Background: an optimization exercise with open tools, aiming at small area. Do not read the settings as production practice.
The RTL was checked by simulation tests, not by an equivalence proof against the original design.
Not every run is shown, and edits may drop behaviour that the tests do not exercise.

==> flow/design.v <==
module delay_signal
(
    input   wire          clk           ,   
    input   wire          rst           ,  
    input   wire          signal_in     ,
    output  wire          signal_out  
);
reg [7:0] reg_delay  ;
always_ff @(posedge clk or negedge rst)
begin
    if(~rst)
        begin
            reg_delay <= 8'b0 ;
        end
    else
        begin
            reg_delay  <= {reg_delay[6:0] ,signal_in} ;
        end
end
assign signal_out = reg_delay[7] ;
endmodule
module div_clk 
(   
    input   wire                clk, rst        ,
    input   wire    [10:0]      div_cnt         ,
    input   wire                stretch         ,
    output  reg                 sclk ,clk_en
);
reg [10:0] counter;
reg [10:0] counter_clk;
always_ff @( posedge clk or negedge rst)
    begin
        if(~rst)
            begin
            counter <= 16'b0      ;
            sclk    <= 1'b0  ;
            end
                else if (counter >= div_cnt)
                    begin
                    counter <= 16'b0  ;
                    sclk <= 1'b1 ;
                    end
                else if(~stretch)
                    begin
                    counter <= counter +1'b1;
                    sclk <= 1'b0;
                    end
    end
always_ff @(posedge clk or negedge rst)
    begin
        if(~rst)
            begin
                counter_clk <= 16'b0;
                clk_en <= 1'b0;
            end
        else if (counter_clk >= div_cnt/2)
            begin
                clk_en <= ~ clk_en;
                counter_clk <= 0;
            end
        else if(~stretch)
            begin
                clk_en <= 1'b0;
                counter_clk <= counter_clk +1;
            end
    end
endmodule
module i2c_master(
    input       wire            clk             ,
    input       wire            rst             ,
    input       wire            i2c_ready       ,
    input       wire    [6:0]   addr            ,
    input       wire    [1:0]   rw              ,
    input       wire    [7:0]   data_in         ,
    output      reg     [7:0]   data_out        ,
    input       wire    [7:0]   data_cnt        ,        
    input       wire            sda_i           ,
    input       wire            scl_i           ,
    output      reg             sda_o           ,
    output      wire            scl_o           ,
    output      wire    [7:0]   status          ,
    input       wire    [10:0]  div_cnt         ,        
    input       wire    [1 :0]  mode_i2c
);
reg   [3:0]     Q,Q_next                  ;
reg   [7:0]     counter, counter_byte     ;
reg   [7:0]     data_addr_rw              ;
reg             repeat_sta                ;
wire            sclk,clk_en               ;
reg             sta_sto                   ;
reg   [15:0]    cnt_clk                   ;
wire            scl_falling               ;
wire            scl_rising                ;
reg             reg_scl_i                 ;
wire            stretch                   ;
wire            tx_da_ack                 ;
wire            rx_da_ack                 ;
wire            i2c_done                  ;
localparam  [3:0]   
                    IDLE            = 4'd1 ,
                    START           = 4'd2 ,
                    ADDR            = 4'd3 ,      
                    ADDR_ACK        = 4'd4 ,      
                    WRITE_DATA      = 4'd5 ,      
                    READ_ACK_DATA   = 4'd6 ,      
                    READ_DATA       = 4'd7 ,      
                    WRITE_ACK_DATA  = 4'd8 ,      
                    SR              = 4'd9 ,      
                    STOP            = 4'd10;
div_clk  div_clk(
    .clk        (clk        ),
    .rst        (rst        ),
    .div_cnt    (div_cnt    ),
    .stretch    (stretch    ),
    .clk_en     (clk_en     ),
    .sclk       (sclk       )
);
always_ff @(posedge clk or negedge rst)
begin
    if(~rst)
        cnt_clk <= 16'b0;
    else 
    begin
        if(scl_falling || scl_rising || Q == IDLE || Q==START || Q==ADDR || Q==STOP || Q==SR)
            cnt_clk <= 16'b0 ;
        else if (i2c_ready)
            cnt_clk <= cnt_clk + 1 ;
    end
end
always_ff @(posedge clk or negedge rst)
begin
    if(~rst)
        reg_scl_i <= 1'b0 ;
    else
        reg_scl_i <= scl_i ;
end
always_ff @(posedge clk or negedge rst)
begin
        if(~rst)
            begin
                Q <= IDLE ;              
            end
        else if(sclk)
            begin
                Q <= Q_next ;               
            end
end
always_comb
begin
    Q_next = Q ;
    case(Q)
            IDLE:  
                    begin
                        if(i2c_ready && (mode_i2c == 2'b10))
                            begin 
                                Q_next = START ;
                            end
                        else
                            begin
                                Q_next = IDLE ;
                            end
                    end
            START:      
                    begin   
                        Q_next = ADDR ;
                    end
            ADDR :    
                    begin 
                        if(counter == 0)  
                            begin                            
                                Q_next = ADDR_ACK;
                            end
                    end
            ADDR_ACK:     
                    begin
                        if((data_addr_rw[0] == 1'b0) && (sda_i == 1'b0)) 
                            begin
                                Q_next = WRITE_DATA; 
                            end
                        else if ((data_addr_rw[0] == 1'b1) && (sda_i == 1'b0)) 
                            begin
                                Q_next = READ_DATA;
                            end
                        else 
                            begin
                                Q_next = STOP;
                            end
                    end            
            WRITE_DATA :        
                        begin 
                            if(counter == 8'd0)
                                begin
                                    Q_next = READ_ACK_DATA;
                                end                                
                        end
            READ_ACK_DATA :      
                        begin 
                            if((counter_byte > 0) && ( sda_i == 0 ))
                            begin
                                if (rw == 2'b10)
                                    begin
                                        Q_next = SR ;
                                    end
                                else
                                    begin    
                                        Q_next = WRITE_DATA;                                   
                                    end
                            end 
                            else
                                begin
                                    Q_next = STOP ;
                                end 
                        end   
            READ_DATA :       
                        begin 
                            if(counter == 0)
                                begin
                                    Q_next = WRITE_ACK_DATA;
                                end
                        end
            WRITE_ACK_DATA :      
                        begin 
                            if(counter_byte > 0) 
                                begin  
                                    Q_next = READ_DATA;  
                                end
                            else 
                                begin
                                    Q_next = STOP ;
                                end
                        end
            SR :
                        begin
                            Q_next = START ;
                        end
            STOP :       
                        begin 
                            Q_next = IDLE;
                        end
        endcase
end
always_ff @(posedge clk )
begin
    if(~rst)
    begin
        sda_o               <= 1'b1     ;
        counter             <= 8'b0     ;
        counter_byte        <= 8'b0     ;
        repeat_sta          <= 1'b0     ;
        data_addr_rw        <= 8'b0     ;
        data_out            <= 8'b0     ;
    end
    else
        case(Q)
                    IDLE: begin
                            sda_o           <= 1'b1     ;
                            counter_byte    <= 8'b0     ;
                            counter         <= 8'd7     ;
                          end
                    START :                     
                        begin 
                            counter         <= 8'd7     ;
                            counter_byte    <= data_cnt ;
                            sda_o           <= 1'b0     ;
                            if(repeat_sta)
                                data_addr_rw  <= {addr , rw[1]} ;
                            else
                                data_addr_rw  <= {addr , rw[0]} ;
                        end
                    ADDR : begin
                        if(sclk) 
                        begin 
                            counter <= counter - 1      ;                            
                        end                     
                        sda_o <= data_addr_rw[counter[2:0]]  ;
                        repeat_sta <= 1'b0 ;
                        end
                    ADDR_ACK:begin
                        if(sclk)
                        begin
                            counter      <= 8'd7        ;
                            counter_byte <= data_cnt    ;                            
                        end
                        sda_o <= 1'b1 ;
                        end 
                    WRITE_DATA :
                    begin
                       if(sclk)  
                        begin 
                            counter <= counter -1    ;
                        end
                        sda_o <= data_in[counter[2:0]];
                        end
                    READ_DATA:begin
                       if(sclk)  
                        begin 
                            counter <= counter - 1    ;
                        end
                        sda_o <= 1'b1;
                        data_out[counter[2:0]] <= sda_i    ;
                        end
                    WRITE_ACK_DATA :begin
                        if(sclk)  
                            begin 
                                counter <= 8'd7 ;
                                if((counter_byte > data_cnt) || (counter < 0)) begin
                                    counter_byte <= data_cnt         ;                                   
                                    end
                                else begin
                                    counter_byte <= counter_byte - 1 ;                                   
                                    end
                            end
                        if(counter_byte > 0)
                            sda_o  <= 1'b0 ;
                            else
                            sda_o  <= 1'b1 ;
                        end
                    READ_ACK_DATA :
                    begin
                        if(sclk)  
                        begin
                            counter <= 8'd7 ;
                            if((counter_byte > data_cnt) || (counter < 0))
                                counter_byte <= data_cnt        ;
                            else
                                counter_byte <= counter_byte -1 ;
                        end
                        sda_o <= 1'b1 ;
                        end
                    SR:
                    begin
                        sda_o       <= 1'b1 ;
                        repeat_sta  <= 1'b1 ;
                    end
                    STOP :  
                        begin
                            counter_byte    <= data_cnt     ;
                            sda_o           <= 1'b0         ;
                        end
        endcase                  
end                  
always_ff @(posedge clk or negedge rst)
begin
    if(~rst)
        begin
            sta_sto <= 1'b0 ;
        end
    else if( Q == IDLE)
        begin
            sta_sto <= 1'b0 ;
        end
    else if(clk_en)
        begin
            sta_sto <= ~ sta_sto ;
        end
end
    assign  scl_o           = (Q == IDLE ) ? 1'b1 : ( Q == START ? ~sta_sto : sta_sto )      ;
    assign  i2c_done        =  Q == STOP                                                                ;
    assign  rx_da_ack       = (Q == WRITE_ACK_DATA  )                                                   ;
    assign  tx_da_ack       = (Q == READ_ACK_DATA  || Q == ADDR_ACK) && Q_next != STOP                  ;
    assign  status          = { 4'b0  , rx_da_ack , tx_da_ack  , i2c_done ,1'b0}                        ;
    assign  scl_falling =  ~scl_i &&  reg_scl_i      ;     
    assign  scl_rising  =   scl_i && ~reg_scl_i      ;
    assign  stretch     = (cnt_clk > div_cnt/2 +1 )  ;     
endmodule            
module i2c_slave
(
    input       wire            scl_i          ,
    output      wire            scl_o          ,
    output      reg             sda_o          ,
    input       wire            sda_i          ,
    input       wire            clk            ,
    input       wire            rst            ,
    input       wire    [7:0]   data_in        ,    
    input       wire    [1:0]   mode_i2c       ,    
    input       wire    [6:0]   addr_device    ,   
    input       wire            tx_data_en     ,
    input       wire    [19:0]  time_out       ,
    output      wire    [7:0]   status         ,
    output      reg     [7:0]   data_out           
);
localparam [4:0] 
                IDLE        = 4'd0 ,
                READ_ADDR   = 4'd1 ,
                ACK_ADDR    = 4'd2 ,
                READ_DATA   = 4'd3 ,
                ACK_READ    = 4'd4 ,
                WRITE_DATA  = 4'd5 ,
                ACK_WRITE   = 4'd6 ;
reg     [4:0]   Q , Q_next          ;    
reg     [7:0]   sr                  ;    
reg     [3:0]   cnt_bit             ;    
wire            byte_done           ;    
wire            acc_addr            ;    
reg             reg_addr            ;    
reg             ready               ;    
wire            d_scl_i             ;    
wire            d_sda_falling       ;    
wire            d_sda_rising        ;    
reg             d_sta , d_sto       ;   
reg     [7:0]   cnt_st              ;
reg             reg_sda             ;
reg             reg_scl             ;
reg             scl_falling         ;  
reg             scl_rising          ; 
reg             sda_rising          ;
reg             sda_falling         ;
wire            tx_da_ack           ;     
wire            rx_da_ack           ;     
reg             sta , sto           ;     
reg             rw                  ;     
reg             reg_tx_da_ack       ;
wire            tx_da_ack_rising    ;
wire            stretch             ;    
reg             stc                 ;    
reg             reg_stretch         ;    
reg  [19:0]     cnt_stretch         ;
delay_signal   delay_sda_falling(
    .clk        (clk            ),
    .rst        (rst            ),
    .signal_in  (sda_falling    ),
    .signal_out (d_sda_falling  )
);
delay_signal   delay_sda_rising(
    .clk        (clk            ),
    .rst        (rst            ),
    .signal_in  (sda_rising     ),
    .signal_out (d_sda_rising   )
);
delay_signal   delay_scl(
    .clk        (clk            ),
    .rst        (rst            ),
    .signal_in  (scl_i          ),
    .signal_out (d_scl_i        )
); 
always_ff @(posedge clk or negedge rst)
begin
    if(~rst)
        begin
            reg_scl         <= 1'b1 ;
            reg_sda         <= 1'b1 ;
            reg_tx_da_ack   <= 1'b0 ;
            reg_stretch     <= 1'b0 ;
        end
    else
        begin
            reg_scl         <= scl_i     ;
            reg_sda         <= sda_i     ;
            reg_tx_da_ack   <= tx_da_ack ;
            reg_stretch     <= stretch   ;
        end
end
always_comb
begin
    scl_falling = 1'b0 ;
    scl_rising  = 1'b0 ;
    sda_falling = 1'b0 ;
    sda_rising  = 1'b0 ;
        if(reg_scl && ~scl_i)
            begin
                scl_falling = 1'b1 ;
            end
        else if (~reg_scl && scl_i)
            begin
                scl_rising = 1'b1 ;
            end
        else if (~reg_sda && sda_i)
            begin
                sda_rising = 1'b1 ;
            end
        else if(reg_sda && ~sda_i)
            begin
                sda_falling = 1'b1 ;
            end
        else 
            begin   
                scl_falling = 1'b0 ; 
                scl_rising  = 1'b0 ;
                sda_rising  = 1'b0 ;
                sda_falling = 1'b0 ;
            end
end
always_ff @(posedge clk or negedge rst)
begin
    if(~rst)
        cnt_st <= 8'b0 ;
    else if((sda_falling && d_scl_i) || (sda_rising && d_scl_i))
        cnt_st <= 8'b0 ;
    else   
        cnt_st <= cnt_st + 8'b1 ;
end
always_ff @(posedge clk or negedge rst)
begin
    if(~rst)
        begin
            sta   <= 1'b0 ;
            sto   <= 1'b0 ; 
            d_sta <= 1'b0 ;
            d_sto <= 1'b0 ;         
        end
    else if ( sda_falling && d_scl_i )
        d_sta <= 1'b1 ;                
    else if (( d_sda_falling && scl_i ) && d_sta) 
        sta <= 1'b1 ;
    else if (sda_rising && d_scl_i)
        d_sto <= 1'b1 ;
    else if (( d_sda_rising && scl_i ) && d_sto)
        sto <= 1'b1 ;
    else if(cnt_st > 8'd10)   
        begin
            d_sto <= 1'b0 ;
            d_sta <= 1'b0 ;
        end    
    else
        begin
            sta <= 1'b0 ;
            sto <= 1'b0 ;
        end
end
always_ff @(posedge clk or negedge rst)
begin
    if(~rst)
        ready <= 1'b0;
    else if (sta)
        ready <= 1'b1 ;
    else if (sto)
        ready <= 1'b0 ;
end
always_ff @(posedge clk or negedge rst)
begin
    if(~rst)
        begin
            sr  <= 8'd0 ;           
        end
    else if(scl_rising)   
        begin
            sr <= {sr[6:0],sda_i} ;
        end
end
always_ff @(posedge clk or negedge rst)
    begin
        if(~rst)
            begin
                Q <= IDLE ;         
                reg_addr <= 1'b0 ;      
            end
        else if( scl_falling)
            begin
                Q <= Q_next ;
                reg_addr <= acc_addr ;
            end 
        else if( sto || sta ||(cnt_stretch >= time_out ))
                Q <= IDLE ;
    end
always_comb
begin
    Q_next = Q ;
    case(Q)
    IDLE :      
        begin
            if(ready && (mode_i2c == 2'b01))
                Q_next = READ_ADDR ;
        end
    READ_ADDR :if( scl_falling)     
        begin
            if(cnt_bit == 0 )
                Q_next = ACK_ADDR ;
        end
    ACK_ADDR :if( scl_falling)     
        begin
            if(reg_addr && rw)
                Q_next = WRITE_DATA ;
            else if(reg_addr && ~rw)
                Q_next = READ_DATA ;
            else 
                Q_next = IDLE ; 
        end
    READ_DATA :if( scl_falling)    
        begin
            if(cnt_bit == 0)
                Q_next = ACK_READ ;
        end
    ACK_READ :if( scl_falling)     
        begin
                Q_next = READ_DATA ;
        end
    WRITE_DATA :if( scl_falling)    
        begin
            if(cnt_bit == 0)
                Q_next = ACK_WRITE ;
        end
    ACK_WRITE :if( scl_falling)     
        begin
            if(sr[0] )         
                Q_next = IDLE ;
            else
                Q_next = WRITE_DATA ;
        end
    endcase
end
always_ff @(posedge clk or negedge rst)
begin
    if(~rst)
        begin
            sda_o    <= 1'b1 ;
            cnt_bit  <= 4'd7 ;
            data_out <= 8'b0 ;
            rw       <= 1'b0 ;
        end
    else 
    begin
            case(Q)
            IDLE :      
                begin
                    sda_o    <= 1'd1 ;
                    cnt_bit  <= 4'd8 ;
                end
            READ_ADDR :   
                begin
                    sda_o   <= 1'b1  ;
                    if(scl_rising  )
                        cnt_bit <= cnt_bit - 4'd1 ;          
                    else if ( cnt_bit == 0 )
                        rw      <= sr[0] ;             
                end
            ACK_ADDR :    
                begin 
                    if(rw)
                    cnt_bit <= 4'd7  ;         
                    else
                    cnt_bit <= 4'd8  ;           
                    if(reg_addr)
                        sda_o   <= 1'b0 ;
                    else 
                        sda_o   <= 1'b1 ;
                end
            READ_DATA :     
                begin
                    sda_o    <= 1'b1 ;
                    if(scl_rising  )
                        cnt_bit <= cnt_bit - 4'd1 ;
                    else if (cnt_bit == 0)
                        data_out <= sr   ;
                end
            ACK_READ :      
                begin
                    cnt_bit  <= 4'd8 ;
                    sda_o    <= 1'b0 ;                                      
                end
            WRITE_DATA :     
                begin
                    sda_o   <= data_in[cnt_bit[2:0]] ; 
                    if(scl_falling  )
                        cnt_bit <= cnt_bit - 4'd1 ;
                end
            ACK_WRITE :      
                begin
                    sda_o   <= 1'b1 ;
                    cnt_bit <= 4'd7 ;
                end
            endcase 
        end
end
always_ff @(posedge clk or negedge rst)
begin
    if(~rst)
        begin
            stc <= 1'b0  ;           
        end
     else
        begin
             if (tx_da_ack_rising) 
                begin
                    stc <= 1'b1 ;
                end
            else if ( tx_data_en || (cnt_stretch > time_out)) 
                begin
                    stc <= 1'b0 ;
                end
        end
end
always_ff @(posedge clk or negedge rst)
begin
    if(~rst)
        cnt_stretch <= 20'd0 ;
    else if (stretch)
        cnt_stretch <= cnt_stretch + 20'b1 ;
    else if((stretch && ~reg_stretch) || (~stretch && reg_stretch) || (Q ==  ACK_ADDR || Q == ACK_WRITE))
        cnt_stretch <= 20'd0 ;  
end
assign acc_addr             =   ( sr[7:1] == addr_device )                               ;
assign byte_done            =   ( cnt_bit == 4'd0 )                                      ;
assign stretch              =   (stc & ~tx_da_ack)                                       ;  
assign scl_o                =   (Q ==  WRITE_DATA && rw && stretch) ? 1'b0 : 1'b1        ;  
assign tx_da_ack_rising     =   tx_da_ack && ~reg_tx_da_ack                              ;
assign rx_da_ack            =   ( Q == ACK_READ)                                                        ; 
assign tx_da_ack            =   (((Q == ACK_ADDR || Q == ACK_WRITE ) && Q_next != IDLE ) && rw )        ;
assign status               =   {2'b0 ,rw, rx_da_ack , tx_da_ack  , sto , sta }                         ;   
endmodule
module core_i2c(
    input   wire                clk                 ,
    input   wire                rst                 ,
    input   wire                i2c_ready           ,
    output  reg     [7:0]       status              ,
    input   wire    [8:0]       tx_apb_addr         ,   
    input   wire    [7:0]       tx_apb_data_cnt     ,
    input   wire    [15:0]      tx_ctrl             ,   
    input   wire    [7:0]       tx_apb_data         , 
    input   wire                tx_data_en          ,
    input   wire    [19:0]      time_out            ,
    output  reg     [7:0]       rx_apb_data         ,   
    input   wire                scl_i               ,
    output  reg                 scl_o               ,
    output  reg                 sda_o               ,
    input   wire                sda_i          
    );
reg  [6:0]   addr_device     ;
reg  [7:0]   data_cnt        ;
reg  [8:0]   data_addr_rw    ;
wire [7:0]   data_out_si     ;
reg  [7:0]   data_in_si      ;
wire [7:0]   data_out_mi     ;
reg  [7:0]   data_in_mi      ;
wire [7:0]   m_status        ;
wire [7:0]   s_status        ;       
wire         sda_mo ,scl_mo  ; 
reg          sda_mi ,scl_mi  ;
wire         sda_so ,scl_so  ; 
reg          sda_si ,scl_si  ;
    i2c_master i2c_master
        (
            .clk            (clk                ),
            .rst            (rst                ),
            .i2c_ready      (i2c_ready          ),
            .addr           (data_addr_rw[8:2]  ),
            .rw             (data_addr_rw[1:0]  ),
            .data_in        (data_in_mi         ),
            .data_out       (data_out_mi        ),
            .data_cnt       (tx_apb_data_cnt    ),
            .div_cnt        (tx_ctrl[10:0]      ),           
            .mode_i2c       (tx_ctrl[13:12]     ),
            .status         (m_status           ),
            .sda_o          (sda_mo             ),
            .sda_i          (sda_mi             ),
            .scl_o          (scl_mo             ),
            .scl_i          (scl_mi             )
        );
    i2c_slave i2c_slave
        (
            .clk            (clk                ),
            .rst            (rst                ),
            .sda_i          (sda_si             ),
            .sda_o          (sda_so             ),
            .scl_i          (scl_si             ), 
            .scl_o          (scl_so             ),
            .data_in        (data_in_si         ),
            .data_out       (data_out_si        ),
            .addr_device    (addr_device        ),
            .time_out       (time_out           ),
            .status         (s_status           ),       
            .mode_i2c       (tx_ctrl[13:12]     ),
            .tx_data_en     (tx_data_en         )
        );
    always_comb
    begin
    addr_device     =   7'd0    ;
    data_addr_rw    =   9'd0    ;
    data_cnt        =   8'd0    ;
    status          =   8'b0    ;
    data_in_mi      =   8'b0    ;
    data_in_si      =   8'b0    ;
    rx_apb_data     =   8'b0    ;
    sda_si          =   1'b1    ;
    scl_si          =   1'b1    ;
    sda_mi          =   1'b1    ;
    scl_mi          =   1'b1    ;
    sda_o           =   1'b1    ;
    scl_o           =   1'b1    ;            
        if(tx_ctrl[13:12] == 2'b01)  
            begin
                sda_o           =   sda_so              ;
                scl_o           =   scl_so              ;
                sda_si          =   sda_i               ;
                scl_si          =   scl_i               ;
                addr_device     =   tx_apb_addr[8:2]    ;
                rx_apb_data     =   data_out_si         ;
                data_in_si      =   tx_apb_data         ;
                status          =   s_status            ;
            end
        else if(tx_ctrl[13:12] == 2'b10)  
            begin
                sda_o           =   sda_mo              ;
                sda_mi          =   sda_i               ;
                scl_o           =   scl_mo              ;
                scl_mi          =   scl_i               ;
                data_addr_rw    =   tx_apb_addr         ;
                data_cnt        =   tx_apb_data_cnt     ;
                rx_apb_data     =   data_out_mi         ;
                data_in_mi      =   tx_apb_data         ;
                status          =   m_status            ;
            end
        else
            begin 
                status          =   8'b0    ;                            
                addr_device     =   7'd0    ;
                data_addr_rw    =   9'd0    ;
                data_cnt        =   8'd0    ;
                data_in_mi      =   8'b0    ;
                data_in_si      =   8'b0    ;
                sda_si          =   1'b1    ;
                scl_si          =   1'b1    ;
                scl_mi          =   1'b1    ;
                sda_mi          =   1'b1    ;
                sda_o           =   1'b1    ;
                scl_o           =   1'b1    ;
            end
    end
endmodule
module apb_interface
(   
    input       wire                PCLK,PRESETn        ,
    input       wire                PSEL,PENABLE        ,
    input       wire                PWRITE              ,    
    input       wire    [31:0]      PADDR               ,
    input       wire    [31:0]      PWDATA              ,
    output      reg     [31:0]      PRDATA              ,
    output      wire                PREADY              ,
    output      wire                PSLVERR             ,
    output      reg                 PINT                , 
    input       wire    [7:0]       rx_apb_data         ,    
    output      reg     [7:0]       tx_apb_data         ,    
    output      reg     [8:0]       tx_apb_addr         ,    
    output      reg     [7:0]       tx_apb_data_cnt     ,    
    output      reg     [15:0]      tx_ctrl             ,    
    output      reg                 tx_data_en          ,
    output      reg     [19:0]      time_out            ,
    input       wire    [7:0]       status              ,    
    output      reg                 i2c_ready 
);
wire        cmd                 ;
reg         irpt_en             ;
wire        cmd_rising          ;
reg         reg_cmd             ;
always_ff @(posedge PCLK or negedge PRESETn)
begin
    if(~PRESETn)
         begin
            i2c_ready    <= 1'b0 ;
        end
    else if( status[1] )  
        begin
            i2c_ready    <= 1'b0 ;
        end   
    else if ( tx_ctrl[11])  
        begin
            i2c_ready <= 1'b1 ;
        end  
end
always_ff @(posedge PCLK or negedge PRESETn)
begin
    if(~PRESETn)
    begin
        tx_apb_data <= 8'b0     ;
        tx_apb_addr <= 9'b0     ;
        tx_ctrl     <= 16'b0    ;
        irpt_en     <= 1'b0     ;
        tx_data_en  <= 1'b0     ;
        time_out    <= 20'b0    ;
        PRDATA      <= 0        ;
        tx_apb_data_cnt <= 8'b0 ;
    end
    else if(PWRITE & PSEL & ~PENABLE)  
    begin
        case(PADDR[8:2])
            7'd0:
                begin
                    tx_apb_addr <= PWDATA[8:0] ;
                end
            7'd2:
                begin
                    tx_apb_data <= PWDATA[7:0] ;   
                    tx_data_en  <= 1'b1        ;       
                end
            7'd4:
                begin
                    tx_apb_data_cnt <= PWDATA[7:0] ;
                end
            7'd6: 
                begin
                    tx_ctrl <= PWDATA[15:0] ; 
                end
            7'd8:
                begin
                    irpt_en <= PWDATA[0] ;  
                end
             7'd10:
                begin
                    time_out <= PWDATA[19:0] ; 
                end
        endcase
    end
     else if(~PWRITE & PSEL & ~PENABLE)  
        begin
            case(PADDR[8:2])
            7'd1: 
                begin
                    PRDATA <= {24'd0 , status}  ;
                end
            7'd3: 
                begin
                    PRDATA <= {24'd0 , rx_apb_data} ;   
                end
            endcase
        end
      else
        begin
            tx_data_en <= 1'b0 ;
            irpt_en    <= 1'b0 ;
        end
end
always_ff @(posedge PCLK or negedge PRESETn)
begin
    if(~PRESETn)
        begin
            reg_cmd       <= 1'b0 ;
        end
    else 
        begin
            reg_cmd       <= cmd        ;
        end
end 
always_ff @(posedge PCLK or negedge PRESETn)
begin
    if(~PRESETn)
        PINT <= 1'b0 ;
    else if(cmd_rising)
        PINT <= 1'b1 ;
    else if(irpt_en)
        PINT <= 1'b0 ;
end
    assign PREADY     = 1'b1 ;
    assign PSLVERR    = 1'b0 ;
    assign cmd_rising = (cmd && ~reg_cmd)                       ;
    assign cmd = status[3] | status[2] | status[1] |status[0]   ;  
endmodule
module top_ip_i2c
(
    input       wire                PCLK,PRESETn  ,
    input       wire                PSEL,PENABLE  ,
    input       wire                PWRITE        ,      
    input       wire    [31:0]      PADDR         ,
    input       wire    [31:0]      PWDATA        ,
    output      wire    [31:0]      PRDATA        ,
    output      wire                PREADY        , 
    output      wire                PSLVERR       ,
    output      wire                PINT          , 
    input       wire                sda_i         ,
    output      wire                sda_o         ,
    output      wire                scl_o         ,
    input       wire                scl_i         
);
    wire    [7:0]   rx_apb_data     ;
    wire    [7:0]   tx_apb_data     ;
    wire            tx_data_en      ;
    wire    [8:0]   tx_apb_addr     ; 
    wire    [7:0]   tx_apb_data_cnt ;
    wire    [15:0]  tx_ctrl         ;
    wire    [19:0]  time_out        ;
    wire            i2c_ready       ;   
    wire    [7:0]   status          ;
    wire    [6:0]   addr_device     ;
    wire    [1:0]   mode_i2c        ;    
        apb_interface apb_interface
            (
                .PCLK               (PCLK               ),
                .PSEL               (PSEL               ),
                .PRESETn            (PRESETn            ),
                .PENABLE            (PENABLE            ),
                .PWDATA             (PWDATA             ),
                .PWRITE             (PWRITE             ),
                .PRDATA             (PRDATA             ),  
                .PREADY             (PREADY             ),
                .PADDR              (PADDR              ),
                .PSLVERR            (PSLVERR            ),
                .rx_apb_data        (rx_apb_data        ),
                .tx_apb_data        (tx_apb_data        ),
                .tx_data_en         (tx_data_en         ),
                .tx_apb_addr        (tx_apb_addr        ),
                .tx_apb_data_cnt    (tx_apb_data_cnt    ),
                .tx_ctrl            (tx_ctrl            ),
                .i2c_ready          (i2c_ready          ),
                .status             (status             ),
                .time_out           (time_out           ),
                .PINT               (PINT               )
            );
        core_i2c    core_i2c
            (
                .clk                (PCLK               ),
                .rst                (PRESETn            ),
                .tx_apb_addr        (tx_apb_addr        ),
                .tx_apb_data_cnt    (tx_apb_data_cnt    ),                
                .i2c_ready          (i2c_ready          ),
                .tx_apb_data        (tx_apb_data        ),
                .tx_data_en         (tx_data_en         ),
                .rx_apb_data        (rx_apb_data        ),                
                .tx_ctrl            (tx_ctrl            ),
                .time_out           (time_out           ),
                .status             (status             ),
                .scl_i              (scl_i              ),
                .scl_o              (scl_o              ),
                .sda_i              (sda_i              ),
                .sda_o              (sda_o              )
            );
endmodule
==> flow/run.sh <==
#!/bin/bash
# synth_recipe.tcl (not shown) runs the flow's synth.tcl, then flattens the netlist and writes it again
# the make line also repeats each setting of config.mk as NAME=value (left out here)
make -C /OpenROAD-flow-scripts/flow DESIGN_CONFIG=/design/flow/config.mk WORK_HOME=/design/flow/orfs CLKGATE_MAP_FILE= SYNTH_SCRIPT=/design/flow/synth_recipe.tcl finish
==> flow/config.mk <==
export PLATFORM = sky130hd
export DESIGN_NAME = top_ip_i2c
export DESIGN_NICKNAME = top_ip_i2c
export VERILOG_FILES = /design/flow/design.v
export SDC_FILE = /design/flow/constraint.sdc
export NUM_CORES = 4
export LEC_CHECK = 0
export CAP_MARGIN = 20
export CORE_MARGIN = 2
export CORE_UTILIZATION = 40
export PLACE_DENSITY = 0.5
export SLEW_MARGIN = 20
==> flow/constraint.sdc <==
create_clock -name core_clock -period 10.0 [get_ports {PCLK}]
set_input_delay 2.0000 -clock core_clock [delete_from_list [all_inputs] [get_ports {PCLK}]]
set_output_delay 2.0000 -clock core_clock [all_outputs]
set_load 0.01 [all_outputs]
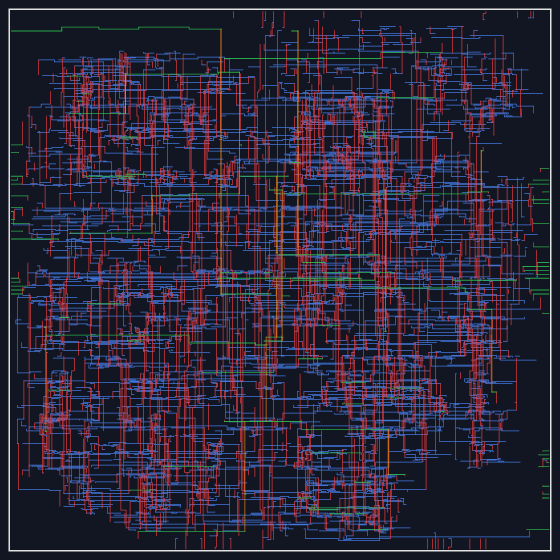
Run 1: signal wires by layer
Key: green = metal 3 [wire length 1,290 um]; red = metal 2 [wire length 14,900 um]; orange = metal 4 [wire length 548 um]; blue = metal 1 [wire length 15,900 um]

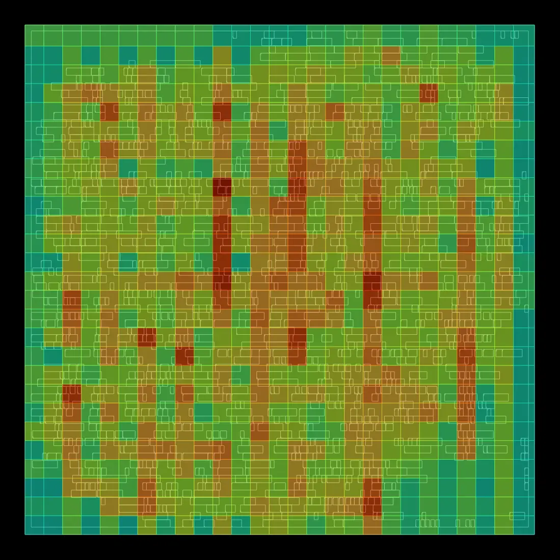
Run 1: track usage over the die
GR peak layer: met2
wire per inst: 17.55 um
Layout Utilization: 0.4569

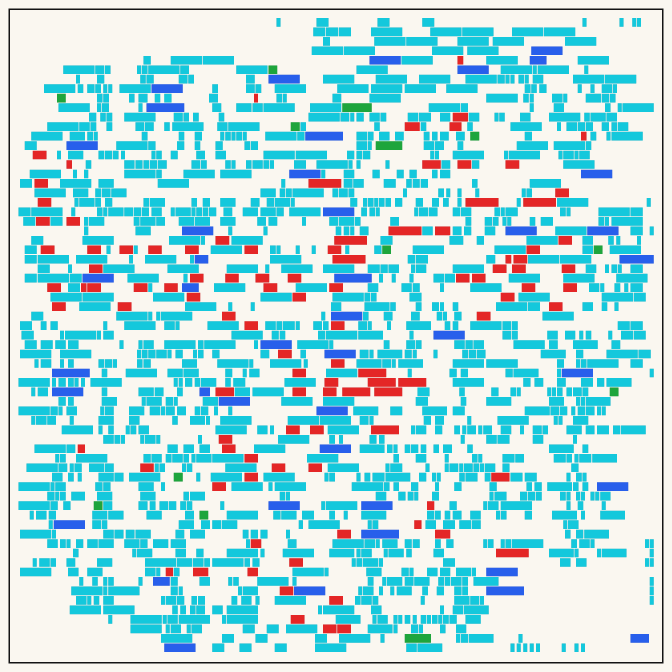
Run 1: cells by drive strength
Key: blue = _6 and larger [cells 42, share 3.0%, most used clkbuf_16]; cyan = _0 and _1 cells [cells 1,254, share 89%, most used dfrtp_1]; red = _2 cells [cells 104, share 7.4%, most used mux2_2]; green = _3 and _4 cells [cells 13, share 0.92%, most used buf_4]

==> impl_metrics.ini, run 1 <==
[floorplan]
die_w_um = 187.1
pin_count = 108
rows = 67
core_mm2 = 0.03328
dieArea_mm2 = 0.03502
initial_utilization = 0.4031
fp.dieH_um = 187.1

[sta]
fmaxAchievable_ghz = 0.1346
period_needed_ps = 7430
setup_ws_ps = 2570
final.setup.tns_ps = 0
skew_ps = 16.97
worst_pin_slew_ps = 1069
hold_viol = 0
timing.final.max_slew_violations = 0
fin_crit_sh = 0.7430
rsz0062_at_grt = false
relSlewSlack = 0.2854
finalSetupViolCount = 0
holdWs_ps = 344.6

[setup_path]
crit_arrival_ps = 5430
cp.required_ps = 8000
path_class = input pin to primary output
cp_slowest_stage_delay_ps = 620
path_cells = clkdlybuf4s50_1, nand4bb_1, or3_1, a31oi_1, nor4b_2, a31oi_4, o32a_1, clkdlybuf4s50_1
cp_top_family = simple AND/OR/NAND/NOR gates
slowest_stage = a31oi_4
crit_top_cell = clkdlybuf4s50_1
critPathMaxFanout = 28
r2r-start = apb_interface.tx_ctrl[3]
worstSetupStartpoint = scl_i
cp-start-kind = input pin
critPathBufInv = 2
end_kind = primary output
rrSetupSlack_ps = 6370

[global_route]
grt_use_met1 = 0.2742
use_met2 = 0.3013
grt_pass1_vias = 9698
track_usage = 0.1889
overflow = 0
grt_pass1_wl_um = 53660
grt.met3_usage = 0.02552
grt_max_degree = 109
antenna_found_initial = 0

[cts]
path_clk_slew_ps = 60
cts-root-buf = clkbuf_16
cts_resized = 0
cts_made_buffers = 29
cts_setup_buffers = 0
clockBufferDepth = 3
htreeDepth = 1
insertion_delay_ps = 550
numClockSinks = 242
cts_tree = built
cts.hold.buffers_added = 0

[synth]
ys_warn_count = 6
synth_edf_count = 0
ys_seq_elements = 242
yosys_most_used_dff = dfrtp_1
seq_area_frac_synth = 0.4393
ys_types = 87
netlist_instances = 1361
async_flop_share = 0.8595
syn_area_mm2 = 0.01342
postSynthAreaPerCell_um2 = 9.858

[route]
vias_per_cell = 5.376
vias = 10005
drc = 0
wl_met2_um = 14930
drt_iter0_markers = 646
dr.pass1.iters = 5
ant_nets = 0
m1WireLength_um = 15900
wl_met3_um = 1285
wl_um = 32660
top_layer = met4

[placement]
portBuffers = 44
dpl.hpwl_um = 22850
routabilityCongestion = 0.8340
dp.cells = 1807
dp_slack_ps = 2524
place_area_mm2 = 0.01415

[status]
status = finished clean

[layout]
final_nets = 1535
top_regs = apb_interface.time_out: 20 flops, core_i2c.i2c_slave.cnt_stretch: 20 flops, core_i2c.i2c_master.cnt_clk: 16 flops
stdcell_count = 1861
drive_above_1_share = 0.1125
finish.instance_area_mm2 = 0.01520
area_growth_pct = 13.33
layout.cells.most_common = dfrtp_1
n_antenna_cell = 0
fill_cells = 3200
final_cell_mix = dfrtp_1 (201), nand2_1 (111), nor2_1 (83)

[flow_run]
drv_cap = 0

[worst_hold_path]
holdCritStartpoint = core_i2c.i2c_slave.delay_sda_rising.reg_delay[0]
hold_path.class = flop to flop
run 1: worst paths after layout:
| kind | end | depth (start not counted) |
|---|---|---|
| min in group asynchronous | apb_interface.tx_apb_data_cnt[6] | 1 |
| max in group asynchronous | core_i2c.i2c_master.cnt_clk[6] | 2 |
| hold / removal | core_i2c.i2c_slave.delay_sda_rising.reg_delay[1] | 0 |
| setup / recovery | scl_o | 8 |
| setup reg to reg | core_i2c.i2c_master.div_clk.counter[10] | 14 |
| hold reg to reg | core_i2c.i2c_slave.delay_sda_rising.reg_delay[1] | 0 |
run 1: cell type report:
class	count	area, um^2	area share
multi-input combinational	985	6887	0.4529
sequential	242	5894	0.3877
clock buffer	38	789.5	0.05193
tap	448	560.5	0.03687
timing repair buffer	54	544.3	0.03580
inverter	79	296.5	0.01950
clock inverter	15	232.7	0.01531
run 1: cell families (layout without fill, tap and decap cells):
logic type,count (synthesis),in the layout,synth area share
AO/OA/AOI/OAI,282,282,0.1438
XOR/XNOR,57,57,0.03721
adder cells (fa/ha/maj),73,73,0.06808
buffers and inverters,158,186,0.05409
flip-flops,242,242,0.4393
multiplexers,91,91,0.08001
other,2,26,0.0005598
AND/OR/NAND/NOR,456,456,0.1769
run 1: Yosys cell counts, types with 13 or more instances:
| cell | number | area (um^2) |
|---|---|---|
| a21o_1 | 25 | 187.7 |
| a21oi_1 | 62 | 310.3 |
| and3_1 | 22 | 137.6 |
| buf_4 | 27 | 202.7 |
| clkbuf_1 | 32 | 120.1 |
| dfrtp_1 | 201 | 5030 |
| dfxtp_1 | 34 | 680.7 |
| ha_1 | 73 | 913.4 |
| inv_1 | 77 | 289.0 |
| mux2_2 | 70 | 788.3 |
| mux2i_1 | 15 | 150.1 |
| nand2_1 | 111 | 416.7 |
| nand2b_1 | 15 | 93.84 |
| nand3_1 | 65 | 325.3 |
| nand4_1 | 19 | 118.9 |
| nor2_1 | 83 | 311.6 |
| nor2b_1 | 20 | 125.1 |
| nor3_1 | 35 | 175.2 |
| nor3b_1 | 13 | 97.59 |
| nor4_1 | 17 | 106.4 |
| o21ai_0 | 60 | 300.3 |
| or3_1 | 13 | 81.33 |
| xnor2_1 | 37 | 324.1 |
| xor2_1 | 20 | 175.2 |
--- run 2 (diff from run 1) ---
--- a/flow/config.mk
+++ b/flow/config.mk
@@ -5,6 +5,7 @@
 export SDC_FILE = /design/flow/constraint.sdc
 export NUM_CORES = 4
 export LEC_CHECK = 0
+export ABC_AREA = 1
 export CAP_MARGIN = 20
 export CORE_MARGIN = 2
 export CORE_UTILIZATION = 40
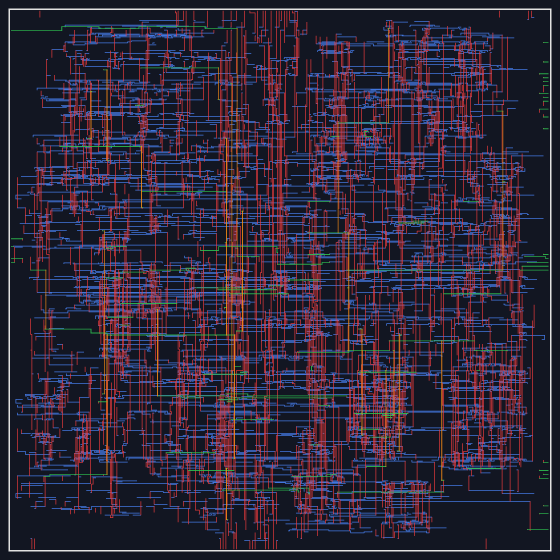
Run 2: signal wires by layer
Key: orange = metal 4 [wire length 941 um]; green = metal 3 [wire length 1,160 um]; blue = metal 1 [wire length 16,300 um]; red = metal 2 [wire length 16,100 um]

==> impl_metrics.ini, run 2 <==
[status]
status = finished clean

[synth]
seq_area_frac_synth = 0.4401
ys_types = 54
ys_warn_count = 6
async_flop_share = 0.8595
yosys_most_used_dff = dfrtp_1
synthTopCellsByArea = dfrtp_1 (38%), nand2_1 (9.7%), ha_1 (6.8%), inv_1 (5.9%), o21ai_0 (5.5%)
synthAdderAreaFrac = 0.06819
ys_seq_elements = 242
synthSimpleGateAreaFrac = 0.2342
synth_edf_count = 0
yosys.area_share.xor_xnor = 0.03139
synth_common_cells = nand2_1 (347), inv_1 (209), dfrtp_1 (201)
syn_area_mm2 = 0.01339
yosysMostFrequentCell = nand2_1
synth_top_area_frac = 0.3755
synth_top_family_by_area = simple AND/OR/NAND/NOR gates
muxShareOfSynthArea = 0
synth_compound_area_frac = 0.1385
synth_top_area_cell = dfrtp_1
postSynthAreaPerCell_um2 = 7.860
netlist_instances = 1704

[cts]
htreeDepth = 1
cts-root-buf = clkbuf_16
cts.hold.buffers_added = 0
path_clk_slew_ps = 50
clockBufferDepth = 3
cts_made_buffers = 30
numClockSinks = 242
cts_resized = 0
cts_setup_buffers = 0
cts_tree = built
insertion_delay_ps = 560

[sta]
timing.final.max_slew_violations = 0
period_needed_ps = 7063
fmaxAchievable_ghz = 0.1416
skew_ps = 6.925
hold_viol = 0
final.setup.tns_ps = 0
holdWs_ps = 345.0
finalSetupViolCount = 0
worst_pin_slew_ps = 1057
fin_crit_sh = 0.7063
rsz0062_at_grt = false
relSlewSlack = 0.2907

[layout]
multi_input_area_mm2 = 0.006426
top_regs = apb_interface.time_out: 20 flops, core_i2c.i2c_slave.cnt_stretch: 20 flops, core_i2c.i2c_master.cnt_clk: 16 flops
layout.cells.most_common = nand2_1
area_growth_pct = 13.45
final_nets = 1895
regArea_mm2 = 0.005894
fill_cells = 3417
n_antenna_cell = 0
finish.instance_area_mm2 = 0.01520
drive_above_1_share = 0.04679
final_cell_mix = nand2_1 (346), inv_1 (209), dfrtp_1 (201)
fin_util = 0.4566

[setup_path]
crit_arrival_ps = 5060
end_kind = primary output
cp-start-kind = input pin
path_cells = clkdlybuf4s50_1, nor2_4, nand2_2, inv_2, nand3_1, nand2_1, nand3_1, nor2_1, nand2_1, nand2_2, nand2_2, o21ai_1, inv_1, clkdlybuf4s50_1
crit_top_cell = nand2_2
cp_slowest_stage_delay_ps = 500
path_class = input pin to primary output
slowest_stage = clkdlybuf4s50_1
critPathMaxFanout = 41
cp.required_ps = 8000

[route]
drc = 0
drt-wirelength-per-cell_um = 15.54
drt_iter0_markers = 661
wl_um = 34540
ant_nets = 0
vias = 11216
dr.pass1.iters = 8
vias_per_cell = 5.048

[global_route]
grt_pass1_wl_um = 57440
grt_max_degree = 82
grt_pass1_vias = 11073
antenna_found_initial = 3
overflow = 0

[floorplan]
die_w_um = 187.0
pin_count = 108
dieArea_mm2 = 0.03497
initial_utilization = 0.4025
fp.dieH_um = 187.0
rows = 67
core_mm2 = 0.03328

[placement]
portBuffers = 44
place_area_mm2 = 0.01419
dpl.hpwl_um = 25360
routabilityCongestion = 0.8633

[flow_run]
drv_cap = 0

[worst_hold_path]
hold_path.class = flop to flop
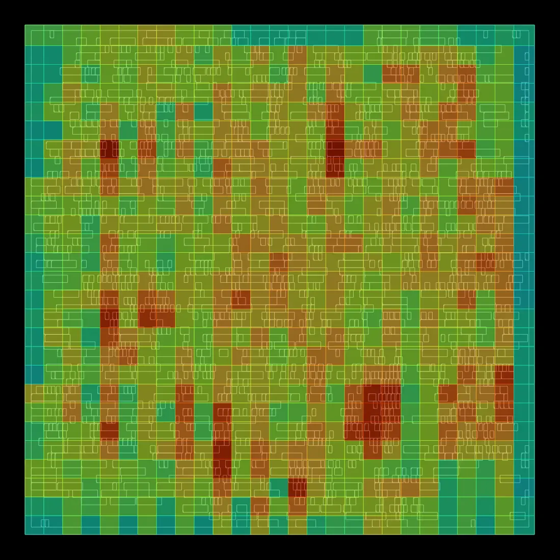
Run 2: track usage over the die
met1 GRT Util: 0.2716
met3 Usage GRT: 0.02439
GRT Total Usage: 0.2004

==> run 2: logic make-up (layout without fill, tap and decap cells) <==
| family | after synthesis | count (layout) |
|---|---|---|
| AND/OR/NAND/NOR | 728 | 728 |
| other | 2 | 26 |
| AO/OA/AOI/OAI | 336 | 336 |
| XOR/XNOR | 48 | 48 |
| buffers and inverters | 275 | 321 |
| flip-flops | 242 | 242 |
| adder cells (fa/ha/maj) | 73 | 73 |
==> run 2: path summary, 6_finish.rpt <==
path	startpoint	endpoint	slack, ps	cells past startpoint
max in group asynchronous	PRESETn	core_i2c.i2c_slave.cnt_stretch[17]	7180	2
min in group asynchronous	PRESETn	core_i2c.i2c_slave.data_out[4]	1430	1
worst min register to register	core_i2c.i2c_slave.delay_sda_rising.reg_delay[6]	core_i2c.i2c_slave.delay_sda_rising.reg_delay[7]	350	0
worst max register to register	apb_interface.tx_ctrl[1]	core_i2c.i2c_master.div_clk.counter[10]	6930	16
worst max-delay path	scl_i	scl_o	2940	14
worst min-delay path	core_i2c.i2c_slave.delay_sda_rising.reg_delay[6]	core_i2c.i2c_slave.delay_sda_rising.reg_delay[7]	350	0
==> run 2: area by class of cell <==
cell class | count | share of cell area
Multi-Input combinational cell | 1211 | 0.4229
Sequential cell | 242 | 0.3879
Clock buffer | 43 | 0.05657
Inverter | 214 | 0.05286
Tap cell | 448 | 0.03689
Timing Repair Buffer | 52 | 0.03326
Clock inverter | 12 | 0.009634
==> run 2: layer usage <==
metal	GRT usage	vias up	part of all wire
met1	0.2716	5258	0.47
met4	0.05891	0	0.027
met5	0	-	0
li1	-	5719	-
met2	0.3370	183	0.47
met3	0.02439	56	0.034
==> run 2: worst max-delay path, delay by kind of cell <==
kind	cells	cell delay [ps]
compound gates	1	410
buf+inv	4	1240
simple gates	9	1400
==> run 2: through the flow <==
step,std cells,setup slack (ps)
after floorplan,1728,4763
after global placement,2167,2825
after detailed placement,2167,2848
after CTS,2222,2827
after global routing,2222,2628
final,2222,2937
## Run 3: files that changed since run 2, shown whole
==> flow/design.v <==
module top_ip_i2c
(
    input       wire                PCLK,PRESETn  ,
    input       wire                PSEL,PENABLE  ,
    input       wire                PWRITE        ,
    input       wire    [31:0]      PADDR         ,
    input       wire    [31:0]      PWDATA        ,
    output      wire    [31:0]      PRDATA        ,
    output      wire                PREADY        ,
    output      wire                PSLVERR       ,
    output      wire                PINT          ,
    input       wire                sda_i         ,
    output      wire                sda_o         ,
    output      wire                scl_o         ,
    input       wire                scl_i
);
    function automatic [19:0] inc20(input [19:0] q);
        reg c; integer i;
        begin c = 1'b1; for (i = 0; i < 20; i = i + 1) begin inc20[i] = q[i] ^ c; c = c & q[i]; end end
    endfunction
    function automatic ge20(input [19:0] a, input [19:0] b);    
        reg g; integer i;
        begin g = 1'b1; for (i = 0; i < 20; i = i + 1) g = (a[i] & ~b[i]) | (~(a[i] ^ b[i]) & g); ge20 = g; end
    endfunction
    wire        setup   = PSEL & ~PENABLE;
    wire        wr      = setup &  PWRITE;
    wire        rd      = setup & ~PWRITE;
    wire [6:0]  idx     = PADDR[8:2];
    reg  [8:0]  tx_apb_addr;
    reg  [7:0]  tx_apb_data;
    reg  [7:0]  tx_apb_data_cnt;
    reg  [13:0] tx_ctrl;
    reg  [19:0] time_out;
    reg         irpt_en, tx_data_en;
    reg  [7:0]  prdata;
    reg         i2c_ready, reg_cmd, pint;
    wire [7:0]  status;
    wire [7:0]  rx_apb_data;
    wire        ms = tx_ctrl[13] & ~tx_ctrl[12];    
    wire        ss = ~tx_ctrl[13] & tx_ctrl[12];    
    always_ff @(posedge PCLK or negedge PRESETn)
    begin
        if (~PRESETn) begin
            tx_apb_addr     <= 9'd0;
            tx_apb_data     <= 8'd0;
            tx_apb_data_cnt <= 8'd0;
            tx_ctrl         <= 14'd0;
            time_out        <= 20'd0;
            irpt_en         <= 1'b0;
            tx_data_en      <= 1'b0;
            prdata          <= 8'd0;
        end else begin
            if (wr && idx == 7'd0)  tx_apb_addr     <= PWDATA[8:0];
            if (wr && idx == 7'd2)  tx_apb_data     <= PWDATA[7:0];
            if (wr && idx == 7'd4)  tx_apb_data_cnt <= PWDATA[7:0];
            if (wr && idx == 7'd6)  tx_ctrl         <= PWDATA[13:0];
            if (wr && idx == 7'd10) time_out        <= PWDATA[19:0];
            if (wr && idx == 7'd2)  tx_data_en      <= 1'b1;
            else if (~setup)        tx_data_en      <= 1'b0;
            if (wr && idx == 7'd8)  irpt_en         <= PWDATA[0];
            else if (~setup)        irpt_en         <= 1'b0;
            if (rd && idx == 7'd1)  prdata          <= status;
            else if (rd && idx == 7'd3) prdata      <= rx_apb_data;
        end
    end
    wire cmd = |status[3:0];
    always_ff @(posedge PCLK or negedge PRESETn)
    begin
        if (~PRESETn) begin
            i2c_ready <= 1'b0;
            pint      <= 1'b0;
        end else begin
            if (status[1])          i2c_ready <= 1'b0;
            else if (tx_ctrl[11])   i2c_ready <= 1'b1;
            if (cmd & ~reg_cmd)     pint <= 1'b1;
            else if (irpt_en)       pint <= 1'b0;
        end
    end
    always_ff @(posedge PCLK)
        reg_cmd <= cmd;
    assign PRDATA  = {24'd0, prdata};
    assign PREADY  = 1'b1;
    assign PSLVERR = 1'b0;
    assign PINT    = pint;
    localparam [3:0] M_IDLE  = 4'd1, M_START = 4'd2, M_ADDR  = 4'd3, M_AACK  = 4'd4,
                     M_WR    = 4'd5, M_RACK  = 4'd6, M_RD    = 4'd7, M_WACK  = 4'd8,
                     M_SR    = 4'd9, M_STOP  = 4'd10;
    wire        m_sda_i = ms ? sda_i : 1'b1;
    wire        m_scl_i = ms ? scl_i : 1'b1;
    wire [1:0]  m_rw    = ms ? tx_apb_addr[1:0] : 2'b00;
    wire [6:0]  m_addr  = ms ? tx_apb_addr[8:2] : 7'd0;
    wire [7:0]  m_din   = ms ? tx_apb_data : 8'd0;
    wire [10:0] div_cnt = tx_ctrl[10:0];
    reg  [3:0]  mq, mq_next;
    reg  [2:0]  m_cnt;           
    reg  [7:0]  m_cb;            
    reg  [7:0]  m_dar;           
    reg         m_rep;           
    reg         m_sda;
    reg  [7:0]  m_dout;
    reg  [15:0] m_cnt_clk;
    reg         m_reg_scl;
    reg         m_sta_sto;
    reg  [10:0] d_cnt, d_cnt2;
    reg         sclk, clk_en;
    wire        m_cnt_z  = (m_cnt == 3'd0);
    wire        m_cb_nz  = |m_cb;
    wire        m_stretch = (m_cnt_clk >= {6'd0, div_cnt[10:1]}) & ~&m_cnt_clk[15:1];
    always_ff @(posedge PCLK)
    begin
        if (d_cnt >= div_cnt) begin
            d_cnt <= 11'd0;
            sclk  <= 1'b1;
        end else if (~m_stretch) begin
            d_cnt <= inc20({9'd0, d_cnt});
            sclk  <= 1'b0;
        end
    end
    wire d2_wrap = d_cnt2 >= {1'b0, div_cnt[10:1]};
    always_ff @(posedge PCLK)
    begin
        if (d2_wrap)
            d_cnt2 <= 11'd0;
        else if (~m_stretch)
            d_cnt2 <= inc20({9'd0, d_cnt2});
    end
    always_ff @(posedge PCLK or negedge PRESETn)
    begin
        if (~PRESETn)
            clk_en <= 1'b0;
        else if (d2_wrap)
            clk_en <= ~clk_en;
        else if (~m_stretch)
            clk_en <= 1'b0;
    end
    wire m_clr_clk = (m_scl_i ^ m_reg_scl) | mq == M_IDLE | mq == M_START | mq == M_ADDR |
                     mq == M_STOP | mq == M_SR;
    always_ff @(posedge PCLK)
    begin
        if (m_clr_clk)
            m_cnt_clk <= 16'hfffe;
        else if (i2c_ready)
            m_cnt_clk <= inc20({4'd0, m_cnt_clk});
    end
    always_ff @(posedge PCLK)
        m_reg_scl <= m_scl_i;
    always_comb
    begin
        mq_next = mq;
        case (mq)
            M_IDLE:  if (i2c_ready && ms) mq_next = M_START;
            M_START: mq_next = M_ADDR;
            M_ADDR:  if (m_cnt_z) mq_next = M_AACK;
            M_AACK:  mq_next = m_sda_i ? M_STOP : (m_dar[0] ? M_RD : M_WR);
            M_WR:    if (m_cnt_z) mq_next = M_RACK;
            M_RACK:  mq_next = (m_cb_nz && !m_sda_i) ? ((m_rw == 2'b10) ? M_SR : M_WR) : M_STOP;
            M_RD:    if (m_cnt_z) mq_next = M_WACK;
            M_WACK:  mq_next = m_cb_nz ? M_RD : M_STOP;
            M_SR:    mq_next = M_START;
            M_STOP:  mq_next = M_IDLE;
            default: mq_next = mq;
        endcase
    end
    always_ff @(posedge PCLK or negedge PRESETn)
    begin
        if (~PRESETn)
            mq <= M_IDLE;
        else if (sclk)
            mq <= mq_next;
    end
    always_ff @(posedge PCLK)
    begin
        if (~PRESETn) begin
            m_rep  <= 1'b0;
            m_dout <= 8'd0;
        end else begin
            if (mq == M_SR)        m_rep <= 1'b1;
            else if (mq == M_ADDR) m_rep <= 1'b0;
            if (mq == M_RD)        m_dout[m_cnt] <= m_sda_i;
        end
    end
    always_ff @(posedge PCLK)
    begin
        if (sclk)
            m_cnt <= (mq == M_ADDR || mq == M_WR || mq == M_RD) ? m_cnt - 3'd1 : 3'd7;
        if (sclk && (mq == M_AACK || mq == M_RACK || mq == M_WACK))
            m_cb <= (mq == M_AACK || m_cb > tx_apb_data_cnt) ? tx_apb_data_cnt : m_cb - 8'd1;
        if (mq == M_START)
            m_dar <= {m_addr, m_rep ? m_rw[1] : m_rw[0]};
        case (mq)
            M_START, M_STOP: m_sda <= 1'b0;
            M_ADDR:          m_sda <= m_dar[m_cnt];
            M_WR:            m_sda <= m_din[m_cnt];
            M_WACK:          m_sda <= ~m_cb_nz;
            default:         m_sda <= 1'b1;
        endcase
    end
    always_ff @(posedge PCLK)
    begin
        if (mq == M_IDLE)
            m_sta_sto <= 1'b0;
        else if (clk_en)
            m_sta_sto <= ~m_sta_sto;
    end
    wire m_scl_o = (mq == M_IDLE) | (m_sta_sto ^ (mq == M_START));
    wire m_tx    = ~m_sda_i & ((mq == M_AACK) | (mq == M_RACK & m_cb_nz));
    wire [7:0] m_status = {4'b0, mq == M_WACK, m_tx, mq == M_STOP, 1'b0};
    localparam [2:0] S_IDLE = 3'd0, S_RADDR = 3'd1, S_AADDR = 3'd2, S_RD = 3'd3,
                     S_ARD  = 3'd4, S_WR    = 3'd5, S_AWR   = 3'd6;
    wire        s_sda_i = ss ? sda_i : 1'b1;
    wire        s_scl_i = ss ? scl_i : 1'b1;
    wire [6:0]  s_addr  = ss ? tx_apb_addr[8:2] : 7'd0;
    wire [7:0]  s_din   = ss ? tx_apb_data : 8'd0;
    reg         s_reg_scl, s_reg_sda;
    reg  [7:0]  s_dscl, s_dsf, s_dsr;
    reg  [7:0]  s_cnt_st;
    reg         s_sta, s_sto, s_dsta, s_dsto;
    reg         s_ready;
    reg  [7:0]  s_sr;
    reg  [2:0]  sq, sq_next;
    reg         s_reg_addr;
    reg         s_sda;
    reg  [3:0]  s_cnt_bit;
    reg  [7:0]  s_dout;
    reg         s_rw;
    reg         s_reg_tx, s_reg_stretch;
    reg         s_stc;
    reg  [19:0] s_cnt_stretch;
    wire s_scl_ev   = s_reg_scl ^ s_scl_i;
    wire s_scl_fall = s_reg_scl & ~s_scl_i;
    wire s_scl_rise = ~s_reg_scl & s_scl_i;
    wire s_sda_rise = ~s_scl_ev & ~s_reg_sda & s_sda_i;
    wire s_sda_fall = ~s_scl_ev & s_reg_sda & ~s_sda_i;
    wire s_d_scl    = s_dscl[7];
    wire s_d_sf     = s_dsf[7];
    wire s_d_sr     = s_dsr[7];
    wire s_to_ge    = s_cnt_stretch >= time_out;
    wire s_to_gt    = s_cnt_stretch >  time_out;
    always_ff @(posedge PCLK)
    begin
        s_reg_scl <= s_scl_i;
        s_reg_sda <= s_sda_i;
    end
    always_ff @(posedge PCLK or negedge PRESETn)
    begin
        if (~PRESETn) begin
            s_dscl <= 8'd0;
            s_dsf  <= 8'd0;
            s_dsr  <= 8'd0;
        end else begin
            s_dscl <= {s_dscl[6:0], s_scl_i};
            s_dsf  <= {s_dsf[6:0], s_sda_fall};
            s_dsr  <= {s_dsr[6:0], s_sda_rise};
        end
    end
    always_ff @(posedge PCLK or negedge PRESETn)
    begin
        if (~PRESETn)
            s_cnt_st <= 8'd0;
        else if ((s_sda_fall | s_sda_rise) & s_d_scl)
            s_cnt_st <= 8'd0;
        else
            s_cnt_st <= inc20({12'd0, s_cnt_st});
    end
    always_ff @(posedge PCLK or negedge PRESETn)
    begin
        if (~PRESETn) begin
            s_sta  <= 1'b0;
            s_sto  <= 1'b0;
            s_dsta <= 1'b0;
            s_dsto <= 1'b0;
        end else if (s_sda_fall & s_d_scl)
            s_dsta <= 1'b1;
        else if (s_d_sf & s_scl_i & s_dsta)
            s_sta <= 1'b1;
        else if (s_sda_rise & s_d_scl)
            s_dsto <= 1'b1;
        else if (s_d_sr & s_scl_i & s_dsto)
            s_sto <= 1'b1;
        else if (s_cnt_st > 8'd10) begin
            s_dsto <= 1'b0;
            s_dsta <= 1'b0;
        end else begin
            s_sta <= 1'b0;
            s_sto <= 1'b0;
        end
    end
    always_ff @(posedge PCLK or negedge PRESETn)
    begin
        if (~PRESETn)
            s_ready <= 1'b0;
        else if (s_sta)
            s_ready <= 1'b1;
        else if (s_sto)
            s_ready <= 1'b0;
    end
    always_ff @(posedge PCLK)
        if (s_scl_rise)
            s_sr <= {s_sr[6:0], s_sda_i};
    wire s_cnt_z = (s_cnt_bit == 4'd0);
    always_comb
    begin
        sq_next = sq;
        case (sq)
            S_IDLE:  if (s_ready && ss) sq_next = S_RADDR;
            S_RADDR: if (s_cnt_z) sq_next = S_AADDR;
            S_AADDR: sq_next = s_reg_addr ? (s_rw ? S_WR : S_RD) : S_IDLE;
            S_RD:    if (s_cnt_z) sq_next = S_ARD;
            S_ARD:   sq_next = S_RD;
            S_WR:    if (s_cnt_z) sq_next = S_AWR;
            S_AWR:   sq_next = s_sr[0] ? S_IDLE : S_WR;
            default: sq_next = sq;
        endcase
    end
    always_ff @(posedge PCLK or negedge PRESETn)
    begin
        if (~PRESETn)
            sq <= S_IDLE;
        else if (s_scl_fall)
            sq <= sq_next;
        else if (s_sto | s_sta | s_to_ge)
            sq <= S_IDLE;
    end
    always_ff @(posedge PCLK)
        if (s_scl_fall)
            s_reg_addr <= (s_sr[7:1] == s_addr);
    always_ff @(posedge PCLK or negedge PRESETn)
    begin
        if (~PRESETn) begin
            s_dout <= 8'd0;
            s_rw   <= 1'b0;
        end else begin
            if (sq == S_RADDR && !s_scl_rise && s_cnt_z) s_rw   <= s_sr[0];
            if (sq == S_RD    && !s_scl_rise && s_cnt_z) s_dout <= s_sr;
        end
    end
    always_ff @(posedge PCLK)
    begin
        case (sq)
            S_IDLE:  begin s_sda <= 1'b1; s_cnt_bit <= 4'd8; end
            S_RADDR: begin s_sda <= 1'b1; if (s_scl_rise) s_cnt_bit <= s_cnt_bit - 4'd1; end
            S_AADDR: begin s_sda <= ~s_reg_addr; s_cnt_bit <= s_rw ? 4'd7 : 4'd8; end
            S_RD:    begin s_sda <= 1'b1; if (s_scl_rise) s_cnt_bit <= s_cnt_bit - 4'd1; end
            S_ARD:   begin s_sda <= 1'b0; s_cnt_bit <= 4'd8; end
            S_WR:    begin s_sda <= s_din[s_cnt_bit[2:0]]; if (s_scl_fall) s_cnt_bit <= s_cnt_bit - 4'd1; end
            S_AWR:   begin s_sda <= 1'b1; s_cnt_bit <= 4'd7; end
            default: begin s_sda <= 1'b1; s_cnt_bit <= 4'd8; end
        endcase
    end
    wire s_tx = s_rw & (((sq == S_AADDR) & ~(s_scl_fall & ~s_reg_addr)) |
                        ((sq == S_AWR)   & ~(s_scl_fall & s_sr[0])));
    wire s_stretch = s_stc & ~s_tx;
    always_ff @(posedge PCLK)
    begin
        s_reg_tx      <= s_tx;
        s_reg_stretch <= s_stretch;
    end
    always_ff @(posedge PCLK or negedge PRESETn)
    begin
        if (~PRESETn)
            s_stc <= 1'b0;
        else if (s_tx & ~s_reg_tx)
            s_stc <= 1'b1;
        else if (tx_data_en | s_to_gt)
            s_stc <= 1'b0;
    end
    always_ff @(posedge PCLK or negedge PRESETn)
    begin
        if (~PRESETn)
            s_cnt_stretch <= 20'd0;
        else if (s_stretch)
            s_cnt_stretch <= inc20(s_cnt_stretch);
        else if (s_reg_stretch | sq == S_AADDR | sq == S_AWR)
            s_cnt_stretch <= 20'd0;
    end
    wire s_scl_o = ~(sq == S_WR & s_rw & s_stretch);
    wire [7:0] s_status = {2'b0, s_rw, sq == S_ARD, s_tx, s_sto, s_sta};
    assign status      = ss ? s_status : ms ? m_status : 8'd0;
    assign rx_apb_data = ss ? s_dout   : ms ? m_dout   : 8'd0;
    assign sda_o       = ss ? s_sda    : ms ? m_sda    : 1'b1;
    assign scl_o       = ss ? s_scl_o  : ms ? m_scl_o  : 1'b1;
endmodule
==> flow/config.mk <==
export PLATFORM = sky130hd
export DESIGN_NAME = top_ip_i2c
export DESIGN_NICKNAME = top_ip_i2c
export VERILOG_FILES = /design/flow/design.v
export SDC_FILE = /design/flow/constraint.sdc
export NUM_CORES = 4
export LEC_CHECK = 0
export CAP_MARGIN = 20
export CORE_MARGIN = 2
export CORE_UTILIZATION = 40
export PLACE_DENSITY = 0.5
export SLEW_MARGIN = 20
==> impl_metrics.ini, run 3 <==
[status]
status = finished clean

[global_route]
grt_max_degree = 95
grt_pass1_vias = 7927
grt_pass1_wl_um = 43750
overflow = 0
antenna_found_initial = 0
track_usage = 0.1744

[layout]
finish.instance_area_mm2 = 0.01398
regArea_mm2 = 0.005757
n_antenna_cell = 0
top_regs = s_cnt_stretch: 20 flops, time_out: 20 flops, m_cnt_clk: 16 flops
multi_input_area_mm2 = 0.005995
drive_above_1_share = 0.1150
layout.cells.most_common = dfrtp_1
final_nets = 1355
area_growth_pct = 14.04
fill_cells = 2869
final_cell_mix = dfrtp_1 (145), ha_1 (124), nand2_1 (96)

[synth]
synth_top_area_cell = dfrtp_1
async_flop_share = 0.6213
synth_common_cells = dfrtp_1 (145), ha_1 (124), nand2_1 (96)
synth_edf_count = 32
ys_types = 71
netlist_instances = 1113
synth_top_area_frac = 0.2960
seq_area_frac_synth = 0.4697
syn_area_mm2 = 0.01226
ys_seq_elements = 235
yosysMostFrequentCell = dfrtp_1
yosys_most_used_dff = dfrtp_1
postSynthAreaPerCell_um2 = 11.01
ys_warn_count = 1
synthTopCellsByArea = dfrtp_1 (30%), ha_1 (13%), dfxtp_1 (9.3%), edfxtp_1 (7.8%), mux2_2 (3.9%)

[cts]
cts_resized = 0
cts_setup_buffers = 0
cts.hold.buffers_added = 0
cts_tree = built
path_clk_slew_ps = 60
htreeDepth = 1
clockBufferDepth = 3
cts_made_buffers = 29
cts-root-buf = clkbuf_16

[route]
vias_per_cell = 5.063
wl_um = 27100
drt-wirelength-per-cell_um = 17.16
drc = 0
dr.pass1.iters = 4
ant_nets = 0
drt_iter0_markers = 328
vias = 7995

[floorplan]
die_w_um = 179.1
fp.dieH_um = 179.1
core_mm2 = 0.03035
pin_count = 108
initial_utilization = 0.4039
dieArea_mm2 = 0.03206
rows = 64

[sta]
hold_viol = 0
finalSetupViolCount = 0
skew_ps = 10.40
worst_pin_slew_ps = 1037
period_needed_ps = 4605
fin_crit_sh = 0.4605
fmaxAchievable_ghz = 0.2172
setup_ws_ps = 5395
holdWs_ps = 343.4
final.setup.tns_ps = 0
relSlewSlack = 0.3065
timing.final.max_slew_violations = 0
rsz0062_at_grt = false

[setup_path]
crit_arrival_ps = 2600
end_kind = primary output
rrSetupSlack_ps = 5830
cp.required_ps = 8000
cp-start-kind = flop
critPathMaxFanout = 17
path_class = flop to primary output

[placement]
place_area_mm2 = 0.01299
routabilityCongestion = 0.7827
dpl.hpwl_um = 19350
portBuffers = 44
dp_slack_ps = 5264

[worst_hold_path]
hold_path.class = flop to flop

[flow_run]
drv_cap = 0
run 3: cell types whose count changed in the layout (fill, tap and decap cells not counted), sizes merged, moves of 77 or more:
cell / delta
a21oi: -81
inv: -149
nand2: -255
nand3: -93
nor2: -77
o21ai: -121
run 3: logic make-up (layout without fill, tap and decap cells):
kind of cell,Yosys count,after routing,share of synthesized area
other,2,26,0.0006127
multiplexers,114,114,0.1117
XOR/XNOR,21,21,0.01501
AO/OA/AOI/OAI,179,179,0.1003
flip-flops,235,235,0.4697
adder cells (fa/ha/maj),124,124,0.1266
buffers and inverters,124,170,0.04992
AND/OR/NAND/NOR,314,314,0.1262
run 3: metrics by stage:
step / util / instances
6_report: 0.4605 / 1579
5_1_grt: 0.4605 / 1579
4_1_cts: 0.4604 / 1579
3_5_place_dp: 0.4279 / 1525
3_3_place_gp: 0.4279 / 1525
2_1_floorplan: - / 1137
run 3: layout make-up:
cell class,count,area share
Inverter,63,0.01692
Clock inverter,5,0.004386
Timing Repair Buffer,53,0.03643
Clock buffer,49,0.06606
Multi-Input combinational cell,778,0.4289
Sequential cell,235,0.4119
Tap cell,396,0.03545
run 3: path summary, 6_finish.rpt:
check	start	end	cells past startpoint
max	mq[3]	scl_o	6
min reg2reg	s_dsf[4]	s_dsf[5]	0
max in group asynchronous	PRESETn	prdata[0]	2
max reg2reg	s_cnt_stretch[0]	s_cnt_stretch[19]	21
min in group asynchronous	PRESETn	s_cnt_stretch[9]	1
min	s_dsf[4]	s_dsf[5]	0
run 3: per-layer routing:
| metal | share of wire | global-route usage |
|---|---|---|
| met2 | 0.44 | 0.2713 |
| met3 | 0.037 | 0.02396 |
| met5 | 0 | 0 |
| met1 | 0.51 | 0.2575 |
| met4 | 0.015 | 0.03828 |
run 3: critical path, stage by stage (launching register included):
cell             delay (ps)
dfrtp_1                 660
nand2b_1                190
nor2_1                   70
a21oi_1                 170
o22ai_1                 100
a21oi_1                 280
clkdlybuf4s50_1         600
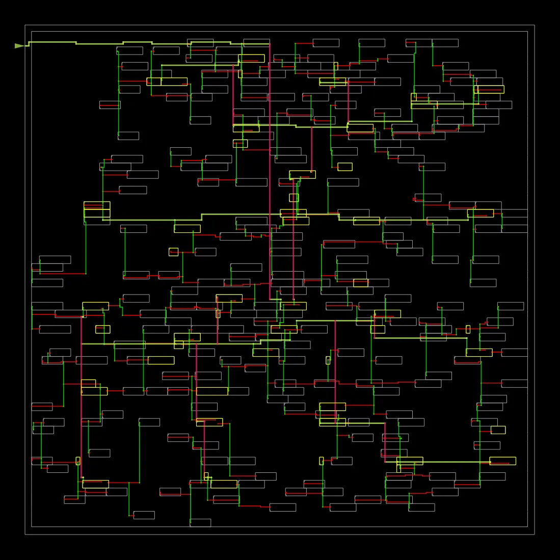
Run 3: clock routing
clock latency (worst-skew pair): 540 ps
Clock Sinks: 235

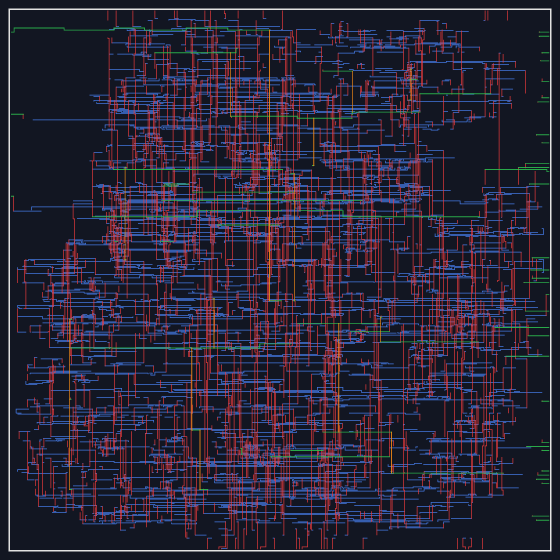
Run 3: signal wires by layer
Key: green = metal 3 [wire length 998 um]; orange = metal 4 [wire length 401 um]; blue = metal 1 [wire length 13,800 um]; red = metal 2 [wire length 11,900 um]

--- run 4 (diff from run 3) ---
--- a/flow/config.mk
+++ b/flow/config.mk
@@ -8,5 +8,8 @@
 export CAP_MARGIN = 20
 export CORE_MARGIN = 2
 export CORE_UTILIZATION = 40
+export CTS_BUF_LIST = sky130_fd_sc_hd__clkbuf_4 sky130_fd_sc_hd__clkbuf_8
+export CTS_CLUSTER_DIAMETER = 60
+export CTS_CLUSTER_SIZE = 20
 export PLACE_DENSITY = 0.5
 export SLEW_MARGIN = 20
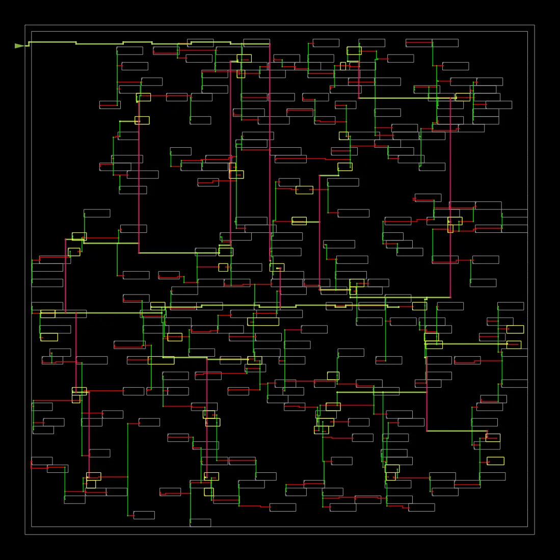
Run 4: clock routing
TritonCTS Buffers: 27
clock latency (worst-skew pair): 600 ps
layout clock buffer count: 29

==> impl_metrics.ini, run 4 <==
[status]
status = finished clean

[global_route]
overflow = 0
grt_pass1_wl_um = 43590
grt_use_met1 = 0.2564
grt_max_degree = 95
grt.met3_usage = 0.02460
grt_pass1_vias = 7879
track_usage = 0.1744
top_usage_layer = met2
use_met2 = 0.2700
antenna_found_initial = 0

[sta]
timing.final.max_slew_violations = 0
rsz0062_at_grt = false
holdWs_ps = 355.7
relSlewSlack = 0.3184
fin_crit_sh = 0.4665
skew_ps = 30.52
hold_viol = 0
period_needed_ps = 4665
finalSetupViolCount = 0
worst_pin_slew_ps = 1019
fmaxAchievable_ghz = 0.2144
final.setup.tns_ps = 0

[layout]
final_cell_mix = dfrtp_1 (145), ha_1 (124), nand2_1 (96)
stdcell_count = 1574
finish.instance_area_mm2 = 0.01362
area_growth_pct = 11.13
final_nets = 1353
layout.cells.most_common = dfrtp_1
n_antenna_cell = 0
drive_above_1_share = 0.1197
top_regs = s_cnt_stretch: 20 flops, time_out: 20 flops, m_cnt_clk: 16 flops
fin_util = 0.4488
fill_cells = 2909

[setup_path]
r2r-start = s_cnt_stretch[0]
crit_arrival_ps = 2660
cp-start-kind = flop
path_class = flop to primary output
critPathMaxFanout = 17
worstSetupStartpoint = mq[3]
cp.required_ps = 8000
end_kind = primary output

[floorplan]
die_w_um = 179.1
pin_count = 108
dieArea_mm2 = 0.03206
rows = 64
initial_utilization = 0.4039
core_mm2 = 0.03035
fp.dieH_um = 179.1

[route]
wl_um = 27070
dr.pass1.iters = 5
drc = 0
vias = 8003
drt_iter0_markers = 369
ant_nets = 0
drt-wirelength-per-cell_um = 17.20
vias_per_cell = 5.084

[worst_hold_path]
holdCritStartpoint = s_dsf[4]
hold_path.class = flop to flop

[placement]
dp.cells = 1525
portBuffers = 44
dpl.hpwl_um = 19350
routabilityCongestion = 0.7827
place_area_mm2 = 0.01299

[synth]
postSynthAreaPerCell_um2 = 11.01
synth_top_area_cell = dfrtp_1
synth_top_area_frac = 0.2960
yosysMostFrequentCell = dfrtp_1
synth_edf_count = 32
ys_seq_elements = 235
seq_area_frac_synth = 0.4697
yosys_most_used_dff = dfrtp_1
netlist_instances = 1113
synth_common_cells = dfrtp_1 (145), ha_1 (124), nand2_1 (96)
ys_warn_count = 1
ys_types = 71
synthTopCellsByArea = dfrtp_1 (30%), ha_1 (13%), dfxtp_1 (9.3%), edfxtp_1 (7.8%), mux2_2 (3.9%)
async_flop_share = 0.6213
syn_area_mm2 = 0.01226

[cts]
cts_setup_buffers = 0
htreeDepth = 1
cts.hold.buffers_added = 0
cts-root-buf = clkbuf_8
numClockSinks = 235
path_clk_slew_ps = 100
cts_tree = built
cts_resized = 0
clockBufferDepth = 3

[flow_run]
drv_cap = 0
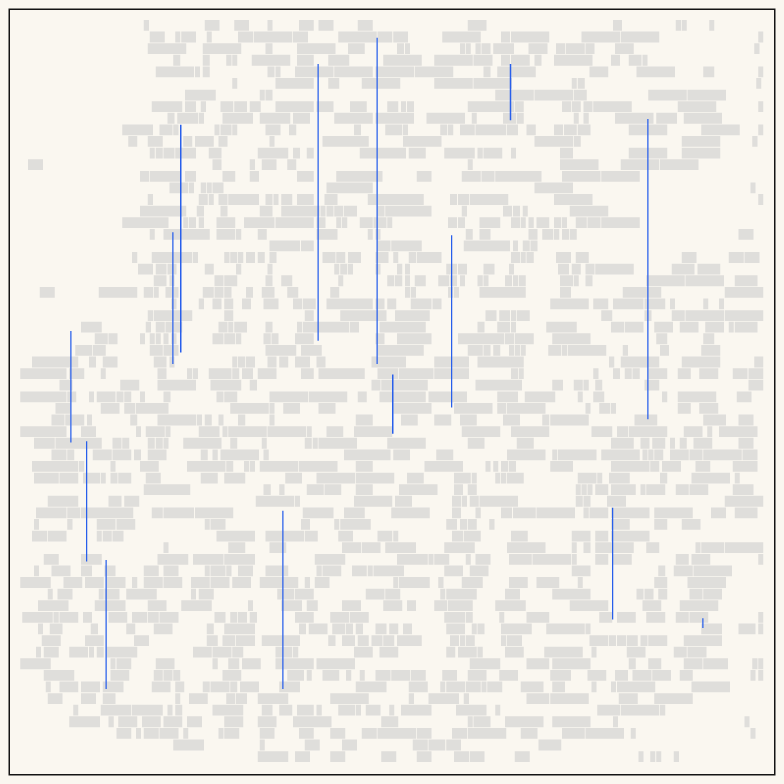
Run 4: metal 4
Cells faint in the background.
The layer holds 1.9% of the routed length. The wires run mostly vertical. 5 nets have wire on it. The longest straight run is 76.2 um.

[run 4: cell counts after synthesis]
No cell type changed its count.
[run 4: final timing paths]
kind | cells after the start | to | slack [ps]
worst max register to register | 21 | s_cnt_stretch[19] | 5850
worst max-delay path | 6 | scl_o | 5340
worst min-delay path | 0 | s_dsf[5] | 360
min in group asynchronous | 1 | s_cnt_stretch[5] | 1480
worst min register to register | 0 | s_dsf[5] | 360
max in group asynchronous | 2 | time_out[13] | 7210
[run 4: through the flow]
| stage | setup slack [ps] |
|---|---|
| final | 5335 |
| after global routing | 5152 |
| after CTS | 5341 |
| after detailed placement | 5264 |
| after global placement | 5271 |
| after floorplan | 6105 |
[run 4: cells by family after synthesis]
logic type      count (synthesis)  share of synthesized area
compound gates                179                     0.1003
xor+xnor                       21                    0.01501
fa+ha+maj                     124                     0.1266
buf+inv                       124                    0.04992
flops                         235                     0.4697
mux                           114                     0.1117
other cells                     2                  0.0006127
simple gates                  314                     0.1262
[run 4: critical path, stage by stage, from the launching register on]
cell and delay (ps):
dfrtp_1 660, nand2b_1 190, nor2_1 70, a21oi_1 170
o22ai_1 100, a21oi_1 280, clkdlybuf4s50_1 600
[run 4: per-layer routing]
layer  part of all wire  vias to the layer above
li1                   -                     4020
met1               0.51                     3846
met4              0.019                        0
met3              0.033                       34
met5                  0                        -
met2               0.44                      103
[run 4: layout make-up]
cell class / instances / area [um^2] / area share
clock buffers: 29 / 392.9 / 0.02884
well taps: 396 / 495.5 / 0.03638
flip-flops and latches: 235 / 5757 / 0.4227
clock inverters: 20 / 235.2 / 0.01727
repair buffers: 53 / 509.2 / 0.03739
inverters: 63 / 236.5 / 0.01736
multi-input cells: 778 / 5995 / 0.4401

-- port drivers added, routing unchanged --
The results above use ideal ports. As a check the final layouts listed here were re-extracted and re-timed, cells and wires unchanged. Step 1 assumes that a clkbuf_16 drives the clock port and a buf_2 every other input. Step 2 moves the port delays by t, midway between the first and last clock arrival at a register: inputs arrive t later, outputs are due t later. That takes back most of the time a late clock gives input paths. Three values: no drivers, after step 1, after step 2; two values: the first two.
run	t (ns)	slack for setup (ns)	worst setup path at the end	latest minus earliest clock arrival (ns)	pins driven straight from the clock port
run 1	0.595	2.570 / 2.527 / 2.527	input to output	0.019 / 0.019	1
run 2	0.607	2.937 / 2.914 / 2.914	input to output	0.007 / 0.007	1
run 3	0.590	5.395 / 5.342 / 5.365	input to register	0.014 / 0.014	1
run 4	0.632	5.335 / 5.289 / 5.334	input to register	0.031 / 0.030	1
After both steps setup and hold are still met in every run listed. For run 1, which loses most, drivers alone change the setup slack by -0.043 ns; drivers and shift together by -0.043 ns.
